Context: an optimization exercise on an open-source flow, tuned for small area, a short achievable clock period and few clock cycles. The choices shown serve that exercise and are no tape-out recipe. Where RTL was checked, it was by simulation tests only, not by an equivalence proof against the original. Some runs may be left out. An edit can pass the tests and still lose a function that they never use. Function not checked in run 2: the RTL went through the layout flow alone.

### flow/config.mk
export PLATFORM = sky130hd
export DESIGN_NAME = arm
export DESIGN_NICKNAME = arm
export VERILOG_FILES = /design/flow/design.v
export SDC_FILE = /design/flow/constraint.sdc
export NUM_CORES = 4
export LEC_CHECK = 0
export CAP_MARGIN = 20
export CORE_MARGIN = 2
export CORE_UTILIZATION = 40
export SETUP_SLACK_MARGIN = 0.4
export SLEW_MARGIN = 20
### flow/constraint.sdc
create_clock -name core_clock -period 13.0 [get_ports {clk}]
set_input_delay 2.6000 -clock core_clock [delete_from_list [all_inputs] [get_ports {clk}]]
set_output_delay 2.6000 -clock core_clock [all_outputs]
set_load 0.01 [all_outputs]
### flow/design.v
module arm (
	clk,
	reset,
	MemWrite,
	Adr,
	WriteData,
	ReadData
);
	input wire clk;
	input wire reset;
	output wire MemWrite;
	output wire [31:0] Adr;
	output wire [31:0] WriteData;
	input wire [31:0] ReadData;
	wire [31:0] Instr;
	wire [3:0] ALUFlags;
	wire PCWrite;
	wire RegWrite;
	wire IRWrite;
	wire AdrSrc;
	wire [1:0] RegSrc;
	wire [1:0] ALUSrcA;
	wire [1:0] ALUSrcB;
	wire [1:0] ImmSrc;
  	wire [2:0] ALUControl;
	wire [1:0] ResultSrc;
  	wire lmulFlag;
  	wire RegSrcMul;
	controller c(
		.clk(clk),
		.reset(reset),
		.Instr(Instr),
		.ALUFlags(ALUFlags),
		.PCWrite(PCWrite),
		.MemWrite(MemWrite),
		.RegWrite(RegWrite),
		.IRWrite(IRWrite),
		.AdrSrc(AdrSrc),
		.RegSrc(RegSrc),
		.ALUSrcA(ALUSrcA),
		.ALUSrcB(ALUSrcB),
		.ResultSrc(ResultSrc),
		.ImmSrc(ImmSrc),
      	.ALUControl(ALUControl),
      	.lmulFlag(lmulFlag),
      	.RegSrcMul(RegSrcMul)
	);
	datapath dp(
		.clk(clk),
		.reset(reset),
		.Adr(Adr),
		.WriteData(WriteData),
		.ReadData(ReadData),
		.Instr(Instr),
		.ALUFlags(ALUFlags),
		.PCWrite(PCWrite),
      	.RegWrite(RegWrite),
		.IRWrite(IRWrite),
		.AdrSrc(AdrSrc),
		.RegSrc(RegSrc),
		.ALUSrcA(ALUSrcA),
		.ALUSrcB(ALUSrcB),
		.ResultSrc(ResultSrc),
		.ImmSrc(ImmSrc),
      	.ALUControl(ALUControl),
      	.lmulFlag(lmulFlag),
      	.RegSrcMul(RegSrcMul)
	);
endmodule
module controller (
	clk,
	reset,
	Instr,
	ALUFlags,
	PCWrite,
	MemWrite,
	RegWrite,
	IRWrite,
	AdrSrc,
	RegSrc,
	ALUSrcA,
	ALUSrcB,
	ResultSrc,
	ImmSrc,
	ALUControl,
  	lmulFlag,
  	RegSrcMul
);
	input wire clk;
	input wire reset;
  	input wire [31:0] Instr;
	input wire [3:0] ALUFlags;
	output wire PCWrite;
	output wire MemWrite;
	output wire RegWrite;
	output wire IRWrite;
	output wire AdrSrc;
	output wire [1:0] RegSrc;
	output wire [1:0] ALUSrcA;
	output wire [1:0] ALUSrcB;
	output wire [1:0] ResultSrc;
	output wire [1:0] ImmSrc;
  	output wire [2:0] ALUControl;
  	output wire lmulFlag;
  	output wire RegSrcMul;
	wire [1:0] FlagW;
	wire PCS;
	wire NextPC;
	wire RegW;
	wire MemW;
	decode dec(
		.clk(clk),
		.reset(reset),
		.Op(Instr[27:26]),
      	.Mop(Instr[7:4]),
		.Funct(Instr[25:20]),
		.Rd(Instr[15:12]),
		.FlagW(FlagW),
		.PCS(PCS),
		.NextPC(NextPC),
		.RegW(RegW),
		.MemW(MemW),
		.IRWrite(IRWrite),
		.AdrSrc(AdrSrc),
		.ResultSrc(ResultSrc),
		.ALUSrcA(ALUSrcA),
		.ALUSrcB(ALUSrcB),
		.ImmSrc(ImmSrc),
		.RegSrc(RegSrc),
      	.ALUControl(ALUControl),
      	.lmulFlag(lmulFlag),
      	.RegSrcMul(RegSrcMul)
	);
	condlogic cl(
		.clk(clk),
		.reset(reset),
		.Cond(Instr[31:28]),
		.ALUFlags(ALUFlags),
		.FlagW(FlagW),
		.PCS(PCS),
		.NextPC(NextPC),
		.RegW(RegW),
		.MemW(MemW),
		.PCWrite(PCWrite),
		.RegWrite(RegWrite),
		.MemWrite(MemWrite)
	);
endmodule
module decode (
	clk,
	reset,
	Op,
  	Mop,
	Funct,
	Rd,
	FlagW,
	PCS,
	NextPC,
	RegW,
	MemW,
	IRWrite,
	AdrSrc,
	ResultSrc,
	ALUSrcA,
	ALUSrcB,
	ImmSrc,
	RegSrc,
	ALUControl,
  	lmulFlag,
  	RegSrcMul
);
	input wire clk;
	input wire reset;
	input wire [1:0] Op;
	input wire [5:0] Funct;
  	input wire [3:0] Mop;
	input wire [3:0] Rd;
	output reg [1:0] FlagW;
	output wire PCS;
	output wire NextPC;
	output wire RegW;
	output wire MemW;
	output wire IRWrite;
	output wire AdrSrc;
	output wire [1:0] ResultSrc;
	output wire [1:0] ALUSrcA;
	output wire [1:0] ALUSrcB;
	output wire [1:0] ImmSrc;
	output wire [1:0] RegSrc;
  	output wire lmulFlag;
  	output reg [2:0] ALUControl;
	wire Branch;
	wire ALUOp;
  	output wire RegSrcMul; 
	mainfsm fsm(
		.clk(clk),
		.reset(reset),
		.Op(Op),
		.Funct(Funct),
		.IRWrite(IRWrite),
		.AdrSrc(AdrSrc),
		.ALUSrcA(ALUSrcA),
		.ALUSrcB(ALUSrcB),
		.ResultSrc(ResultSrc),
		.NextPC(NextPC),
		.RegW(RegW),
		.MemW(MemW),
		.Branch(Branch),
      	.ALUOp(ALUOp),
      	.lmulFlag(lmulFlag)
	);
	always @(*) begin
    	if (ALUOp) begin
        	if (RegSrcMul) begin
            	ALUControl = 3'b101;                     
        	end
        	else begin
            	case (Funct[4:1])
                	4'b0100: ALUControl = 3'b000;        
                	4'b0010: ALUControl = 3'b001;        
                	4'b0000: ALUControl = 3'b010;        
                	4'b1100: ALUControl = 3'b011;        
                	4'b0001: ALUControl = 3'b100;        
                	default: ALUControl = 3'bxxx;
            	endcase
        	end
        	FlagW[1] = Funct[0];
        	FlagW[0] = Funct[0] & ((ALUControl == 3'b000) | (ALUControl == 3'b001));
    	end
    	else begin
        	ALUControl = 3'b000;
        	FlagW = 2'b00;
    	end
	end
	assign PCS = ((Rd == 4'b1111) & RegW) | Branch;
	assign ImmSrc = Op;
  	assign RegSrc[1] = Op == 2'b01;  
	assign RegSrc[0] = Op == 2'b10;  
    assign RegSrcMul = (Op == 2'b00) & ~Funct[5] & (Mop[3:0] == 4'b1001);
endmodule
module mainfsm (
	clk,
	reset,
	Op,
	Funct,
	IRWrite,
	AdrSrc,
	ALUSrcA,
	ALUSrcB,
	ResultSrc,
	NextPC,
	RegW,
	MemW,
	Branch,
	ALUOp,
  	lmulFlag
);
	input wire clk;
	input wire reset;
	input wire [1:0] Op;
	input wire [5:0] Funct;
	output wire IRWrite;
	output wire AdrSrc;
	output wire [1:0] ALUSrcA;
	output wire [1:0] ALUSrcB;
	output wire [1:0] ResultSrc;
	output wire NextPC;
	output wire RegW;
	output wire MemW;
	output wire Branch;
	output wire ALUOp;
  	output wire lmulFlag;
	reg [3:0] state;
	reg [3:0] nextstate;
  	reg [13:0] controls;
	localparam [3:0] FETCH = 0;
	localparam [3:0] DECODE = 1;
	localparam [3:0] MEMADR = 2;
	localparam [3:0] MEMRD = 3;
	localparam [3:0] MEMWB = 4;
	localparam [3:0] MEMWR = 5;
	localparam [3:0] EXECUTER = 6;
	localparam [3:0] EXECUTEI = 7;
	localparam [3:0] ALUWB = 8;
	localparam [3:0] BRANCH = 9;
	localparam [3:0] UNKNOWN = 10;
	always @(posedge clk or posedge reset)
		if (reset)
			state <= FETCH;
		else
			state <= nextstate;
	always @(*)
		casex (state)
			FETCH: nextstate = DECODE;
			DECODE:
				case (Op)
					2'b00:
						if (Funct[5])
							nextstate = EXECUTEI;
						else
							nextstate = EXECUTER;
					2'b01: nextstate = MEMADR;
					2'b10: nextstate = BRANCH;
					default: nextstate = UNKNOWN;
				endcase
			MEMADR:
				if (Funct[0]) 
					nextstate = MEMRD;
				else
					nextstate = MEMWR;
			MEMRD: nextstate = MEMWB;
			MEMWB: nextstate = FETCH;
			MEMWR: nextstate = FETCH;
			EXECUTER: nextstate = ALUWB;
			EXECUTEI: nextstate = ALUWB;
			ALUWB: nextstate = FETCH;
			BRANCH: nextstate = FETCH;
			default: nextstate = FETCH;
		endcase
	always @(*) begin
		case (state)
			FETCH: controls =    14'b10001010011000;
			DECODE: controls =   14'b00000010011000;
			MEMADR: controls =   14'b00000000000100;
			MEMRD: controls =    14'b00000100000000;
			MEMWB: controls =    14'b00010001000000;
			MEMWR: controls =    14'b00100100000000;
			EXECUTER: controls = 14'b00000000000010;
			EXECUTEI: controls = 14'b00000000000110;
			ALUWB: controls =    14'b00010000000000;
			BRANCH: controls =   14'b01000010100100;
			default: controls =  14'bxxxxxxxxxxxxxx;
		endcase
	end
  assign {NextPC, Branch, MemW, RegW, IRWrite, AdrSrc,
        ResultSrc, ALUSrcA, ALUSrcB, ALUOp, lmulFlag} = controls;
endmodule
module condlogic (
	clk,
	reset,
	Cond,
	ALUFlags,
	FlagW,
	PCS,
	NextPC,
	RegW,
	MemW,
	PCWrite,
	RegWrite,
	MemWrite
);
	input wire clk;
	input wire reset;
	input wire [3:0] Cond;
	input wire [3:0] ALUFlags;
	input wire [1:0] FlagW;
	input wire PCS;
	input wire NextPC;
	input wire RegW;
	input wire MemW;
	output wire PCWrite;
	output wire RegWrite;
	output wire MemWrite;
	wire [1:0] FlagWrite;
	wire [3:0] Flags;
	wire CondEx;
  	wire actualCondEx;
  	wire PCSrc;
	flopenr #(2) flagreg1 (      
        .clk(clk),
		.reset(reset),
		.en(FlagWrite[1]),
		.d(ALUFlags[3:2]),
		.q(Flags[3:2])           
    );
  	flopenr #(2) flagreg0 (     
        .clk(clk),
		.reset(reset),
		.en(FlagWrite[0]),
		.d(ALUFlags[1:0]),
		.q(Flags[1:0])
    );
  	flopr #(1) condexreg (
        .clk(clk),
		.reset(reset),
		.d(CondEx),
		.q(actualCondEx)
    );
  	condcheck cc (
        .Cond(Cond),
        .Flags(Flags),
        .CondEx(CondEx)
    );
  	assign FlagWrite = FlagW & {2 {CondEx}};
  	assign RegWrite = RegW & actualCondEx;
    assign MemWrite = MemW & actualCondEx;
    assign PCSrc   = PCS & actualCondEx;
    assign PCWrite = PCSrc | NextPC;
endmodule
module condcheck (
	Cond,
	Flags,
	CondEx
);
	input wire [3:0] Cond;
	input wire [3:0] Flags;
	output reg CondEx;
  	wire neg;
	wire zero;
	wire carry;
	wire overflow;
	wire ge;
	assign {neg, zero, carry, overflow} = Flags;
	assign ge = neg == overflow;
	always @(*)
		case (Cond)
			4'b0000: CondEx = zero;
			4'b0001: CondEx = ~zero;
			4'b0010: CondEx = carry;
			4'b0011: CondEx = ~carry;
			4'b0100: CondEx = neg;
			4'b0101: CondEx = ~neg;
			4'b0110: CondEx = overflow;
			4'b0111: CondEx = ~overflow;
			4'b1000: CondEx = carry & ~zero;
			4'b1001: CondEx = ~(carry & ~zero);
			4'b1010: CondEx = ge;
			4'b1011: CondEx = ~ge;
			4'b1100: CondEx = ~zero & ge;
			4'b1101: CondEx = ~(~zero & ge);
			4'b1110: CondEx = 1'b1;
			default: CondEx = 1'bx;
		endcase
endmodule
module datapath (
	clk,
	reset,
	Adr,
	WriteData,
	ReadData,
	Instr,
	ALUFlags,
	PCWrite,
	RegWrite,
	IRWrite,
	AdrSrc,
	RegSrc,
	ALUSrcA,
	ALUSrcB,
	ResultSrc,
	ImmSrc,
	ALUControl,
  	lmulFlag,
  	RegSrcMul
);
	input wire clk;
	input wire reset;
	output wire [31:0] Adr;
	output wire [31:0] WriteData;
	input wire [31:0] ReadData;
	output wire [31:0] Instr;
	output wire [3:0] ALUFlags;
	input wire PCWrite;
	input wire RegWrite;
	input wire IRWrite;
	input wire AdrSrc;
	input wire [1:0] RegSrc;
	input wire [1:0] ALUSrcA;
	input wire [1:0] ALUSrcB;
	input wire [1:0] ResultSrc;
	input wire [1:0] ImmSrc;
  	input wire [2:0] ALUControl;
  	input wire lmulFlag;
  	input wire RegSrcMul;
	wire [31:0] PCNext;
	wire [31:0] PC;
	wire [31:0] ExtImm;
	wire [31:0] SrcA;
	wire [31:0] SrcB;
	wire [31:0] Result;
	wire [31:0] Data;
	wire [31:0] RD1;
	wire [31:0] RD2;
	wire [31:0] A;
	wire [31:0] ALUResult;
	wire [31:0] ALUOut;
	wire [3:0] RA1;
	wire [3:0] RA2;
  	wire [3:0] _RA1, _RA2, A3;
  	flopenr #(32) pcreg(
		.clk(clk),
		.reset(reset),
		.en(PCWrite),
		.d(Result),
		.q(PC)
	);
	mux2 #(32) adrmux(
		.d0(PC),
		.d1(Result),
		.s(AdrSrc),
		.y(Adr)
	);
	flopenr #(32) instrreg(
		.clk(clk),
		.reset(reset),
		.en(IRWrite),
		.d(ReadData),
		.q(Instr)
	);
	flopr #(32) readdatareg(
		.clk(clk),
		.reset(reset),
		.d(ReadData),
		.q(Data)
	);
  	mux2 #(4) ra1mulmux(
      .d0(Instr[19:16]), 
      .d1(Instr[3:0]), 
      .s(RegSrcMul), 
      .y(_RA1)
    );
  	mux2 #(4) ra2mulmux(
    	.d0(Instr[3:0]),     
    	.d1(Instr[11:8]),    
    	.s(RegSrcMul),
    	.y(_RA2)
	);
  	mux2 #(4) a3mux(
    	.d0(Instr[15:12]),   
    	.d1(Instr[19:16]),   
    	.s(RegSrcMul),
    	.y(A3)
	);
  	mux2 #(4) ra1mux(
    	.d0(_RA1),
    	.d1(4'd15),
    	.s(RegSrc[0]),
    	.y(RA1)
	);
  	mux2 #(4) ra2mux(
    	.d0(_RA2),
    	.d1(Instr[15:12]),
    	.s(RegSrc[1]),
    	.y(RA2)
	);
	regfile rf(
		.clk(clk),
		.we3(RegWrite),
		.ra1(RA1),
		.ra2(RA2),
      	.wa3(A3),
		.wd3(Result),
		.r15(Result),
		.rd1(RD1),
		.rd2(RD2)
	);
	extend ext(
		.Instr(Instr[23:0]),
		.ImmSrc(ImmSrc),
		.ExtImm(ExtImm)
	);
	flopr2 #(32) regdatareg(
		.clk(clk),
		.reset(reset),
		.d0(RD1),
		.d1(RD2),
		.q0(A),
		.q1(WriteData)
	);
	mux3 #(32) srcamux(
		.d0(A),
		.d1(PC),
		.d2(ALUOut),
		.s(ALUSrcA),
		.y(SrcA)
	);
	mux3 #(32) srcbmux(
		.d0(WriteData),
		.d1(ExtImm),
		.d2(4),
		.s(ALUSrcB),
		.y(SrcB)
	);
	alu alu(
		SrcA,
		SrcB,
		ALUControl,
		ALUResult,
		ALUFlags
	);
	flopr #(32) aluresultreg(
		.clk(clk),
		.reset(reset),
		.d(ALUResult),
		.q(ALUOut)
	);
	mux3 #(32) resmux(
		.d0(ALUOut),
		.d1(Data),
		.d2(ALUResult),
		.s(ResultSrc),
		.y(Result)
	);
endmodule
module mux3 (
	d0,
	d1,
	d2,
	s,
	y
);
	parameter WIDTH = 8;
	input wire [WIDTH - 1:0] d0;
	input wire [WIDTH - 1:0] d1;
	input wire [WIDTH - 1:0] d2;
	input wire [1:0] s;
	output wire [WIDTH - 1:0] y;
	assign y = (s[1] ? d2 : (s[0] ? d1 : d0));
endmodule
module flopr (
	clk,
	reset,
	d,
	q
);
	parameter WIDTH = 8;
	input wire clk;
	input wire reset;
	input wire [WIDTH - 1:0] d;
	output reg [WIDTH - 1:0] q;
	always @(posedge clk or posedge reset)
		if (reset)
			q <= 0;
		else
			q <= d;
endmodule
module alu(input  [31:0] a, b,
           input  [2:0]  ALUControl,
           output reg [31:0] Result,
           output wire [3:0]  ALUFlags);
	wire        neg, zero, carry, overflow;
    wire [31:0] condinvb;
    wire [32:0] sum;
    assign condinvb = ALUControl[0] ? ~b : b;
    assign sum = a + condinvb + ALUControl[0];
    always @(*)
    begin
      	casex (ALUControl[2:0])
        3'b00?: Result = sum;
        3'b010: Result = a & b;
        3'b011: Result = a | b;
        3'b100: Result = a ^ b;
        3'b101: Result = a * b;
        default: Result = 32'bx;
        endcase
    end
    assign neg      = Result[31];
    assign zero     = (Result == 32'b0);
    assign carry    = (ALUControl[1] == 1'b0) & sum[32];
    assign overflow = (ALUControl[1] == 1'b0) & ~(a[31] ^ b[31] ^ ALUControl[0]) & (a[31] ^ sum[31]);
    assign ALUFlags = {neg, zero, carry, overflow};
endmodule
module flopr2 (
	clk,
	reset,
	d0,
    d1,
	q0,
    q1
);
	parameter WIDTH = 8;
	input wire clk;
	input wire reset;
	input wire [WIDTH - 1:0] d0;
    input wire [WIDTH - 1:0] d1;
	output reg [WIDTH - 1:0] q0;
    output reg [WIDTH - 1:0] q1;
	always @(posedge clk or posedge reset) begin
		if (reset) begin
			q0 <= 0;
            q1 <= 0;
        end
		else begin
			q0 <= d0;
            q1 <= d1;
        end
    end
endmodule
module extend (
	Instr,
	ImmSrc,
	ExtImm
);
	input wire [23:0] Instr;
	input wire [1:0] ImmSrc;
	output reg [31:0] ExtImm;
	always @(*)
		case (ImmSrc)
			2'b00: ExtImm = {24'b000000000000000000000000, Instr[7:0]};
			2'b01: ExtImm = {20'b00000000000000000000, Instr[11:0]};
			2'b10: ExtImm = {{6 {Instr[23]}}, Instr[23:0], 2'b00};
			default: ExtImm = 32'bxxxxxxxxxxxxxxxxxxxxxxxxxxxxxxxx;
		endcase
endmodule
module regfile (
	clk,
	we3,
	ra1,
	ra2,
	wa3,
	wd3,
	r15,
	rd1,
	rd2
);
	input wire clk;
	input wire we3;
	input wire [3:0] ra1;
	input wire [3:0] ra2;
	input wire [3:0] wa3;
	input wire [31:0] wd3;
	input wire [31:0] r15;
	output wire [31:0] rd1;
	output wire [31:0] rd2;
	reg [31:0] rf [14:0];
	always @(posedge clk)
		if (we3) begin
			rf[wa3] <= wd3;
		end
	assign rd1 = (ra1 == 4'b1111 ? r15 : rf[ra1]);
	assign rd2 = (ra2 == 4'b1111 ? r15 : rf[ra2]);
endmodule
module mux2 (
	d0,
	d1,
	s,
	y
);
	parameter WIDTH = 8;
	input wire [WIDTH - 1:0] d0;
	input wire [WIDTH - 1:0] d1;
	input wire s;
	output wire [WIDTH - 1:0] y;
	assign y = (s ? d1 : d0);
endmodule
module flopenr (
	clk,
	reset,
	en,
	d,
	q
);
	parameter WIDTH = 8;
	input wire clk;
	input wire reset;
	input wire en;
	input wire [WIDTH - 1:0] d;
	output reg [WIDTH - 1:0] q;
	always @(posedge clk or posedge reset)
		if (reset)
			q <= 0;
		else if (en)
			q <= d;
endmodule
### flow/run.sh
#!/bin/bash
# synth_recipe.tcl (not shown) runs the flow's synth.tcl, then flattens the netlist and writes it again
# the make line also repeats each setting of config.mk as NAME=value (left out here)
make -C /OpenROAD-flow-scripts/flow DESIGN_CONFIG=/design/flow/config.mk WORK_HOME=/design/flow/orfs CLKGATE_MAP_FILE= SYNTH_SCRIPT=/design/flow/synth_recipe.tcl finish
**Run 1: top view of the die**

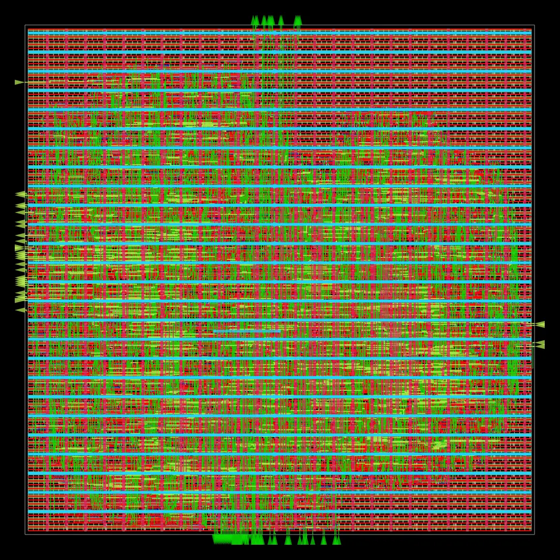
chip height: 362 um
DIE AREA: 0.131 mm2
site row count: 131

**Run 1: register map, names as in the netlist**

(1.5 px per um)
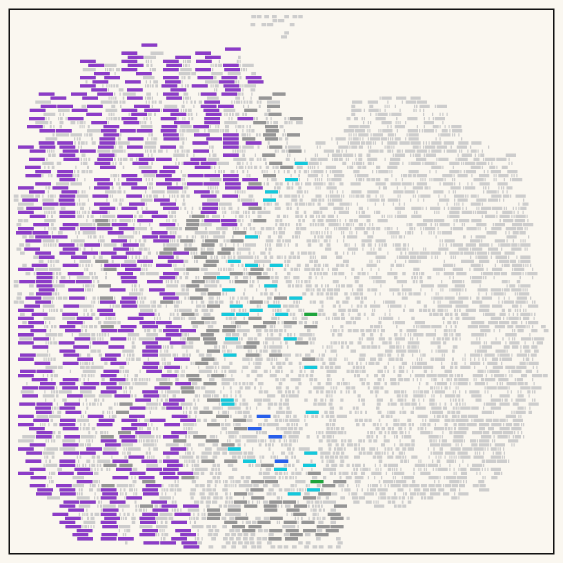
[dp.aluresultreg.q] cyan | sequential cells: 32
[c.dec.fsm.state] blue | sequential cells: 4 | where: bottom center
[dp.rf.rf] purple | sequential cells: 480
[c.cl.flagreg1.q] green | sequential cells: 2
not colored: 163

**Run 1: the metal 4 layer**

(1 px per um)
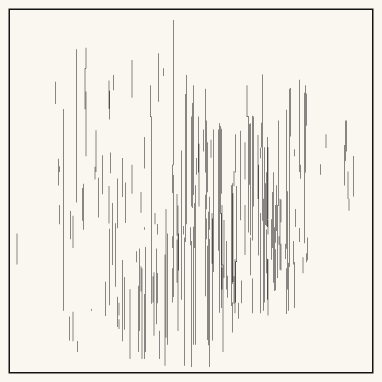
share of all routed wire: 6.2%
main direction: vertical
longest straight run: 201 um
wire length on this layer: 11600 um
nets with wire on the layer: 143

==> impl_metrics.yaml, run 1 <==
status:
  status: "no timing/DRC/antenna violations"
synth:
  ys_ff_latch: 681
  synthSimpleGateAreaFrac_pct: 14.7
  ys_top_cells_by_count: "934 x nand2_1, 529 x nor2_1, 480 x edfxtp_1, 452 x inv_1, 409 x fa_1"
  synth_top_area_cell: "edfxtp_1"
  yosysUniqueCellTypes: 90
  syn_area_mm2: 0.0513
  yosysWarnings: 11
  synthXorXnorAreaFrac_pct: 2.27
  synth.most_common_cell: "nand2_1"
  synth_top_family_by_area: "adder cells"
  synth-compound-area-share_pct: 10.4
  synth-edff-count: 480
  yosysSeqAreaShare_pct: 37.9
  syn_nets: 5770
  synth_top_area_share_pct: 28.1
  async_flop_share_pct: 29.5
  synthMuxAreaShare_pct: 7.35
  synth_adder_area_share_pct: 21.5
  postSynthCellCount: 5102
setup_path:
  crit_path_top_delay_cell: "clkdlybuf4s50_1"
  reg2regPathDepth: 32
  crit_required_ps: 10400
  crit_path_start_kind: "flop"
  cpMostUsedCell: "fa_1"
  path_max_fanout: 12
  worst-path-buf-inv: 8
  critPathMaxStageDelay_ps: 540
  critical_path_class: "reg2out"
  end_kind: "primary output"
  crit_family: "adder cells"
  arrival_ps: 9830
global_route:
  overflow: 0
  grt_max_degree: 175
  antenna_found_initial: 3
  grtUsageTotal_pct: 28.5
sta:
  worst_slew_pin_slew_ps: 1100
  max_freq_mhz: 80.5
  finalHoldViolations: 0
  grt_setup_unrepaired: "true"
  relSlewSlack_pct: 25.8
  fin_crit_ps: 12430
  final-max-slew-violation-count: 0
final_layout:
  multi_input_area_mm2: 0.0296
  final_area_mm2: 0.0587
  n_fill_cell: 11806
  final_layout_size_suffix_gt1_share_pct: 13.5
  nets: 5886
  synthToLayoutAreaGrowth_pct: 14.5
  antenna_cells: 0
clocking:
  cts_made_buffers: 68
  cts_sinks: 681
  cts_buffer_depth: 3
  clk_latency_ps: 650
  cts_tree: "done"
  clk_pin_slew_ps: 70
route:
  drtIter0Drc: 4566
  vias: 40608
  wl_met2_mm: 88.1
  dr_wl_met3_mm: 15.4
  first_pass_iters: 6
  wl_met1_mm: 73.8
  vias_per_cell: 5.86
  ant_nets: 0
  wl_per_cell_um: 27.3
placed_design:
  portBuffers: 98
  dp_hpwl_mm: 133
  gp_congestion: 1.04
min_path:
  min_to: "dp.pcreg.q[29]"
  hold_depth: 2
  hold_path_class: "reg2reg"
run:
  maxCapViolCount: 0
floorplan:
  coreArea_mm2: 0.127
  ios: 99
  die_w_um: 362
Testbench counts for the RTL of run 1, summed over its fixed seeds: cycles 127,253.
-- run 1: routing by layer --
layer,vias up,GRT usage [%]
met5,-,0
met4,2,15.5
met3,422,4.24
met2,1959,46.3
met1,20547,36.8
li1,17678,-
-- run 1: what timing repair did --
| item | CTS | global route |
|---|---|---|
| gates cloned | 2 | 0 |
| pin swaps | 15 | 24 |
| endpoints found under the setup margin | 17 | 16 |
| gates resized for setup | 112 | 87 |
| hold buffers | 0 | 0 |
| setup buffers | 25 | 19 |
-- run 1: registers in the layout, summed over array words and instances, names as in the netlist --
signal,flops
dp.rf.rf,480
c.cl.flagreg0.q,2
dp.regdatareg.q1,32
dp.regdatareg.q0,32
dp.pcreg.q,32
dp.readdatareg.q,32
c.cl.condexreg.q,1
c.dec.fsm.state,4
dp.aluresultreg.q,32
dp.instrreg.q,32
c.cl.flagreg1.q,2
-- run 1: cells in the final DEF, fill, tap and decap left out, types with 15 or more instances in the layout --
cell,count
mux4_2,96
buf_4,223
buf_6,20
a21oi_1,141
nor3_1,19
xnor2_1,103
inv_1,434
a311oi_1,97
a211oi_1,30
nor2_4,19
clkdlybuf4s50_1,94
mux2i_1,85
a31oi_1,69
xor2_1,22
o21ai_1,28
o21a_1,17
nand3_1,168
dfrtp_1,196
a221oi_1,15
clkbuf_16,71
edfxtp_1,480
inv_2,16
a21o_1,43
nor2_1,503
and3_1,46
o21ai_0,201
nand2_1,931
mux2_2,57
o211ai_1,31
ha_1,210
fa_1,405
-- run 1: area by class of cell --
| cell class | count | share of cell area [%] |
|---|---|---|
| Multi-Input combinational cell | 3635 | 50.5 |
| Sequential cell | 681 | 33.1 |
| Timing Repair Buffer | 360 | 5.57 |
| Tap cell | 1662 | 3.54 |
| Inverter | 472 | 3.20 |
| Clock buffer | 84 | 3.16 |
| Clock inverter | 38 | 0.910 |
-- run 1: per-stage QoR --
| stage | hold WS (ps) | instances | setup WS (ps) | utilization [%] |
|---|---|---|---|---|
| global route | 536 | 6932 | 353 | 46.1 |
| finish | 509 | 6932 | 571 | 46.1 |
| floorplan | 471 | 5102 | 1700 | - |
| CTS | 508 | 6913 | 337 | 45.7 |
| global placement | 487 | 6764 | 294 | 43.3 |
| detailed placement | 492 | 6764 | 208 | 43.3 |
**Run 1: cells colored by class**

(1.5 px per um) Fill, decap, tap and diode cells in gray.
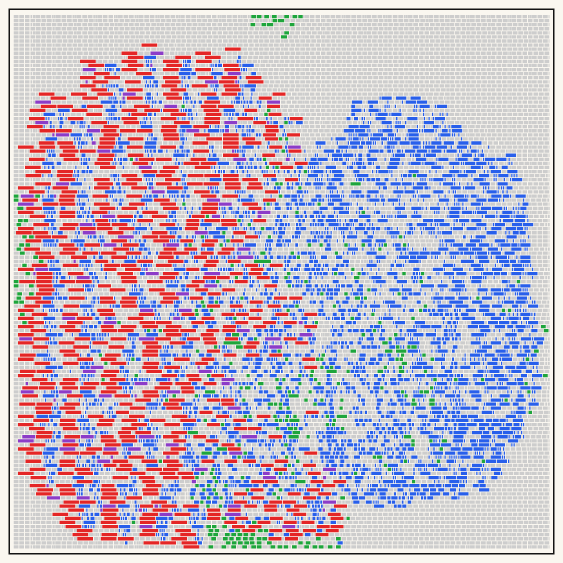

--- run 2 (changed files replaced; the others as in run 1) ---
==> flow/design.v <==
module arm (
	input  wire        clk,
	input  wire        reset,
	output wire        MemWrite,
	output wire [31:0] Adr,
	output wire [31:0] WriteData,
	input  wire [31:0] ReadData
);
	localparam [1:0] S_EX = 2'd0, S_MEM = 2'd1, S_M2 = 2'd2, S_M3 = 2'd3;
	reg  [1:0]  st;
	reg  [10:0] pc;         
	reg         iv;         
	reg  [3:0]  flags;      
	reg  [3:0]  d_cond;
	reg         d_dp, d_mul, d_ldr, d_str, d_b, d_immop, d_s;
	reg  [1:0]  d_lop;      
	reg         d_sub, d_arith;
	reg  [11:0] d_imm;
	reg  [3:0]  d_ra1, d_ra2, d_wa;
	reg  [31:0] X, Y;
	reg  [3:0]  ld_wa;
	reg         m_str;
	reg  [31:0] rf [0:14];
	wire [31:0] fw = ReadData;
	wire f_mul = (fw[27:26] == 2'b00) & ~fw[25] & (fw[7:4] == 4'b1001);
	wire f_mem = (fw[27:26] == 2'b01);
	wire [3:0] f_cmd = fw[24:21];
	reg cpass;
	wire fN = flags[3], fZ = flags[2], fC = flags[1], fV = flags[0];
	always @(*)
		case (d_cond)
			4'b0000: cpass = fZ;
			4'b0001: cpass = ~fZ;
			4'b0010: cpass = fC;
			4'b0011: cpass = ~fC;
			4'b0100: cpass = fN;
			4'b0101: cpass = ~fN;
			4'b0110: cpass = fV;
			4'b0111: cpass = ~fV;
			4'b1000: cpass = fC & ~fZ;
			4'b1001: cpass = ~(fC & ~fZ);
			4'b1010: cpass = fN == fV;
			4'b1011: cpass = fN != fV;
			4'b1100: cpass = ~fZ & (fN == fV);
			4'b1101: cpass = ~(~fZ & (fN == fV));
			default: cpass = 1'b1;
		endcase
	wire ex = (st == S_EX) & iv;
	wire go = ex & cpass;
	wire [31:0] r15 = {19'b0, pc + 11'd1, 2'b00};
	wire [31:0] rd1 = (d_ra1 == 4'd15) ? r15 : rf[d_ra1];
	wire [31:0] rd2 = (d_ra2 == 4'd15) ? r15 : rf[d_ra2];
	wire m3 = (st == S_M3);
	wire [31:0] opa = m3 ? X : rd1;
	wire [31:0] opb = m3 ? Y : (d_immop ? {20'b0, d_imm} : rd2);
	wire sub = d_sub & ~m3;
	wire [32:0] sum = {1'b0, opa} + {1'b0, sub ? ~opb : opb} + {32'b0, sub};
	reg  [31:0] res;
	always @(*)
		case (m3 ? 2'd0 : d_lop)
			2'd0: res = sum[31:0];
			2'd1: res = opa & opb;
			2'd2: res = opa | opb;
			default: res = opa ^ opb;
		endcase
	wire resN = res[31];
	wire resZ = (res == 32'b0);
	wire resC = sum[32];
	wire resV = ~(opa[31] ^ opb[31] ^ sub) & (opa[31] ^ sum[31]);
	wire        mem_ld = (st == S_MEM) & ~m_str;
	wire        we = (go & d_dp) | (m3) | mem_ld;
	wire [3:0]  wa = (st == S_MEM) ? ld_wa : d_wa;
	wire [31:0] wd = (st == S_MEM) ? ReadData : res;
	integer i;
	always @(posedge clk)
		for (i = 0; i < 15; i = i + 1)
			if (we && wa == i) rf[i] <= wd;
	always @(posedge clk or posedge reset)
		if (reset) flags <= 4'b0;
		else if ((go & d_dp & d_s) | (m3 & d_s)) begin
			flags[3] <= resN;
			flags[2] <= resZ;
			if (d_arith & ~m3) begin
				flags[1] <= resC;
				flags[0] <= resV;
			end
		end
	wire [31:0] prod = X * Y;
	always @(posedge clk) begin
		if (ex) begin
			X <= d_mul ? rd1 : sum[31:0];
			Y <= rd2;
			ld_wa <= d_wa;
			m_str <= d_str;
		end else if (st == S_M2) begin
			X <= prod;
			Y <= 32'b0;
		end
	end
	wire taken = go & d_b;
	wire fetch = ((st == S_EX) & ~(iv & d_mul & cpass)) | m3;
	always @(posedge clk or posedge reset)
		if (reset) begin
			st <= S_EX;
			pc <= 11'd0;
			iv <= 1'b0;
		end else begin
			case (st)
				S_EX: if (go & (d_ldr | d_str)) st <= S_MEM;
				      else if (go & d_mul) st <= S_M2;
				S_MEM: st <= S_EX;
				S_M2: st <= S_M3;
				default: st <= S_EX;
			endcase
			if (taken) begin
				pc <= pc + 11'd1 + d_imm[10:0];
				iv <= 1'b0;
			end else if (fetch) begin
				pc <= pc + 11'd1;
				iv <= 1'b1;
			end
		end
	always @(posedge clk)
		if (fetch) begin
			d_cond  <= fw[31:28];
			d_mul   <= f_mul;
			d_dp    <= (fw[27:26] == 2'b00) & ~f_mul;
			d_ldr   <= f_mem & fw[20];
			d_str   <= f_mem & ~fw[20];
			d_b     <= (fw[27:26] == 2'b10);
			d_immop <= fw[25] | f_mem;
			d_s     <= fw[20];
			d_imm   <= fw[11:0];
			d_sub   <= (f_cmd == 4'b0010) & ~f_mem;
			d_arith <= (f_cmd == 4'b0010) | (f_cmd == 4'b0100);
			d_lop   <= f_mem ? 2'd0 :
			           (f_cmd == 4'b0000) ? 2'd1 :
			           (f_cmd == 4'b1100) ? 2'd2 :
			           (f_cmd == 4'b0001) ? 2'd3 : 2'd0;
			d_ra1   <= f_mul ? fw[11:8] : fw[19:16];
			d_ra2   <= f_mem ? fw[15:12] : fw[3:0];
			d_wa    <= f_mul ? fw[19:16] : fw[15:12];
		end
	assign Adr       = (st == S_MEM) ? X : {19'b0, pc, 2'b00};
	assign WriteData = Y;
	assign MemWrite  = (st == S_MEM) & m_str;
endmodule
**Run 2: cells colored by class**

(1.5 px per um) Fill, decap, tap and diode cells in gray.
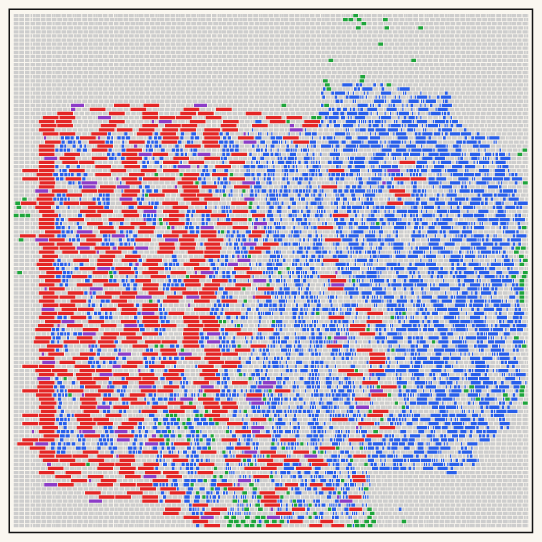
[combinational and other logic] blue | cells: 3630 | share of their area: 56%
[flops] red | cells: 606 | share of their area: 36%
[other buffers and delay cells] green | cells: 218 | share of their area: 3.7%
[clock drivers and dummy loads] purple | cells: 122 | share of their area: 4.3%

**Run 2: register map, names as in the netlist**

(1.5 px per um)
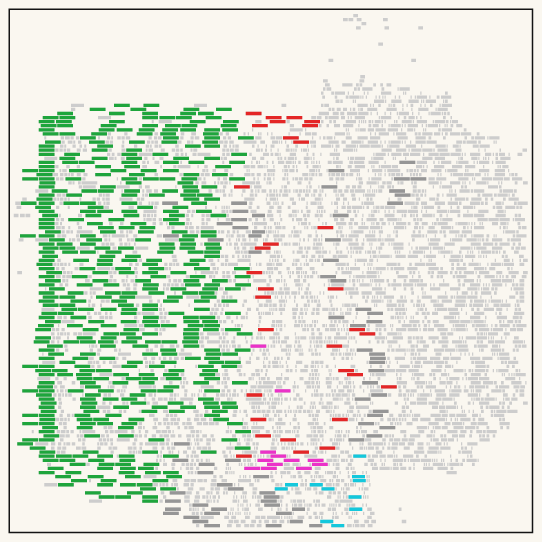
[Y] red | sequential cells: 32 | where: a vertical strip down the middle
[d_imm] magenta | sequential cells: 12 | where: bottom center
[pc] cyan | sequential cells: 11
[rf] green | sequential cells: 480
not colored: 71

**Run 2: the metal 4 layer**

(1.5 px per um)
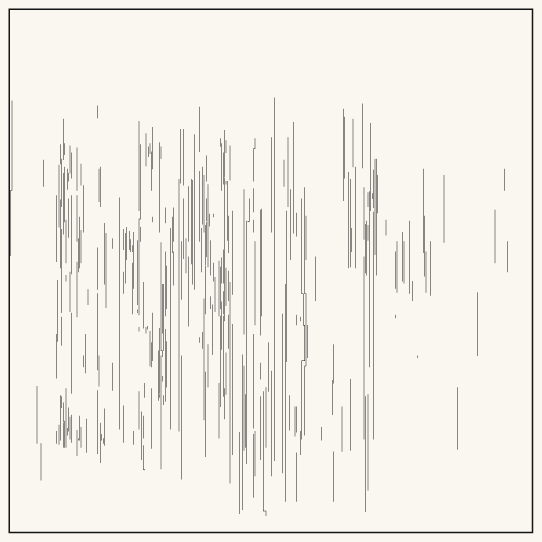
share of all routed wire: 5.9%
nets with wire on the layer: 156
longest straight run: 242 um
wire length on this layer: 10400 um
main direction: vertical

**Run 2: top view of the die**

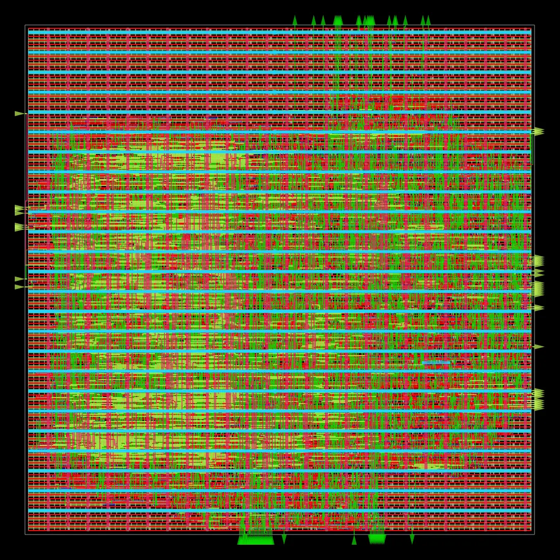
Routed WL: 175 mm
site row count: 126
final std cell area, no fill: 0.0525 mm2

==> impl_metrics.yaml, run 2 <==
floorplan:
  ios: 99
  die_h_um: 348
  coreArea_mm2: 0.118
  die_w_um: 348
  initial_core_util_pct: 40.2
  dieArea_mm2: 0.121
synth:
  synth-edff-count: 588
  ys_top_cells_by_count: "588 x edfxtp_1, 474 x inv_1, 469 x nand2_1, 410 x fa_1, 337 x and2_1"
  synth_area_per_cell_um2: 10.4
  ys_ff_latch: 606
  yosysUniqueCellTypes: 82
  postSynthCellCount: 4526
  synth.most_common_cell: "edfxtp_1"
  ys.flop_type: "edfxtp_1"
  yosysSeqAreaShare_pct: 38.3
  synth_top_area_share_pct: 37.3
  syn_area_mm2: 0.0473
  synth_top_cells_by_area: "edfxtp_1 37%, fa_1 17%, ha_1 6.1%"
  syn_nets: 5199
  synth_top_area_cell: "edfxtp_1"
  async_flop_share_pct: 2.97
  yosysWarnings: 2
sta:
  relSlewSlack_pct: 16.3
  finalHoldViolations: 0
  worst_slew_pin_slew_ps: 1250
  finalCritPeriodShare_pct: 62.7
  fin_worst_skew_ps: 32.5
  fin_setup_tns_ps: 0
  max_freq_mhz: 123
  timing.hold.ws_ps: 484
  fin_ws_ps: 4850
  grt_setup_unrepaired: "false"
  fin_crit_ps: 8150
  setup_viol: 0
  final-max-slew-violation-count: 0
final_layout:
  largest_reg_flops: 480
  final_common_cell: "edfxtp_1"
  regArea_mm2: 0.0181
  multi_input_area_mm2: 0.0266
  top_regs: "rf: 480 flops, X: 32 flops, Y: 32 flops"
  n_fill_cell: 11021
  regMostFlops: "rf"
  synthToLayoutAreaGrowth_pct: 11.0
  final_layout_size_suffix_gt1_share_pct: 6.69
  nets: 5197
  final_cell_mix: "588 x edfxtp_1, 474 x inv_1, 467 x nand2_1"
placed_design:
  gp_congestion: 0.967
  dp_hpwl_mm: 113
  dp_slack_ps: 4810
  portBuffers: 98
  placed_area_mm2: 0.0503
route:
  drc: 0
  vias_per_cell: 6.18
  wl_per_cell_um: 28.7
  drtIter0Drc: 5652
  ant_nets: 0
  first_pass_iters: 10
  vias: 37807
run:
  maxCapViolCount: 0
setup_path:
  crit_required_ps: 13380
  end_kind: "flop"
  arrival_ps: 8530
  critical_path_class: "reg2reg"
  crit_path_start_kind: "flop"
  path_max_fanout: 25
global_route:
  grtUsageTotal_pct: 28.5
  grt_max_degree: 86
  overflow: 0
  antenna_found_initial: 8
  grt_pass1_vias: 37920
  grt_first_pass_wirelength_mm: 254
clocking:
  cts_resized: 0
  cts_made_buffers: 68
  clk_pin_slew_ps: 60
  cts_sinks: 606
  cts_hold_buf: 0
  cts_tree: "done"
  cts-root-buf: "clkbuf_16"
  clk_latency_ps: 630
  htree_num_levels: 3
  cts_buffer_depth: 3
  post_cts_buffers: 0
min_path:
  hold_path_class: "reg2reg"
status:
  status: "no timing/DRC/antenna violations"
-- run 2: cells by family (layout without fill, tap and decap cells) --
logic type / Yosys count / in the layout / synth area share, %
DFF: 606 / 606 / 38.3
AOI/OAI and AO/OA: 986 / 986 / 14.4
xor gates and xnor gates: 177 / 177 / 3.28
buffers and inverters: 768 / 818 / 6.13
adders and majority gates: 639 / 639 / 23.4
other: 0 / 2 / 0
muxes: 35 / 35 / 0.765
and+or+nand+nor: 1315 / 1315 / 13.7
-- run 2: final cells by class --
cell class / count / share of cell area (%)
multi-input combinational: 3152 / 50.7
sequential: 606 / 34.5
tap: 1536 / 3.66
timing repair buffer: 218 / 3.59
inverter: 478 / 3.42
clock buffer: 80 / 3.33
clock inverter: 42 / 0.775
antenna: 2 / 0.00954
-- run 2: worst paths after layout --
path / startpoint / to / slack [ps] / cells past startpoint
max: X[9] / X[31] / 4850 / 27
min: d_str / m_str / 480 / 0
max reg2reg: X[9] / X[31] / 4850 / 27
min reg2reg: d_str / m_str / 480 / 0
max in group asynchronous: reset / st[1] / 9930 / 2
min in group asynchronous: reset / pc[10] / 2490 / 2
-- run 2: metal layers --
layer,vias to the layer above,GRT usage [%],wire length (um)
li1,15871,-,-
met5,-,0,17
met4,2,14.6,10400
met3,649,6.95,20700
met1,18688,36.0,64800
met2,2597,45.3,79200
-- run 2: through the flow --
| step | utilization, % | cells |
|---|---|---|
| floorplan | - | 4526 |
| global placement | 42.8 | 5990 |
| detailed placement | 42.8 | 5990 |
| CTS | 44.6 | 6112 |
| global route | 44.6 | 6112 |
| finish | 44.6 | 6114 |
-- run 2: worst max-delay path, stage by stage, from the launching register on --
cell	delay [ps]
edfxtp_1	1070
nand2_1	190
fa_1	470
inv_1	80
fa_1	430
fa_1	530
inv_1	50
fa_1	470
inv_1	50
fa_1	500
inv_1	60
fa_1	540
inv_1	50
fa_1	380
fa_1	470
ha_1	340
a21o_1	200
a21o_1	180
nand2_1	60
nand2_1	60
a41oi_1	370
a21oi_1	190
a21boi_0	270
a21oi_1	150
a21o_1	190
a21oi_1	180
xnor2_1	80
mux2_2	260
**Run 2: nets reached from selected ports**

(2 px per um)
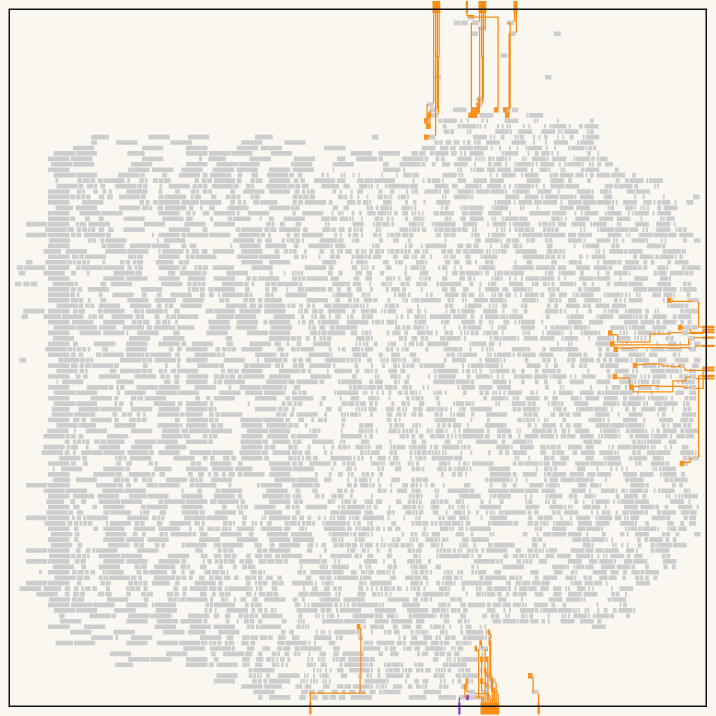

--- run 3: outline of the changes from run 2 ---
flow/design.v: 147 -> 961 lines; modules unchanged: 0
  arm: edited, 147 -> 157 lines
  mul_csa: new, 804 lines
==> module arm as of run 3 <==
module arm (
	input  wire        clk,
	input  wire        reset,
	output wire        MemWrite,
	output wire [31:0] Adr,
	output wire [31:0] WriteData,
	input  wire [31:0] ReadData
);
	localparam [1:0] S_EX = 2'd0, S_MEM = 2'd1, S_M2 = 2'd2, S_M3 = 2'd3;
	reg  [1:0]  st;
	reg  [10:0] pc;         
	reg         iv;         
	reg  [3:0]  flags;      
	reg  [3:0]  d_cond;
	reg         d_dp, d_mul, d_ldr, d_str, d_b, d_immop, d_s;
	reg  [1:0]  d_lop;      
	reg         d_sub, d_arith;
	reg  [11:0] d_imm;
	reg  [15:0] d_ra1, d_ra2;    
	reg  [3:0]  d_wa;
	reg  [31:0] X, Y;
	reg  [3:0]  ld_wa;
	reg         m_str;
	reg  [31:0] rf [0:14];
	wire [31:0] fw = ReadData;
	wire f_mul = (fw[27:26] == 2'b00) & ~fw[25] & (fw[7:4] == 4'b1001);
	wire f_mem = (fw[27:26] == 2'b01);
	wire [3:0] f_cmd = fw[24:21];
	reg cpass;
	wire fN = flags[3], fZ = flags[2], fC = flags[1], fV = flags[0];
	always @(*)
		case (d_cond)
			4'b0000: cpass = fZ;
			4'b0001: cpass = ~fZ;
			4'b0010: cpass = fC;
			4'b0011: cpass = ~fC;
			4'b0100: cpass = fN;
			4'b0101: cpass = ~fN;
			4'b0110: cpass = fV;
			4'b0111: cpass = ~fV;
			4'b1000: cpass = fC & ~fZ;
			4'b1001: cpass = ~(fC & ~fZ);
			4'b1010: cpass = fN == fV;
			4'b1011: cpass = fN != fV;
			4'b1100: cpass = ~fZ & (fN == fV);
			4'b1101: cpass = ~(~fZ & (fN == fV));
			default: cpass = 1'b1;
		endcase
	wire ex = (st == S_EX) & iv;
	wire go = ex & cpass;
	wire [31:0] r15 = {19'b0, pc + 11'd1, 2'b00};
	reg  [31:0] rd1, rd2;
	integer k;
	always @(*) begin
		rd1 = {32{d_ra1[15]}} & r15;
		rd2 = {32{d_ra2[15]}} & r15;
		for (k = 0; k < 15; k = k + 1) begin
			rd1 = rd1 | ({32{d_ra1[k]}} & rf[k]);
			rd2 = rd2 | ({32{d_ra2[k]}} & rf[k]);
		end
	end
	wire m3 = (st == S_M3);
	wire [31:0] opa = m3 ? X : rd1;
	wire [31:0] opb = m3 ? Y : (d_immop ? {20'b0, d_imm} : rd2);
	wire sub = d_sub & ~m3;
	wire [32:0] sum = {1'b0, opa} + {1'b0, sub ? ~opb : opb} + {32'b0, sub};
	reg  [31:0] res;
	always @(*)
		case (m3 ? 2'd0 : d_lop)
			2'd0: res = sum[31:0];
			2'd1: res = opa & opb;
			2'd2: res = opa | opb;
			default: res = opa ^ opb;
		endcase
	wire resN = res[31];
	wire resZ = (res == 32'b0);
	wire resC = sum[32];
	wire resV = ~(opa[31] ^ opb[31] ^ sub) & (opa[31] ^ sum[31]);
	wire        mem_ld = (st == S_MEM) & ~m_str;
	wire        we = (go & d_dp) | (m3) | mem_ld;
	wire [3:0]  wa = (st == S_MEM) ? ld_wa : d_wa;
	wire [31:0] wd = (st == S_MEM) ? ReadData : res;
	integer i;
	always @(posedge clk)
		for (i = 0; i < 15; i = i + 1)
			if (we && wa == i) rf[i] <= wd;
	always @(posedge clk or posedge reset)
		if (reset) flags <= 4'b0;
		else if ((go & d_dp & d_s) | (m3 & d_s)) begin
			flags[3] <= resN;
			flags[2] <= resZ;
			if (d_arith & ~m3) begin
				flags[1] <= resC;
				flags[0] <= resV;
			end
		end
	wire [31:0] ps, pc2;
	mul_csa mul (.a(X), .b(Y), .s(ps), .c(pc2));
	always @(posedge clk) begin
		if (ex) begin
			X <= d_mul ? rd1 : sum[31:0];
			Y <= rd2;
			ld_wa <= d_wa;
			m_str <= d_str;
		end else if (st == S_M2) begin
			X <= ps;
			Y <= pc2;
		end
	end
	wire taken = go & d_b;
	wire fetch = ((st == S_EX) & ~(iv & d_mul & cpass)) | m3;
	always @(posedge clk or posedge reset)
		if (reset) begin
			st <= S_EX;
			pc <= 11'd0;
			iv <= 1'b0;
		end else begin
			case (st)
				S_EX: if (go & (d_ldr | d_str)) st <= S_MEM;
				      else if (go & d_mul) st <= S_M2;
				S_MEM: st <= S_EX;
				S_M2: st <= S_M3;
				default: st <= S_EX;
			endcase
			if (taken) begin
				pc <= pc + 11'd1 + d_imm[10:0];
				iv <= 1'b0;
			end else if (fetch) begin
				pc <= pc + 11'd1;
				iv <= 1'b1;
			end
		end
	always @(posedge clk)
		if (fetch) begin
			d_cond  <= fw[31:28];
			d_mul   <= f_mul;
			d_dp    <= (fw[27:26] == 2'b00) & ~f_mul;
			d_ldr   <= f_mem & fw[20];
			d_str   <= f_mem & ~fw[20];
			d_b     <= (fw[27:26] == 2'b10);
			d_immop <= fw[25] | f_mem;
			d_s     <= fw[20];
			d_imm   <= fw[11:0];
			d_sub   <= (f_cmd == 4'b0010) & ~f_mem;
			d_arith <= (f_cmd == 4'b0010) | (f_cmd == 4'b0100);
			d_lop   <= f_mem ? 2'd0 :
			           (f_cmd == 4'b0000) ? 2'd1 :
			           (f_cmd == 4'b1100) ? 2'd2 :
			           (f_cmd == 4'b0001) ? 2'd3 : 2'd0;
			d_ra1   <= 16'd1 << (f_mul ? fw[11:8] : fw[19:16]);
			d_ra2   <= 16'd1 << (f_mem ? fw[15:12] : fw[3:0]);
			d_wa    <= f_mul ? fw[19:16] : fw[15:12];
		end
	assign Adr       = (st == S_MEM) ? X : {19'b0, pc, 2'b00};
	assign WriteData = Y;
	assign MemWrite  = (st == S_MEM) & m_str;
endmodule
==> flow/flow/run.sh (new file) <==
#!/bin/bash
# Standard ORFS layout (standard.sh), with timing repair aimed at a
# tighter setup slack than the default so that the layout's achieved period
# shrinks. Constraints (clock period, I/O delays) are the standard flow's, unchanged.
set -euo pipefail
MARGIN=$(cat flow/margin.txt 2>/dev/null || echo 8)
bash standard.sh SETUP_SLACK_MARGIN=$MARGIN finish > flow_standard.log 2>&1
==> flow/flow/margin.txt (new file) <==
8
==> flow/standard.sh (new file) <==
#!/bin/bash
# synth_recipe.tcl (not shown) runs the flow's synth.tcl, then flattens the netlist and writes it again
# the make line also repeats each setting of config.mk as NAME=value (left out here)
make -C /OpenROAD-flow-scripts/flow DESIGN_CONFIG=/design/flow/config.mk WORK_HOME=/design/flow/orfs CLKGATE_MAP_FILE= SYNTH_SCRIPT=/design/flow/synth_recipe.tcl "${@:-finish}"
removed: flow/run.sh
**Run 3: nets reached from selected ports**

(2 px per um)
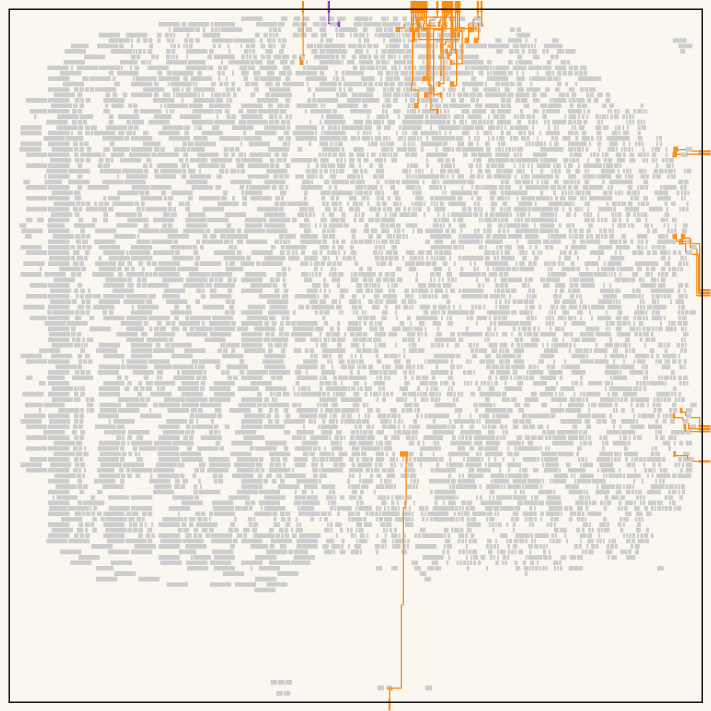
[reset] purple | direction: input | end cells: 1 | wire: 8.20 um
[Adr] orange | direction: output | end cells: 32 | wire: 997 um

**Run 3: cells colored by class**

(1.5 px per um) Fill, decap, tap and diode cells in gray.
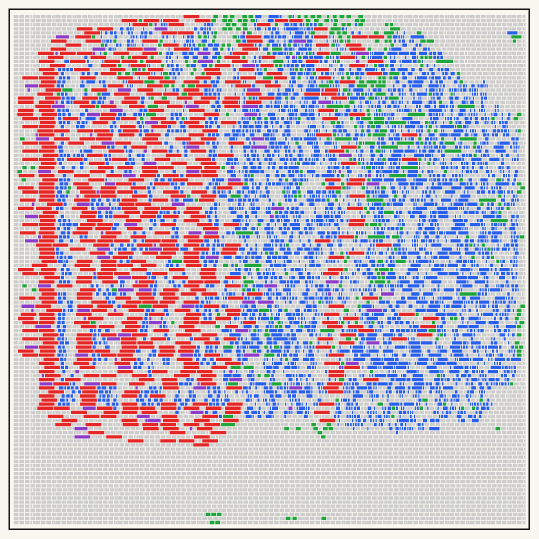
[clock drivers and dummy loads] purple | cells: 130 | share of their area: 4.4%
[other buffers and delay cells] green | cells: 455 | share of their area: 9.0%
[combinational and other logic] blue | cells: 3822 | share of their area: 51%
[flops] red | cells: 630 | share of their area: 35%

==> impl_metrics.yaml, run 3 <==
floorplan:
  dieArea_mm2: 0.120
  die_h_um: 346
  std_cell_rows: 125
  coreArea_mm2: 0.116
  ios: 99
  die_w_um: 346
  initial_core_util_pct: 40.3
status:
  status: "no timing/DRC/antenna violations"
setup_path:
  end_kind: "flop"
  crit_required_ps: 13540
  crit_path_start_kind: "flop"
  critical_path_class: "reg2reg"
  path_max_fanout: 3
  arrival_ps: 5850
final_layout:
  synthToLayoutAreaGrowth_pct: 18.6
  nets: 5339
  final_area_mm2: 0.0554
  largest_reg_flops: 480
  final_common_cell: "edfxtp_1"
  instances_no_fill: 6564
  final_layout_size_suffix_gt1_share_pct: 15.1
  top_regs: "rf: 480 flops, X: 32 flops, Y: 31 flops"
  regMostFlops: "rf"
  final_cell_mix: "612 x edfxtp_1, 502 x a22oi_1, 451 x nand2_1"
clocking:
  cts_tree: "done"
  clk_latency_ps: 670
  htree_num_levels: 3
  cts-root-buf: "clkbuf_16"
  cts_buffer_depth: 3
  cts_sinks: 630
  clk_pin_slew_ps: 70
  cts_hold_buf: 0
  cts_made_buffers: 71
synth:
  ys_top_cells_by_count: "612 x edfxtp_1, 510 x a22oi_1, 466 x nand2_1, 453 x nor2_1, 396 x clkbuf_1"
  synth-edff-count: 612
  yosysWarnings: 2
  yosysSeqAreaShare_pct: 40.3
  synth_top_area_cell: "edfxtp_1"
  async_flop_share_pct: 2.86
  synth_top_cells_by_area: "edfxtp_1 39%, a22oi_1 8.2%, fa_1 8.1%"
  yosysUniqueCellTypes: 87
  synth_top_area_share_pct: 39.3
  ys_ff_latch: 630
  ys.flop_type: "edfxtp_1"
  syn_nets: 5306
  synth_area_per_cell_um2: 9.44
  postSynthCellCount: 4947
  syn_area_mm2: 0.0467
  synth.most_common_cell: "edfxtp_1"
sta:
  fin_ws_ps: 7690
  finalHoldViolations: 0
  fin_worst_skew_ps: 42.6
  timing.hold.ws_ps: 489
  final-max-slew-violation-count: 0
  fin_setup_tns_ps: 0
  grt_setup_unrepaired: "true"
  worst_slew_pin_slew_ps: 1160
  fin_crit_ps: 5310
  max_freq_mhz: 188
  relSlewSlack_pct: 22.4
  finalCritPeriodShare_pct: 40.8
  setup_viol: 0
route:
  topRoutingLayerUsed: "met5"
  wl_per_cell_um: 31.4
  vias_per_cell: 6.69
  ant_nets: 0
  vias: 43919
  wl_met2_mm: 90.0
  dr_wl_met3_mm: 27.7
  drc: 0
  first_pass_iters: 11
  drtIter0Drc: 7498
  wl_mm: 206
  wl_met1_mm: 72.8
global_route:
  grt_first_pass_wirelength_mm: 290
  grtUsageMet2_pct: 50.6
  grt-busiest-layer: "met2"
  grtUsageTotal_pct: 32.9
  gr-usage-met1_pct: 41.6
  antenna_found_initial: 8
  grt_max_degree: 94
  grt_pass1_vias: 40492
  use_met3_pct: 8.78
  overflow: 0
min_path:
  hold_path_class: "reg2reg"
placed_design:
  portBuffers: 98
  gp_congestion: 0.987
  numPlacedInstances: 6226
  dp_slack_ps: 6530
  dp_hpwl_mm: 125
  placed_area_mm2: 0.0490
run:
  maxCapViolCount: 0
Testbench counts for the RTL of run 3, summed over its fixed seeds: cycles 47,477.
**Run 3: register map, names as in the netlist**

(1.5 px per um)
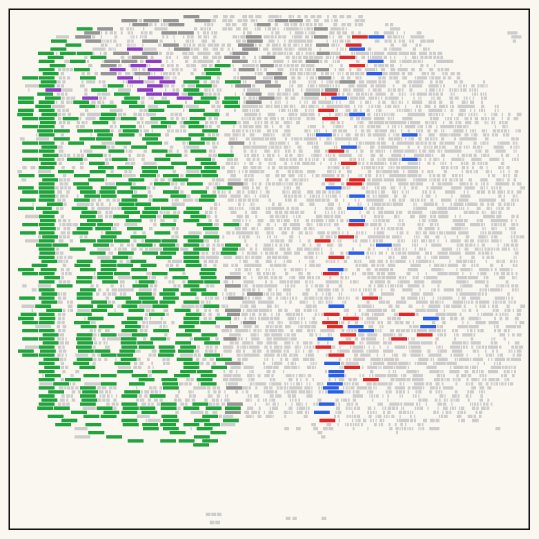
[Y] blue | sequential cells: 31
[X] red | sequential cells: 32
[rf] green | sequential cells: 480
[d_ra2] purple | sequential cells: 16 | where: upper left

**Run 3: supply voltage drop heat map**

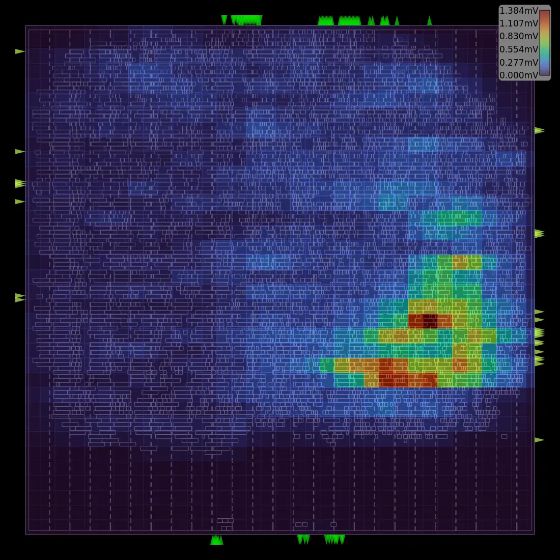

==> run 3: logic make-up after synthesis <==
| family | Yosys count | share of synthesized area [%] |
|---|---|---|
| simple gates | 1286 | 12.1 |
| fa+ha+maj | 346 | 12.2 |
| buf+inv | 759 | 6.25 |
| xor+xnor | 170 | 3.19 |
| compound gates | 1666 | 23.9 |
| flops | 630 | 40.3 |
| mux | 90 | 2.01 |
==> run 3: cell type report <==
type / count / area, um2
Antenna cell: 3 / 7.51
Clock buffer: 79 / 1810
Clock inverter: 51 / 539
Fill cell: 10678 / 60700
Inverter: 260 / 991
Multi-Input combinational cell: 3562 / 26500
Sequential cell: 630 / 18800
Tap cell: 1524 / 1910
Timing Repair Buffer: 455 / 4830
==> run 3: worst paths after layout <==
check                           start       end  slack, ps  depth (start not counted)
worst max-delay path            pc[1]  flags[2]       7690                         24
worst min register to register  d_str     m_str        490                          0
worst min-delay path            d_str     m_str        490                          0
max in group asynchronous       reset     pc[4]       9820                          2
min in group asynchronous       reset     pc[0]       2490                          2
worst max register to register  pc[1]  flags[2]       7690                         24
==> run 3: through the flow <==
| step | utilization, % |
|---|---|
| 3_5_place_dp | 42.3 |
| 5_1_grt | 47.7 |
| 6_report | 47.7 |
| 3_3_place_gp | 42.2 |
| 2_1_floorplan | - |
| 4_1_cts | 46.8 |
==> run 3: critical path, cell delays in order (launching register included) <==
cell and delay (ps):
dfrtp_2 420, ha_4 170, nand3_4 90, nor2_4 100, and3_4 220, nand3_4 110, xnor2_4 180, buf_12 150
a211oi_4 350, or2_4 190, xor2_1 150, o21ai_1 90, ha_2 360, and4_1 210, and3_4 210, nand2_2 50
or3_4 340, o2111a_2 310, o31a_1 290, xor2_2 190, buf_4 140, o211ai_1 160, nor4_4 400, nand2_1 120
o41ai_2 190
==> run 3: what timing repair did <==
item                                    4_1_cts  5_1_grt
hold endpoints to repair                      0        0
setup buffers                               135       42
gates resized for setup                     309      156
pin swaps                                    59       60
endpoints found under the setup margin      414      394
cloned                                       23        5
**Run 3: top view of the die**

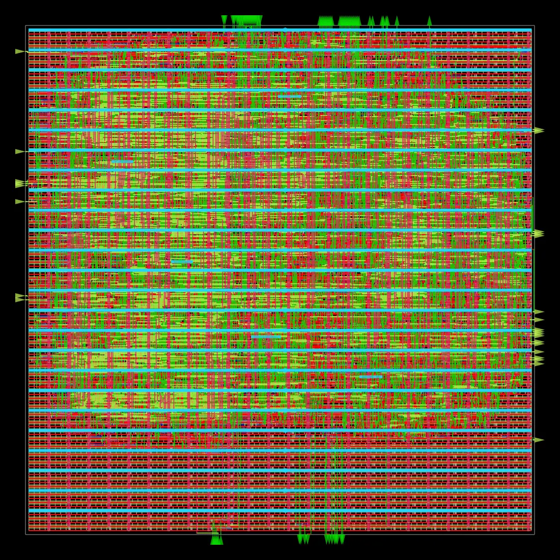

## Run 4: large edit since run 3, in outline
flow/design.v: 961 -> 926 lines; modules unchanged: 0
  arm: edited, 157 -> 223 lines
  csa42: new, 13 lines
  mul_csa4: new, 690 lines
  removed: mul_csa
==> module arm as of run 4 <==
module arm (
	input  wire        clk,
	input  wire        reset,
	output wire        MemWrite,
	output wire [31:0] Adr,
	output wire [31:0] WriteData,
	input  wire [31:0] ReadData
);
	reg  [10:0] pc;         
	reg  [3:0]  flags;      
	reg         Dv;
	reg  [3:0]  D_cond;
	reg  [1:0]  D_op;
	reg         D_I, D_S, D_mop, D_bneg, D_fpred;
	reg  [3:0]  D_cmd, D_rn, D_rd;
	reg  [11:0] D_imm;
	reg  [10:0] D_pc8;      
	reg         Ev;
	reg         E_m2;       
	reg         E_m3;       
	reg  [3:0]  E_cond;
	reg         E_dp, E_mul, E_ldr, E_str, E_immop, E_s, E_sub, E_arith;
	reg  [1:0]  E_lop;
	reg  [3:0]  E_ra1, E_ra2, E_wa;
	reg  [31:0] A, B, Y;
	reg         E_bchk;     
	reg         E_pred;     
	reg         Mv;
	reg         M_ldr;
	reg         M_wr;       
	reg  [3:0]  M_wa;
	reg  [31:0] AR;         
	reg  [31:0] WD;
	reg  [31:0] rf [0:14];
	function automatic condok(input [3:0] c, input [3:0] f);
		reg n, z, cc, v;
		begin
			{n, z, cc, v} = f;
			case (c)
				4'b0000: condok = z;
				4'b0001: condok = ~z;
				4'b0010: condok = cc;
				4'b0011: condok = ~cc;
				4'b0100: condok = n;
				4'b0101: condok = ~n;
				4'b0110: condok = v;
				4'b0111: condok = ~v;
				4'b1000: condok = cc & ~z;
				4'b1001: condok = ~(cc & ~z);
				4'b1010: condok = n == v;
				4'b1011: condok = n != v;
				4'b1100: condok = ~z & (n == v);
				4'b1101: condok = ~(~z & (n == v));
				default: condok = 1'b1;
			endcase
		end
	endfunction
	wire e_run  = Ev & ~Mv;
	wire pass   = condok(E_cond, flags);
	wire e1     = e_run & ~E_m2 & ~E_m3;
	wire go     = e1 & pass;
	wire e_to_m2  = go & E_mul;
	wire e_m2   = e_run & E_m2;
	wire e_to_mem = go & (E_ldr | E_str);
	wire e_last = ~Ev | (e_run & ~e_to_m2 & ~E_m2);
	wire [32:0] sum = {1'b0, A} + {1'b0, B} + {32'b0, E_sub};
	reg  [31:0] alures;
	always @(*)
		case (E_lop)
			2'd0: alures = sum[31:0];
			2'd1: alures = A & B;
			2'd2: alures = A | B;
			default: alures = A ^ B;
		endcase
	wire [31:0] r0, r1, r2, r3;
	mul_csa4 mul (.a(A), .b(B), .s(r0), .c(r1), .t(r2), .u(r3));
	wire [31:0] m2s, m2c;
	csa42 m2 (.a(A), .b(B), .c(WD), .d(Y), .s(m2s), .co(m2c));
	wire        we_e = (go & E_dp) | (e_run & E_m3);
	wire        we   = we_e | (Mv & M_ldr);
	wire [3:0]  wa   = Mv ? M_wa : E_wa;
	wire [31:0] ewd  = alures;
	wire [31:0] wd   = Mv ? ReadData : ewd;
	integer i;
	always @(posedge clk)
		for (i = 0; i < 15; i = i + 1)
			if (we && wa == i) rf[i] <= wd;
	wire resN = ewd[31];
	wire resZ = (ewd == 32'b0);
	wire resC = sum[32];
	wire resV = ~(A[31] ^ B[31]) & (A[31] ^ sum[31]);
	always @(posedge clk or posedge reset)
		if (reset) flags <= 4'b0;
		else if (E_s & we_e) begin
			flags[3] <= resN;
			flags[2] <= resZ;
			if (E_arith & ~E_m3) begin
				flags[1] <= resC;
				flags[0] <= resV;
			end
		end
	wire d_mul = (D_op == 2'b00) & ~D_I & D_mop;
	wire d_dp  = (D_op == 2'b00) & ~d_mul;
	wire d_mem = (D_op == 2'b01);
	wire d_b   = (D_op == 2'b10);
	wire d_immop = D_I | d_mem;
	wire d_sub = (D_cmd == 4'b0010) & ~d_mem;
	wire [3:0] d_ra1 = d_mul ? D_imm[11:8] : D_rn;
	wire [3:0] d_ra2 = d_mem ? D_rd : D_imm[3:0];
	wire [3:0] d_wa  = d_mul ? D_rn : D_rd;
	wire [31:0] r15 = {19'b0, D_pc8, 2'b00};
	wire [31:0] rd1 = (d_ra1 == 4'd15) ? r15 : rf[d_ra1];
	wire [31:0] rd2 = (d_ra2 == 4'd15) ? r15 : rf[d_ra2];
	wire fe1 = we_e & (E_wa == d_ra1);
	wire fe2 = we_e & (E_wa == d_ra2);
	wire fm1 = Mv & M_ldr & (M_wa == d_ra1);
	wire fm2 = Mv & M_ldr & (M_wa == d_ra2);
	wire [31:0] rm1 = fm1 ? ReadData : rd1;
	wire [31:0] rm2 = fm2 ? ReadData : rd2;
	wire unstable = Ev & E_s & (E_dp | E_mul) & ~(e1 & ~pass);
	wire e_misp  = e1 & E_bchk & (pass != E_pred);
	wire d_stable = ~unstable | (D_cond == 4'b1110);
	wire [10:0] btarget = D_pc8 + D_imm[10:0];
	wire [10:0] fallthru = D_pc8 - 11'd1;
	wire d_bres  = Dv & d_b & d_stable & ~e_misp;
	wire d_act   = condok(D_cond, flags);
	wire d_redir = d_bres & (d_act != D_fpred);
	wire d_to_e  = Dv & (~d_b | ~d_stable) & e_last & ~e_misp;
	wire d_free  = ~Dv | d_to_e | d_bres | e_misp;
	wire f_load  = d_free & ~Mv & ~d_redir & ~e_misp;
	wire [31:0] fw = ReadData;
	wire f_pt = (fw[27:25] == 3'b101) & (fw[23] | (fw[31:28] == 4'b1110));
	wire [10:0] f_target = pc + 11'd2 + fw[10:0];
	wire [10:0] pc_next = e_misp ? Y[10:0] :
	                      d_redir ? (d_act ? btarget : fallthru) :
	                      ~f_load ? pc :
	                      f_pt ? f_target : pc + 11'd1;
	wire ld_fwd1 = Mv & M_ldr & (E_ra1 == M_wa);
	wire ld_fwd2 = Mv & M_ldr & (E_ra2 == M_wa) & ~E_bchk;
	wire [10:0] d_alt = D_fpred ? fallthru : btarget;
	always @(posedge clk) begin
		if (e_last & fe1) A <= ewd;
		else if (e_last) A <= rm1;
		else if (e_to_m2) A <= r0;
		else if (e_m2) A <= m2s;
		else if (ld_fwd1) A <= ReadData;
		if (e_last & fe2 & ~d_immop) B <= ewd ^ {32{d_sub}};
		else if (e_last) B <= (d_immop ? {20'b0, D_imm} : rm2) ^ {32{d_sub}};
		else if (e_to_m2) B <= r1;
		else if (e_m2) B <= m2c;
		else if (ld_fwd2 & ~E_immop) B <= E_sub ? ~ReadData : ReadData;
		if (e_last & d_b) Y <= {21'b0, d_alt};
		else if (e_last & fe2) Y <= ewd;
		else if (e_last) Y <= rm2;
		else if (e_to_m2) Y <= r3;
		else if (ld_fwd2) Y <= ReadData;
		if (e_to_mem) begin
			WD <= Y;
			M_wa <= E_wa;
			M_ldr <= E_ldr;
		end else if (e_to_m2) begin
			WD <= r2;
		end
		if (e_last) begin
			E_cond  <= D_cond;
			E_dp    <= d_dp;
			E_mul   <= d_mul;
			E_ldr   <= d_mem & D_S;
			E_str   <= d_mem & ~D_S;
			E_immop <= d_immop;
			E_s     <= D_S;
			E_sub   <= d_sub;
			E_arith <= (D_cmd == 4'b0010) | (D_cmd == 4'b0100);
			E_lop   <= (d_mem | d_mul) ? 2'd0 :
			           (D_cmd == 4'b0000) ? 2'd1 :
			           (D_cmd == 4'b1100) ? 2'd2 :
			           (D_cmd == 4'b0001) ? 2'd3 : 2'd0;
			E_ra1   <= d_ra1;
			E_ra2   <= d_ra2;
			E_wa    <= d_wa;
			E_bchk  <= d_b;
			E_pred  <= D_fpred;
		end
	end
	always @(posedge clk or posedge reset)
		if (reset) begin
			pc   <= 11'd0;
			Dv   <= 1'b0;
			Ev   <= 1'b0;
			E_m2 <= 1'b0;
			E_m3 <= 1'b0;
			Mv   <= 1'b0;
			M_wr <= 1'b0;
			AR   <= 32'b0;
		end else begin
			pc   <= pc_next;
			Dv   <= f_load | (Dv & ~d_free);
			if (e_last) Ev <= d_to_e;
			E_m2 <= e_to_m2;
			E_m3 <= e_m2;
			Mv   <= e_to_mem;
			M_wr <= e_to_mem & E_str;
			AR   <= e_to_mem ? sum[31:0] : {19'b0, pc_next, 2'b00};
		end
	always @(posedge clk)
		if (f_load) begin
			D_cond  <= fw[31:28];
			D_op    <= fw[27:26];
			D_I     <= fw[25];
			D_cmd   <= fw[24:21];
			D_S     <= fw[20];
			D_rn    <= fw[19:16];
			D_rd    <= fw[15:12];
			D_imm   <= fw[11:0];
			D_mop   <= (fw[7:4] == 4'b1001);
			D_bneg  <= fw[23];
			D_fpred <= f_pt;
			D_pc8   <= pc + 11'd2;
		end
	assign Adr       = AR;
	assign WriteData = WD;
	assign MemWrite  = M_wr;
endmodule
==> module csa42 as of run 4 <==
module csa42 (
	input  wire [31:0] a,
	input  wire [31:0] b,
	input  wire [31:0] c,
	input  wire [31:0] d,
	output wire [31:0] s,
	output wire [31:0] co
);
	wire [31:0] s1 = a ^ b ^ c;
	wire [31:0] c1 = {(a[30:0] & b[30:0]) | (a[30:0] & c[30:0]) | (b[30:0] & c[30:0]), 1'b0};
	assign s  = s1 ^ c1 ^ d;
	assign co = {(s1[30:0] & c1[30:0]) | (s1[30:0] & d[30:0]) | (c1[30:0] & d[30:0]), 1'b0};
endmodule
==> flow/flow/run.sh (replaced) <==
#!/bin/bash
# The standard ORFS layout (standard.sh: standard synthesis and every
# step up to finish), with timing repair aimed at a tighter setup slack than the
# default so that the layout's achieved period shrinks. The clock period, I/O
# delays and loads are the standard flow's constraint.sdc, unchanged.
# flow/vars.txt holds the extra make variables, one per line.
set -euo pipefail
mapfile -t VARS < <(grep -v '^#' flow/vars.txt | sed '/^\s*$/d')
bash standard.sh "${VARS[@]}" finish > flow_standard.log 2>&1
==> flow/flow/vars.txt (new file) <==
SETUP_SLACK_MARGIN=8.6
MATCH_CELL_FOOTPRINT=0
BUFFER_PORTS_ARGS=-buffer_cell sky130_fd_sc_hd__buf_4
removed: flow/flow/margin.txt
**Run 4: top view of the die**

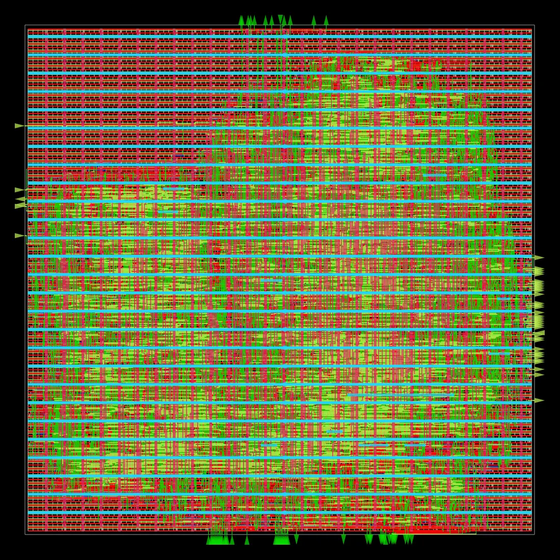
DIE AREA: 0.143 mm2
Die Wd: 379 um

**Run 4: supply voltage drop heat map**

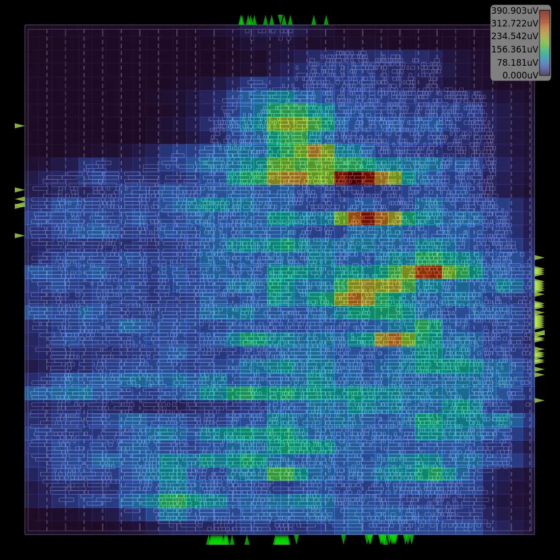

==> impl_metrics.yaml, run 4 <==
final_layout:
  nets: 6320
  final_layout_size_suffix_gt1_share_pct: 14.1
  instances_no_fill: 7917
  n_fill_cell: 13095
  final_cell_mix: "665 x edfxtp_1, 653 x a21oi_1, 559 x nand2_1"
  regMostFlops: "rf"
  largest_reg_flops: 480
sta:
  grt_setup_unrepaired: "true"
  worst_slew_pin_slew_ps: 1200
  final-max-slew-violation-count: 0
min_path:
  min_to: "E_s"
  hp-start: "D_S"
  hold_depth: 0
setup_path:
  crit_required_ps: 13460
  reg2regPathDepth: 12
  r2r_slack_ps: 8560
  crit_path_start_kind: "flop"
  r2r-start: "D_op[0]"
  arrival_ps: 4900
  end_kind: "flop"
  timing.rr.end: "B[9]"
  path_max_fanout: 15
synth:
  ys_top_cells_by_count: "665 x edfxtp_1, 661 x a21oi_1, 571 x nand2_1, 475 x clkbuf_1, 457 x nor2_1"
  yosysWarnings: 2
  yosysSeqAreaShare_pct: 38.7
  synth_top_area_share_pct: 35.6
  synth_top_cells_by_area: "edfxtp_1 36%, fa_1 7.2%, a21oi_1 5.9%"
  yosysUniqueCellTypes: 99
  synth-edff-count: 665
  synth.most_common_cell: "edfxtp_1"
  ys.flop_type: "edfxtp_1"
  syn_nets: 6409
  ys_ff_latch: 739
  async_flop_share_pct: 7.17
  postSynthCellCount: 6060
global_route:
  grt-busiest-layer: "met2"
  gr-usage-met1_pct: 47.8
  use_met3_pct: 13.4
  grtUsageTotal_pct: 37.2
  grt_max_degree: 101
  grtUsageMet2_pct: 53.6
  overflow: 0
route:
  wl_met1_mm: 99.4
  vias_per_cell: 7.09
  vias: 56143
  first_pass_iters: 9
  ant_nets: 0
  wl_per_cell_um: 35.4
  drc: 0
  dr_wl_met3_mm: 43.8
  wl_mm: 280
clocking:
  htree_num_levels: 3
  cts_buffer_depth: 3
  cts_hold_buf: 0
  cts_tree: "done"
  cts_sinks: 739
  cts-root-buf: "clkbuf_16"
run:
  maxCapViolCount: 0
floorplan:
  initial_core_util_pct: 40.3
placed_design:
  numPlacedInstances: 7633
status:
  status: "no timing/DRC/antenna violations"
Testbench counts for the RTL of run 4, summed over its fixed seeds: cycles 45,962.
**Run 4: cells colored by class**

(1.5 px per um) Fill, decap, tap and diode cells in gray.
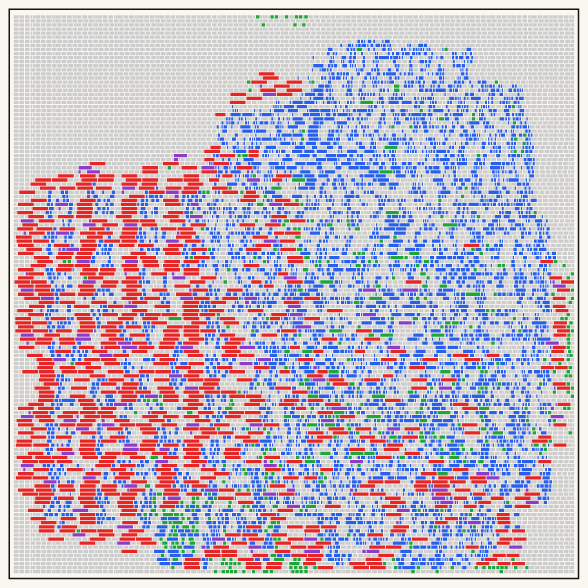
[other buffers and delay cells] green | cells: 451 | share of their area: 6.9%
[combinational and other logic] blue | cells: 4696 | share of their area: 53%
[clock drivers and dummy loads] purple | cells: 154 | share of their area: 4.6%
[flops] red | cells: 739 | share of their area: 35%

**Run 4: nets reached from selected ports**

(2 px per um)
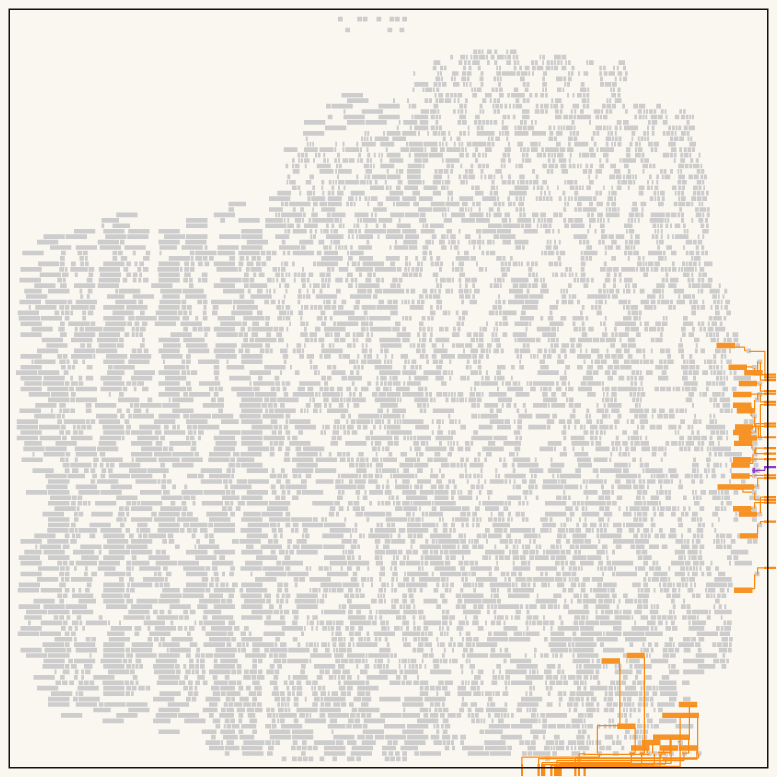
[reset] purple | direction: input | end cells: 1 | wire: 9.50 um
[Adr] orange | direction: output | end cells: 32 | wire: 1210 um

## run 4: changes by cell type after synthesis, moves of 74 or more
cell and delta:
a22oi_1 -114, inv_1 -97, nand2_1 +105, a21oi_1 +364, o211ai_1 +74, clkbuf_1 +79
xnor2_1 +106, a211oi_1 +118
## run 4: what timing repair did
item,CTS,global route
gates cloned,6,15
setup endpoints to repair,529,300
pin swaps,12,17
gates resized for setup,202,135
buffers inserted,44,63
## run 4: worst max path at each step
stage,endpoint,slack [ps],cells past startpoint,from
floorplan,AR[12],8230,12,ReadData[0]
global placement,rf[10][28],6810,14,A[7]
detailed placement,rf[5][28],6750,14,A[7]
CTS,AR[5],8570,10,ReadData[28]
global route,flags[2],8480,13,A[7]
finish,B[9],8560,12,D_op[0]
## run 4: kinds of logic (layout without fill, tap and decap cells)
group	Yosys count	count (layout)	synth area share, %
and+or+nand+nor	1476	1477	11.8
adders and majority gates	325	325	9.91
buffers and inverters	823	802	5.69
xor gates and xnor gates	271	271	4.25
muxes	94	94	1.83
other	0	1	0
DFF	739	739	38.7
AOI/OAI and AO/OA	2332	2332	27.8
## run 4: per-stage QoR
step           hold slack [ps]  setup WS, ps  instance area (um2)
2_1_floorplan              421          8230                56200
3_3_place_gp               484          6810                58900
3_5_place_dp               492          6750                58900
4_1_cts                    512          8570                62800
5_1_grt                    532          8480                64200
6_report                   515          8560                64200
## run 4: worst max-delay path: stages (launching register included)
cell      delay (ps)
edfxtp_1         500
and2b_1          450
o31ai_1          350
buf_4            290
and2_4           430
buf_4            380
a222oi_1         130
nand3_1          120
o22ai_1          200
a31o_2           320
o21ai_0          350
xnor2_1          200
o21ai_1          410
## run 4: layout make-up
| type | count | area [um2] | share of cell area, % |
|---|---|---|---|
| Antenna cell | 1 | 2.50 | 0.00390 |
| Multi-Input combinational cell | 4499 | 32200 | 50.1 |
| Timing Repair inverter | 2 | 12.5 | 0.0195 |
| Tap cell | 1876 | 2350 | 3.66 |
| Sequential cell | 739 | 21700 | 33.8 |
| Timing Repair Buffer | 451 | 4240 | 6.60 |
| Clock inverter | 52 | 611 | 0.951 |
| Clock buffer | 102 | 2220 | 3.46 |
| Inverter | 195 | 846 | 1.32 |
**Run 4: register map, names as in the netlist**

(1.5 px per um)
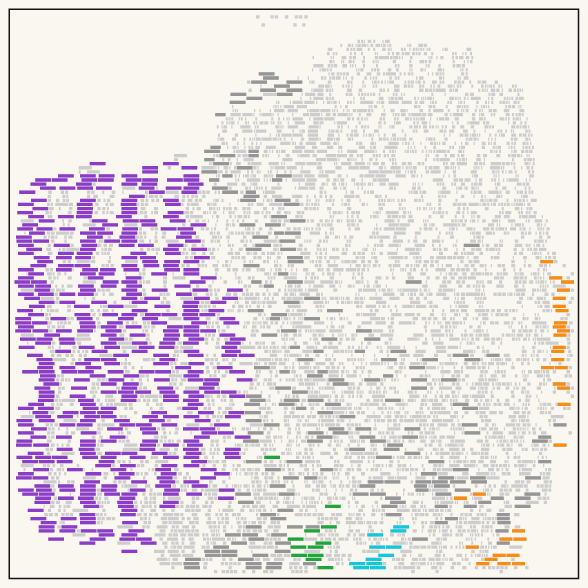

--- run 5 (diff from run 4) ---
--- a/flow/design.v
+++ b/flow/design.v
@@ -87,5 +87,15 @@
 			if (we && wa == i) rf[i] <= wd;
 	wire resN = ewd[31];
-	wire resZ = (ewd == 32'b0);
+	wire [31:0] zp = A ^ B;
+	wire [31:0] zc = {A[30:0] | B[30:0], E_sub};
+	wire sumZ = (zp == zc);
+	reg  logZ;
+	always @(*)
+		case (E_lop)
+			2'd1: logZ = ((A & B) == 32'b0);
+			2'd2: logZ = ((A | B) == 32'b0);
+			default: logZ = ((A ^ B) == 32'b0);
+		endcase
+	wire resZ = (E_lop == 2'd0) ? sumZ : logZ;
 	wire resC = sum[32];
 	wire resV = ~(A[31] ^ B[31]) & (A[31] ^ sum[31]);
**Run 5: register map, names as in the netlist**

(1.5 px per um)
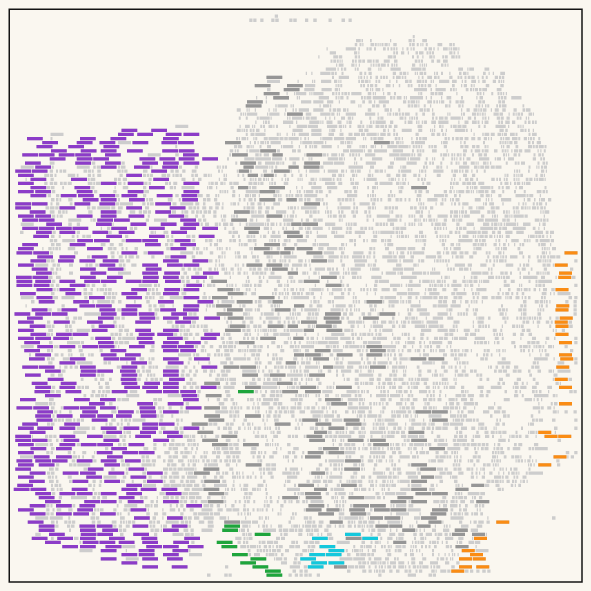
[AR] orange | sequential cells: 32
[D_imm] green | sequential cells: 12 | where: bottom center
[D_pc8] cyan | sequential cells: 11 | where: bottom center
[rf] purple | sequential cells: 480

**Run 5: supply voltage drop heat map**

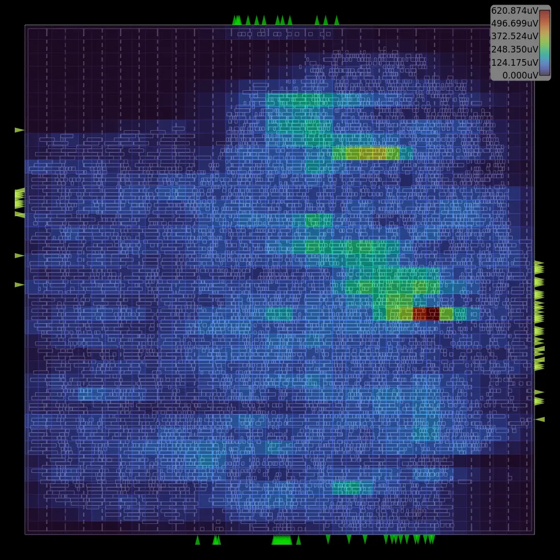

==> impl_metrics.yaml, run 5 <==
setup_path:
  crit_family: "compound AO/OA/AOI/OAI gates"
  crit_path_start_kind: "flop"
  r2r-start: "D_op[0]"
  crit_cells: 14
  critical_path_class: "reg2reg"
  timing.rr.end: "B[30]"
  cpMostUsedCell: "buf_4"
  critPathLaunch: "D_op[0]"
  r2r_slack_ps: 8470
  reg2regPathDepth: 14
  arrival_ps: 4990
  crit_chain: "buf_4 -> nor2b_1 -> buf_4 -> o21ai_1 -> buf_4 -> and2_1 -> buf_4 -> a22oi_1 -> and3_1 -> a211oi_1 -> o21ai_0 -> xnor2_1 -> a211oi_1 -> a21oi_1"
  crit_path_top_delay_cell: "and2_1"
  crit_required_ps: 13460
  critPathMaxStageDelay_ps: 610
  end_kind: "flop"
  worst-path-buf-inv: 4
  crit_path_end: "B[30]"
  path_max_fanout: 19
clocking:
  cts-root-buf: "clkbuf_16"
  htree_num_levels: 3
  clk_latency_ps: 730
  cts_buffer_depth: 3
  cts_tree: "done"
  cts_hold_buf: 0
  cts_made_buffers: 82
  clk_pin_slew_ps: 60
  cts_sinks: 739
placed_design:
  numPlacedInstances: 7822
  dp_hpwl_mm: 187
  placed_area_mm2: 0.0595
  portBuffers: 98
  dp_slack_ps: 7160
  gp_congestion: 1.05
route:
  drc: 0
  vias_per_cell: 7.09
  wl_per_cell_um: 35.1
  vias: 57323
  drtIter0Drc: 11274
  wl_mm: 283
  first_pass_iters: 10
  ant_nets: 0
global_route:
  grt_first_pass_wirelength_mm: 394
  grt_pass1_vias: 52454
  overflow: 0
  antenna_found_initial: 14
  grtUsageTotal_pct: 37.1
  grt_max_degree: 99
floorplan:
  coreArea_mm2: 0.141
  die_w_um: 381
  initial_core_util_pct: 40.2
  std_cell_rows: 138
sta:
  finalHoldViolations: 0
  timing.hold.ws_ps: 545
  fin_crit_ps: 4530
  finalCritPeriodShare_pct: 34.9
  relSlewSlack_pct: 23.2
  worst_slew_pin_slew_ps: 1150
  grt_setup_unrepaired: "true"
  fin_setup_tns_ps: 0
  max_freq_mhz: 221
  setup_viol: 0
  fin_ws_ps: 8470
  fin_worst_skew_ps: 31.6
  final-max-slew-violation-count: 0
synth:
  syn_area_mm2: 0.0568
  async_flop_share_pct: 7.17
  synth_top_area_cell: "edfxtp_1"
  synth.most_common_cell: "a21oi_1"
  synth-edff-count: 665
  synth_top_cells_by_area: "edfxtp_1 35%, fa_1 7.1%, a21oi_1 6.4%"
  ys.flop_type: "edfxtp_1"
  ys_ff_latch: 739
  synth_area_per_cell_um2: 9.10
  yosysSeqAreaShare_pct: 38.2
  postSynthCellCount: 6242
  yosysUniqueCellTypes: 98
  syn_nets: 6595
  ys_top_cells_by_count: "730 x a21oi_1, 665 x edfxtp_1, 624 x nand2_1, 467 x nor2_1, 465 x clkbuf_1"
  synth_top_area_share_pct: 35.2
  yosysWarnings: 2
final_layout:
  final_cell_mix: "723 x a21oi_1, 665 x edfxtp_1, 613 x nand2_1"
  regMostFlops: "rf"
  final_common_cell: "a21oi_1"
  final_layout_size_suffix_gt1_share_pct: 13.5
  largest_reg_flops: 480
  instances_no_fill: 8082
  nets: 6478
  synthToLayoutAreaGrowth_pct: 13.9
  final_core_util_pct: 45.8
status:
  status: "no timing/DRC/antenna violations"
min_path:
  hold_path_class: "reg2reg"
  hold_depth: 2
run:
  maxCapViolCount: 0
Testbench counts for the RTL of run 5, summed over its fixed seeds: cycles 45,962.
**Run 5: top view of the die**

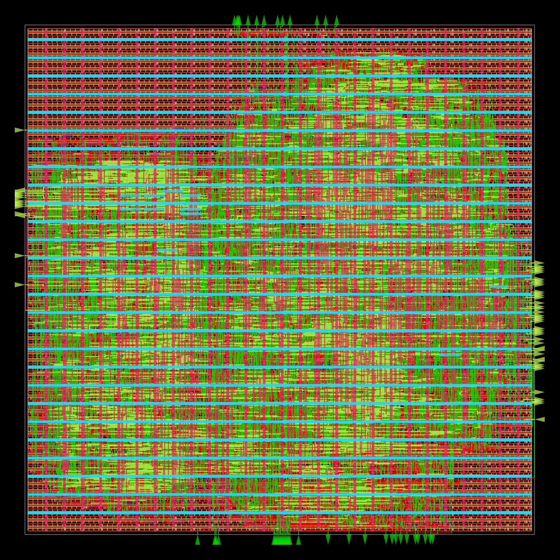
DIE AREA: 0.145 mm2
I/O pin cnt: 99
final std cell area, no fill: 0.0647 mm2
chip height: 381 um

**Run 5: the metal 4 layer**

(1 px per um)
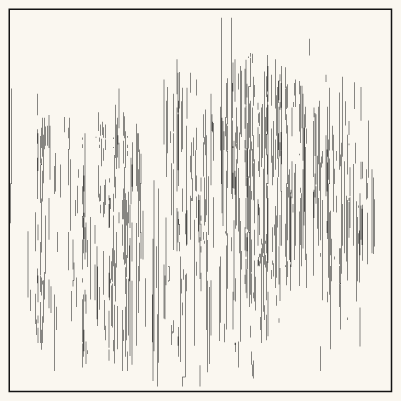
wire length on this layer: 21.5 mm
share of all routed wire: 7.6%

[run 5: cell count changes in the layout (fill, tap and decap cells not counted), sizes merged, moves of 13 or more]
cell    previous run  this run
a22oi            396       356
a21oi            661       730
inv              167       183
buf              431       416
a21o              41        18
clkbuf           121       108
a211oi           164       149
and3              15        38
o211ai            87        73
nor4              24        38
xor2              57        77
o21ai            294       341
nand2            571       625
o221ai            78        58
[run 5: layout make-up]
| cell class | count | area (um2) |
|---|---|---|
| Timing Repair inverter | 4 | 28.8 |
| Multi-Input combinational cell | 4651 | 32900 |
| Inverter | 214 | 951 |
| Fill cell | 13441 | 76500 |
| Clock inverter | 57 | 633 |
| Timing Repair Buffer | 433 | 4050 |
| Clock buffer | 91 | 2100 |
| Antenna cell | 3 | 7.51 |
| Sequential cell | 739 | 21700 |
| Tap cell | 1890 | 2360 |
[run 5: cell families (layout without fill, tap and decap cells)]
kind of cell	after synthesis	in the layout	share of synthesized area, %
AOI/OAI and AO/OA	2362	2362	27.4
xor gates and xnor gates	296	296	4.56
adders and majority gates	328	328	9.86
buffers and inverters	852	799	5.85
DFF	739	739	38.2
muxes	88	88	1.67
other	0	3	0
and+or+nand+nor	1577	1577	12.4
[run 5: worst min-delay path by stage]
stage          startpoint    end  slack, ps
3_5_place_dp        Y[15]  Y[15]        530
2_1_floorplan       E_ldr  M_ldr        420
5_1_grt             Y[15]  Y[15]        560
6_report            Y[15]  Y[15]        550
3_3_place_gp        Y[15]  Y[15]        520
4_1_cts             Y[15]  Y[15]        540
[run 5: routing by layer]
layer	vias up	wire length, um	global-route usage (%)
li1	23295	-	-
met1	27571	100000	47.9
met2	5174	118000	54.8
met3	1261	43000	12.1
met4	22	21500	19.9
met5	-	146	0
[run 5: repair_timing]
item                       CTS  global route
gates resized for setup    204           157
cloned                       7            11
pin swaps                   17            29
setup endpoints to repair  573           290
setup buffers               58            32
[run 5: tightest hold or removal path: cells and delay by family (launching register included)]
family | cells | cell delay (ps)
AO/OA/AOI/OAI | 1 | 60
flip-flops | 1 | 360
AND/OR/NAND/NOR | 1 | 90
**Run 5: cells colored by class**

(1.5 px per um) Fill, decap, tap and diode cells in gray.
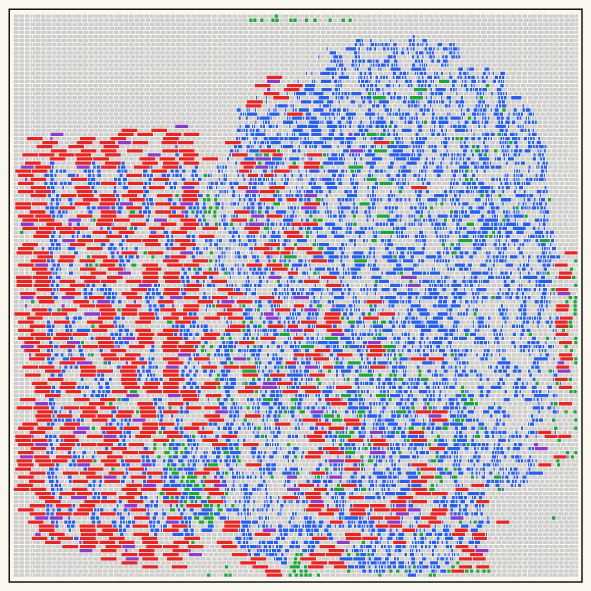

--- run 6 (diff from run 5) ---
==> flow/flow/vars.txt (replaced) <==
SETUP_SLACK_MARGIN=8.35
MATCH_CELL_FOOTPRINT=0
BUFFER_PORTS_ARGS=-buffer_cell sky130_fd_sc_hd__buf_4
**Run 6: cells colored by class**

(1.5 px per um) Fill, decap, tap and diode cells in gray.
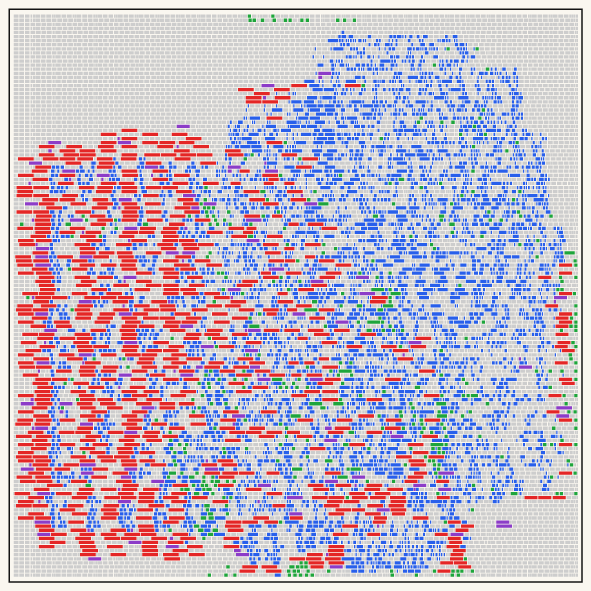
[other buffers and delay cells] green | cells: 419 | share of their area: 5.8%
[clock drivers and dummy loads] purple | cells: 152 | share of their area: 4.3%
[flops] red | cells: 739 | share of their area: 35%
[combinational and other logic] blue | cells: 4867 | share of their area: 54%

**Run 6: top view of the die**

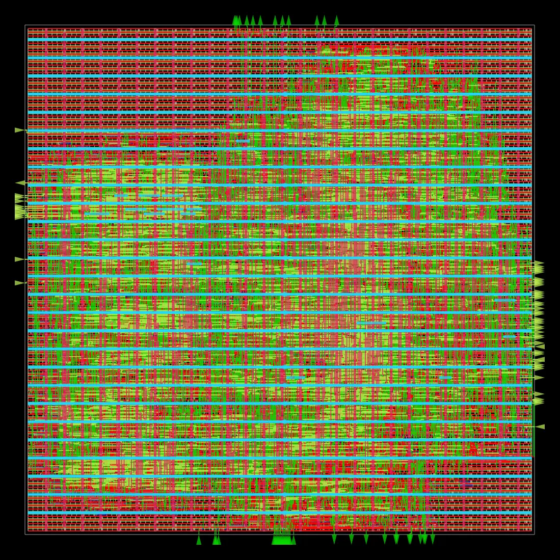
Final Instance Count excl. Fillers: 8070
Routed WL: 281 mm
utilization after layout: 45.1%

==> impl_metrics.yaml, run 6 <==
status:
  status: "no timing/DRC/antenna violations"
clocking:
  clk_pin_slew_ps: 60
  cts_hold_buf: 0
  htree_num_levels: 3
  cts_made_buffers: 81
  clk_latency_ps: 740
  cts_sinks: 739
  cts-root-buf: "clkbuf_16"
floorplan:
  dieArea_mm2: 0.145
  std_cell_rows: 138
  initial_core_util_pct: 40.2
  die_h_um: 381
synth:
  yosysUniqueCellTypes: 98
  syn_nets: 6595
  ys_ff_latch: 739
  syn_area_mm2: 0.0568
  yosysSeqAreaShare_pct: 38.2
  synth_top_cells_by_area: "edfxtp_1 35%, fa_1 7.1%, a21oi_1 6.4%"
  ys_top_cells_by_count: "730 x a21oi_1, 665 x edfxtp_1, 624 x nand2_1, 467 x nor2_1, 465 x clkbuf_1"
  ys.flop_type: "edfxtp_1"
  synth_top_area_cell: "edfxtp_1"
  postSynthCellCount: 6242
  synth_area_per_cell_um2: 9.10
  yosysWarnings: 2
  synth_top_area_share_pct: 35.2
placed_design:
  gp_congestion: 1.02
  placed_area_mm2: 0.0596
  numPlacedInstances: 7836
  portBuffers: 98
sta:
  fin_setup_tns_ps: 0
  setup_viol: 0
  grt_setup_unrepaired: "true"
  finalCritPeriodShare_pct: 36.5
  max_freq_mhz: 211
  fin_worst_skew_ps: 49.9
  finalHoldViolations: 0
  relSlewSlack_pct: 13.3
  timing.hold.ws_ps: 521
  worst_slew_pin_slew_ps: 1290
  fin_crit_ps: 4740
  final-max-slew-violation-count: 0
final_layout:
  final_cell_mix: "726 x a21oi_1, 665 x edfxtp_1, 618 x nand2_1"
  synthToLayoutAreaGrowth_pct: 12.2
  regMostFlops: "rf"
  final_common_cell: "a21oi_1"
  nets: 6461
  largest_reg_flops: 480
  n_fill_cell: 13561
global_route:
  antenna_found_initial: 22
  grtUsageTotal_pct: 36.9
  overflow: 0
  grt_pass1_vias: 52047
  grt_first_pass_wirelength_mm: 390
  grt_max_degree: 108
setup_path:
  path_max_fanout: 24
  critical_path_class: "reg2reg"
  crit_required_ps: 13470
  crit_path_start_kind: "flop"
  timing.rr.end: "A[28]"
  reg2regPathDepth: 14
  r2r-start: "D_I"
  arrival_ps: 5210
run:
  maxCapViolCount: 0
route:
  drtIter0Drc: 10589
  first_pass_iters: 13
  vias_per_cell: 7.07
  ant_nets: 0
  vias: 57016
  drc: 0
  wl_per_cell_um: 34.9
min_path:
  hold_path_class: "reg2reg"
**Run 6: nets reached from selected ports**

(2 px per um)
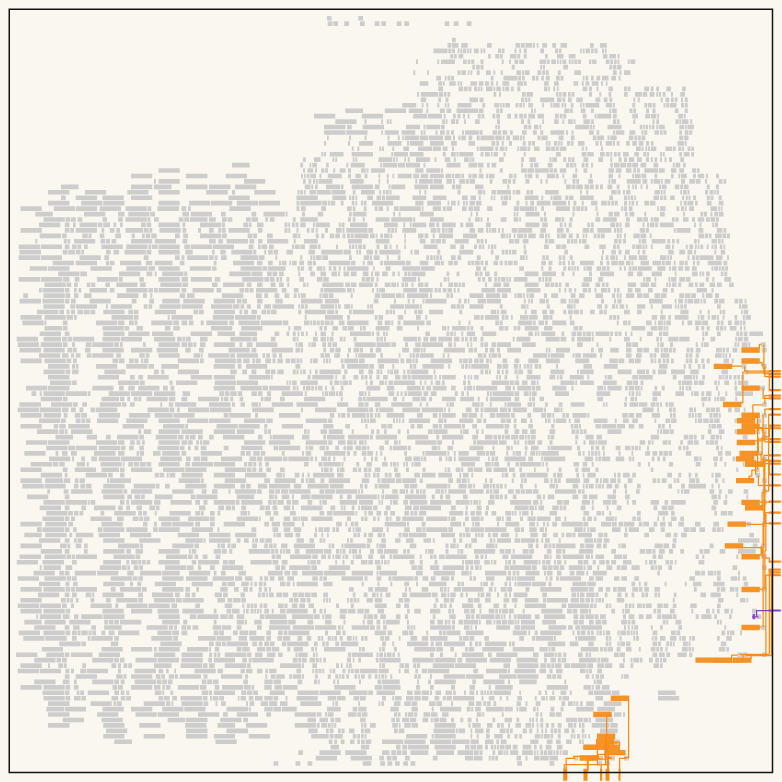
[reset] purple | direction: input | end cells: 1 | wire: 13.1 um
[Adr] orange | direction: output | end cells: 32 | wire: 967 um

**Run 6: the metal 4 layer**

(1 px per um)
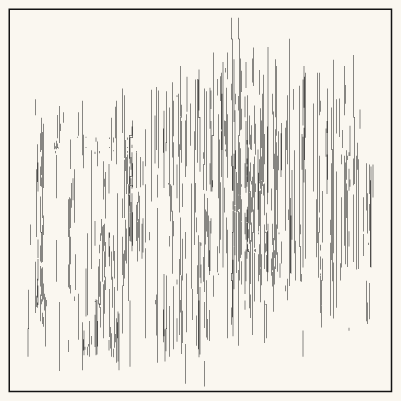
main direction: vertical
share of all routed wire: 7.4%
longest straight run: 247 um
nets with wire on the layer: 330

run 6: cell counts after synthesis:
No cell type changed its count.
run 6: kinds of logic after synthesis:
logic type / share of synthesized area [%]
flip-flops: 38.2
AO/OA/AOI/OAI: 27.4
buffers and inverters: 5.85
AND/OR/NAND/NOR: 12.4
multiplexers: 1.67
XOR/XNOR: 4.56
adder cells (fa/ha/maj): 9.86
run 6: critical path, cell delays in order, from the launching register on:
cell and delay, ps:
edfxtp_1 600, nor4b_2 290, buf_4 270, mux2i_2 230
buf_4 320, inv_2 240, nand4_1 240, buf_6 350
nand2_1 90, buf_4 260, a2111oi_0 440, nand4_1 370
a221oi_1 490, a211o_1 170, o21ai_0 70
run 6: how the worst max path moves through the flow:
stage,from,end,cells past startpoint,slack [ps]
floorplan,ReadData[0],AR[12],12,8150
global placement,flags[2],Y[10],14,6810
detailed placement,flags[2],Y[10],14,6790
CTS,D_I,A[28],14,8350
global route,D_op[0],A[28],14,8160
finish,D_I,A[28],14,8260
run 6: routing by layer:
layer  wire (um)  GRT usage (%)  up-vias
li1            -              -    23240
met1      101000           47.8    27560
met2      117000           53.7     5026
met3       42000           12.4     1158
met4       20900           20.9       32
met5         194              0        -
run 6: metrics by stage:
step / util (%) / setup WS [ps]
3_5_place_dp: 42.2 / 6790
5_1_grt: 45.1 / 8160
3_3_place_gp: 42.2 / 6810
6_report: 45.1 / 8260
4_1_cts: 44.5 / 8350
2_1_floorplan: - / 8150
run 6: timing repair:
item,4_1_cts,5_1_grt
endpoints found under the setup margin,391,292
resized for setup,117,101
cloned,1,8
pin swaps,4,17
setup buffers,23,46
run 6: final cells by class:
type,instances,area [um2],share of cell area [%]
Inverter,214,928,1.46
Tap cell,1890,2360,3.71
Multi-Input combinational cell,4651,32500,51.0
Antenna cell,3,7.51,0.0118
Timing Repair Buffer,419,3560,5.58
Timing Repair inverter,2,10.0,0.0157
Sequential cell,739,21700,34.1
Clock buffer,104,2140,3.36
Clock inverter,48,518,0.813

## Gallery

Supply voltage drop heat map.
image #1
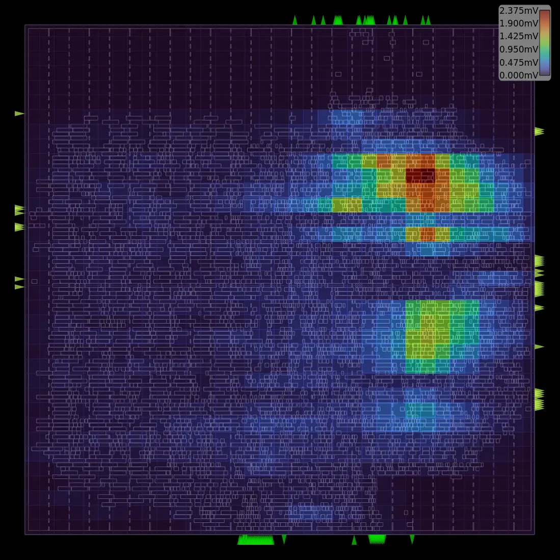
image #2
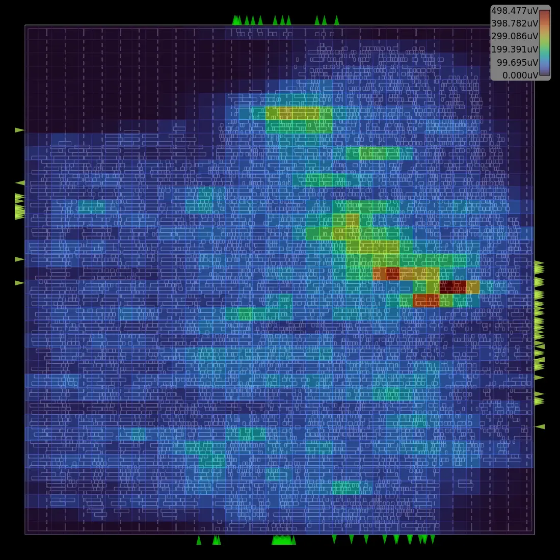
image #3
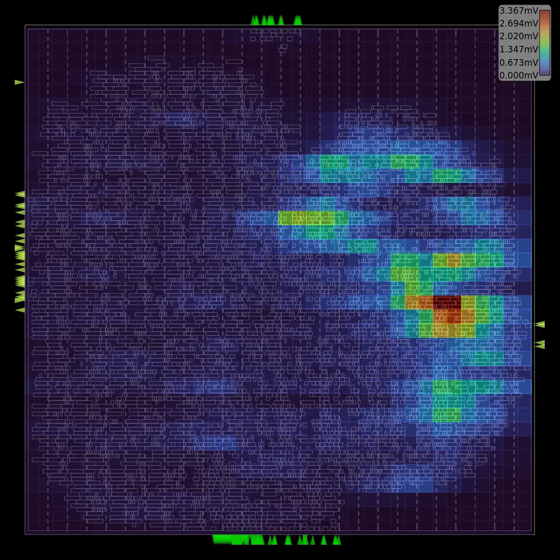
- image #2 = run 6
- image #3 = run 1
- image #1 = run 2

-- what the ideal ports hide --
The results above use ideal ports. As a check the final layouts listed here were re-extracted and re-timed, cells and wires unchanged. Step 1 assumes that a clkbuf_16 drives the clock port and a buf_2 every other input. Step 2 times the ports against the registers' clock, not the clock port: input delays grow and output delays shrink by t, the midpoint of the rising clock arrivals with the driver on. Slacks: ideal ports / drivers / drivers and shift; pairs: ideal ports / drivers.
| run | t, ns | setup WS [ns] | clock arrival spread, ns | worst slew at a driven data input, ns |
|---|---|---|---|---|
| run 1 | 0.695 | 0.571 / 0.502 / 1.197 | 0.040 / 0.040 | 0.05 |
| run 2 | 0.683 | 4.854 / 4.854 / 4.854 | 0.032 / 0.033 | 0.04 |
| run 3 | 0.714 | 7.693 / 7.693 / 7.636 | 0.043 / 0.043 | 0.14 |
| run 4 | 0.781 | 8.561 / 8.561 / 7.855 | 0.069 / 0.069 | 0.15 |
| run 5 | 0.786 | 8.465 / 8.465 / 7.830 | 0.032 / 0.032 | 0.18 |
| run 6 | 0.788 | 8.257 / 8.257 / 7.688 | 0.051 / 0.052 | 0.18 |
After both steps setup and hold are still met in every run listed. The setup slack of run 4, which loses most, moves by 0.000 ns with the drivers and by -0.706 ns with both steps.
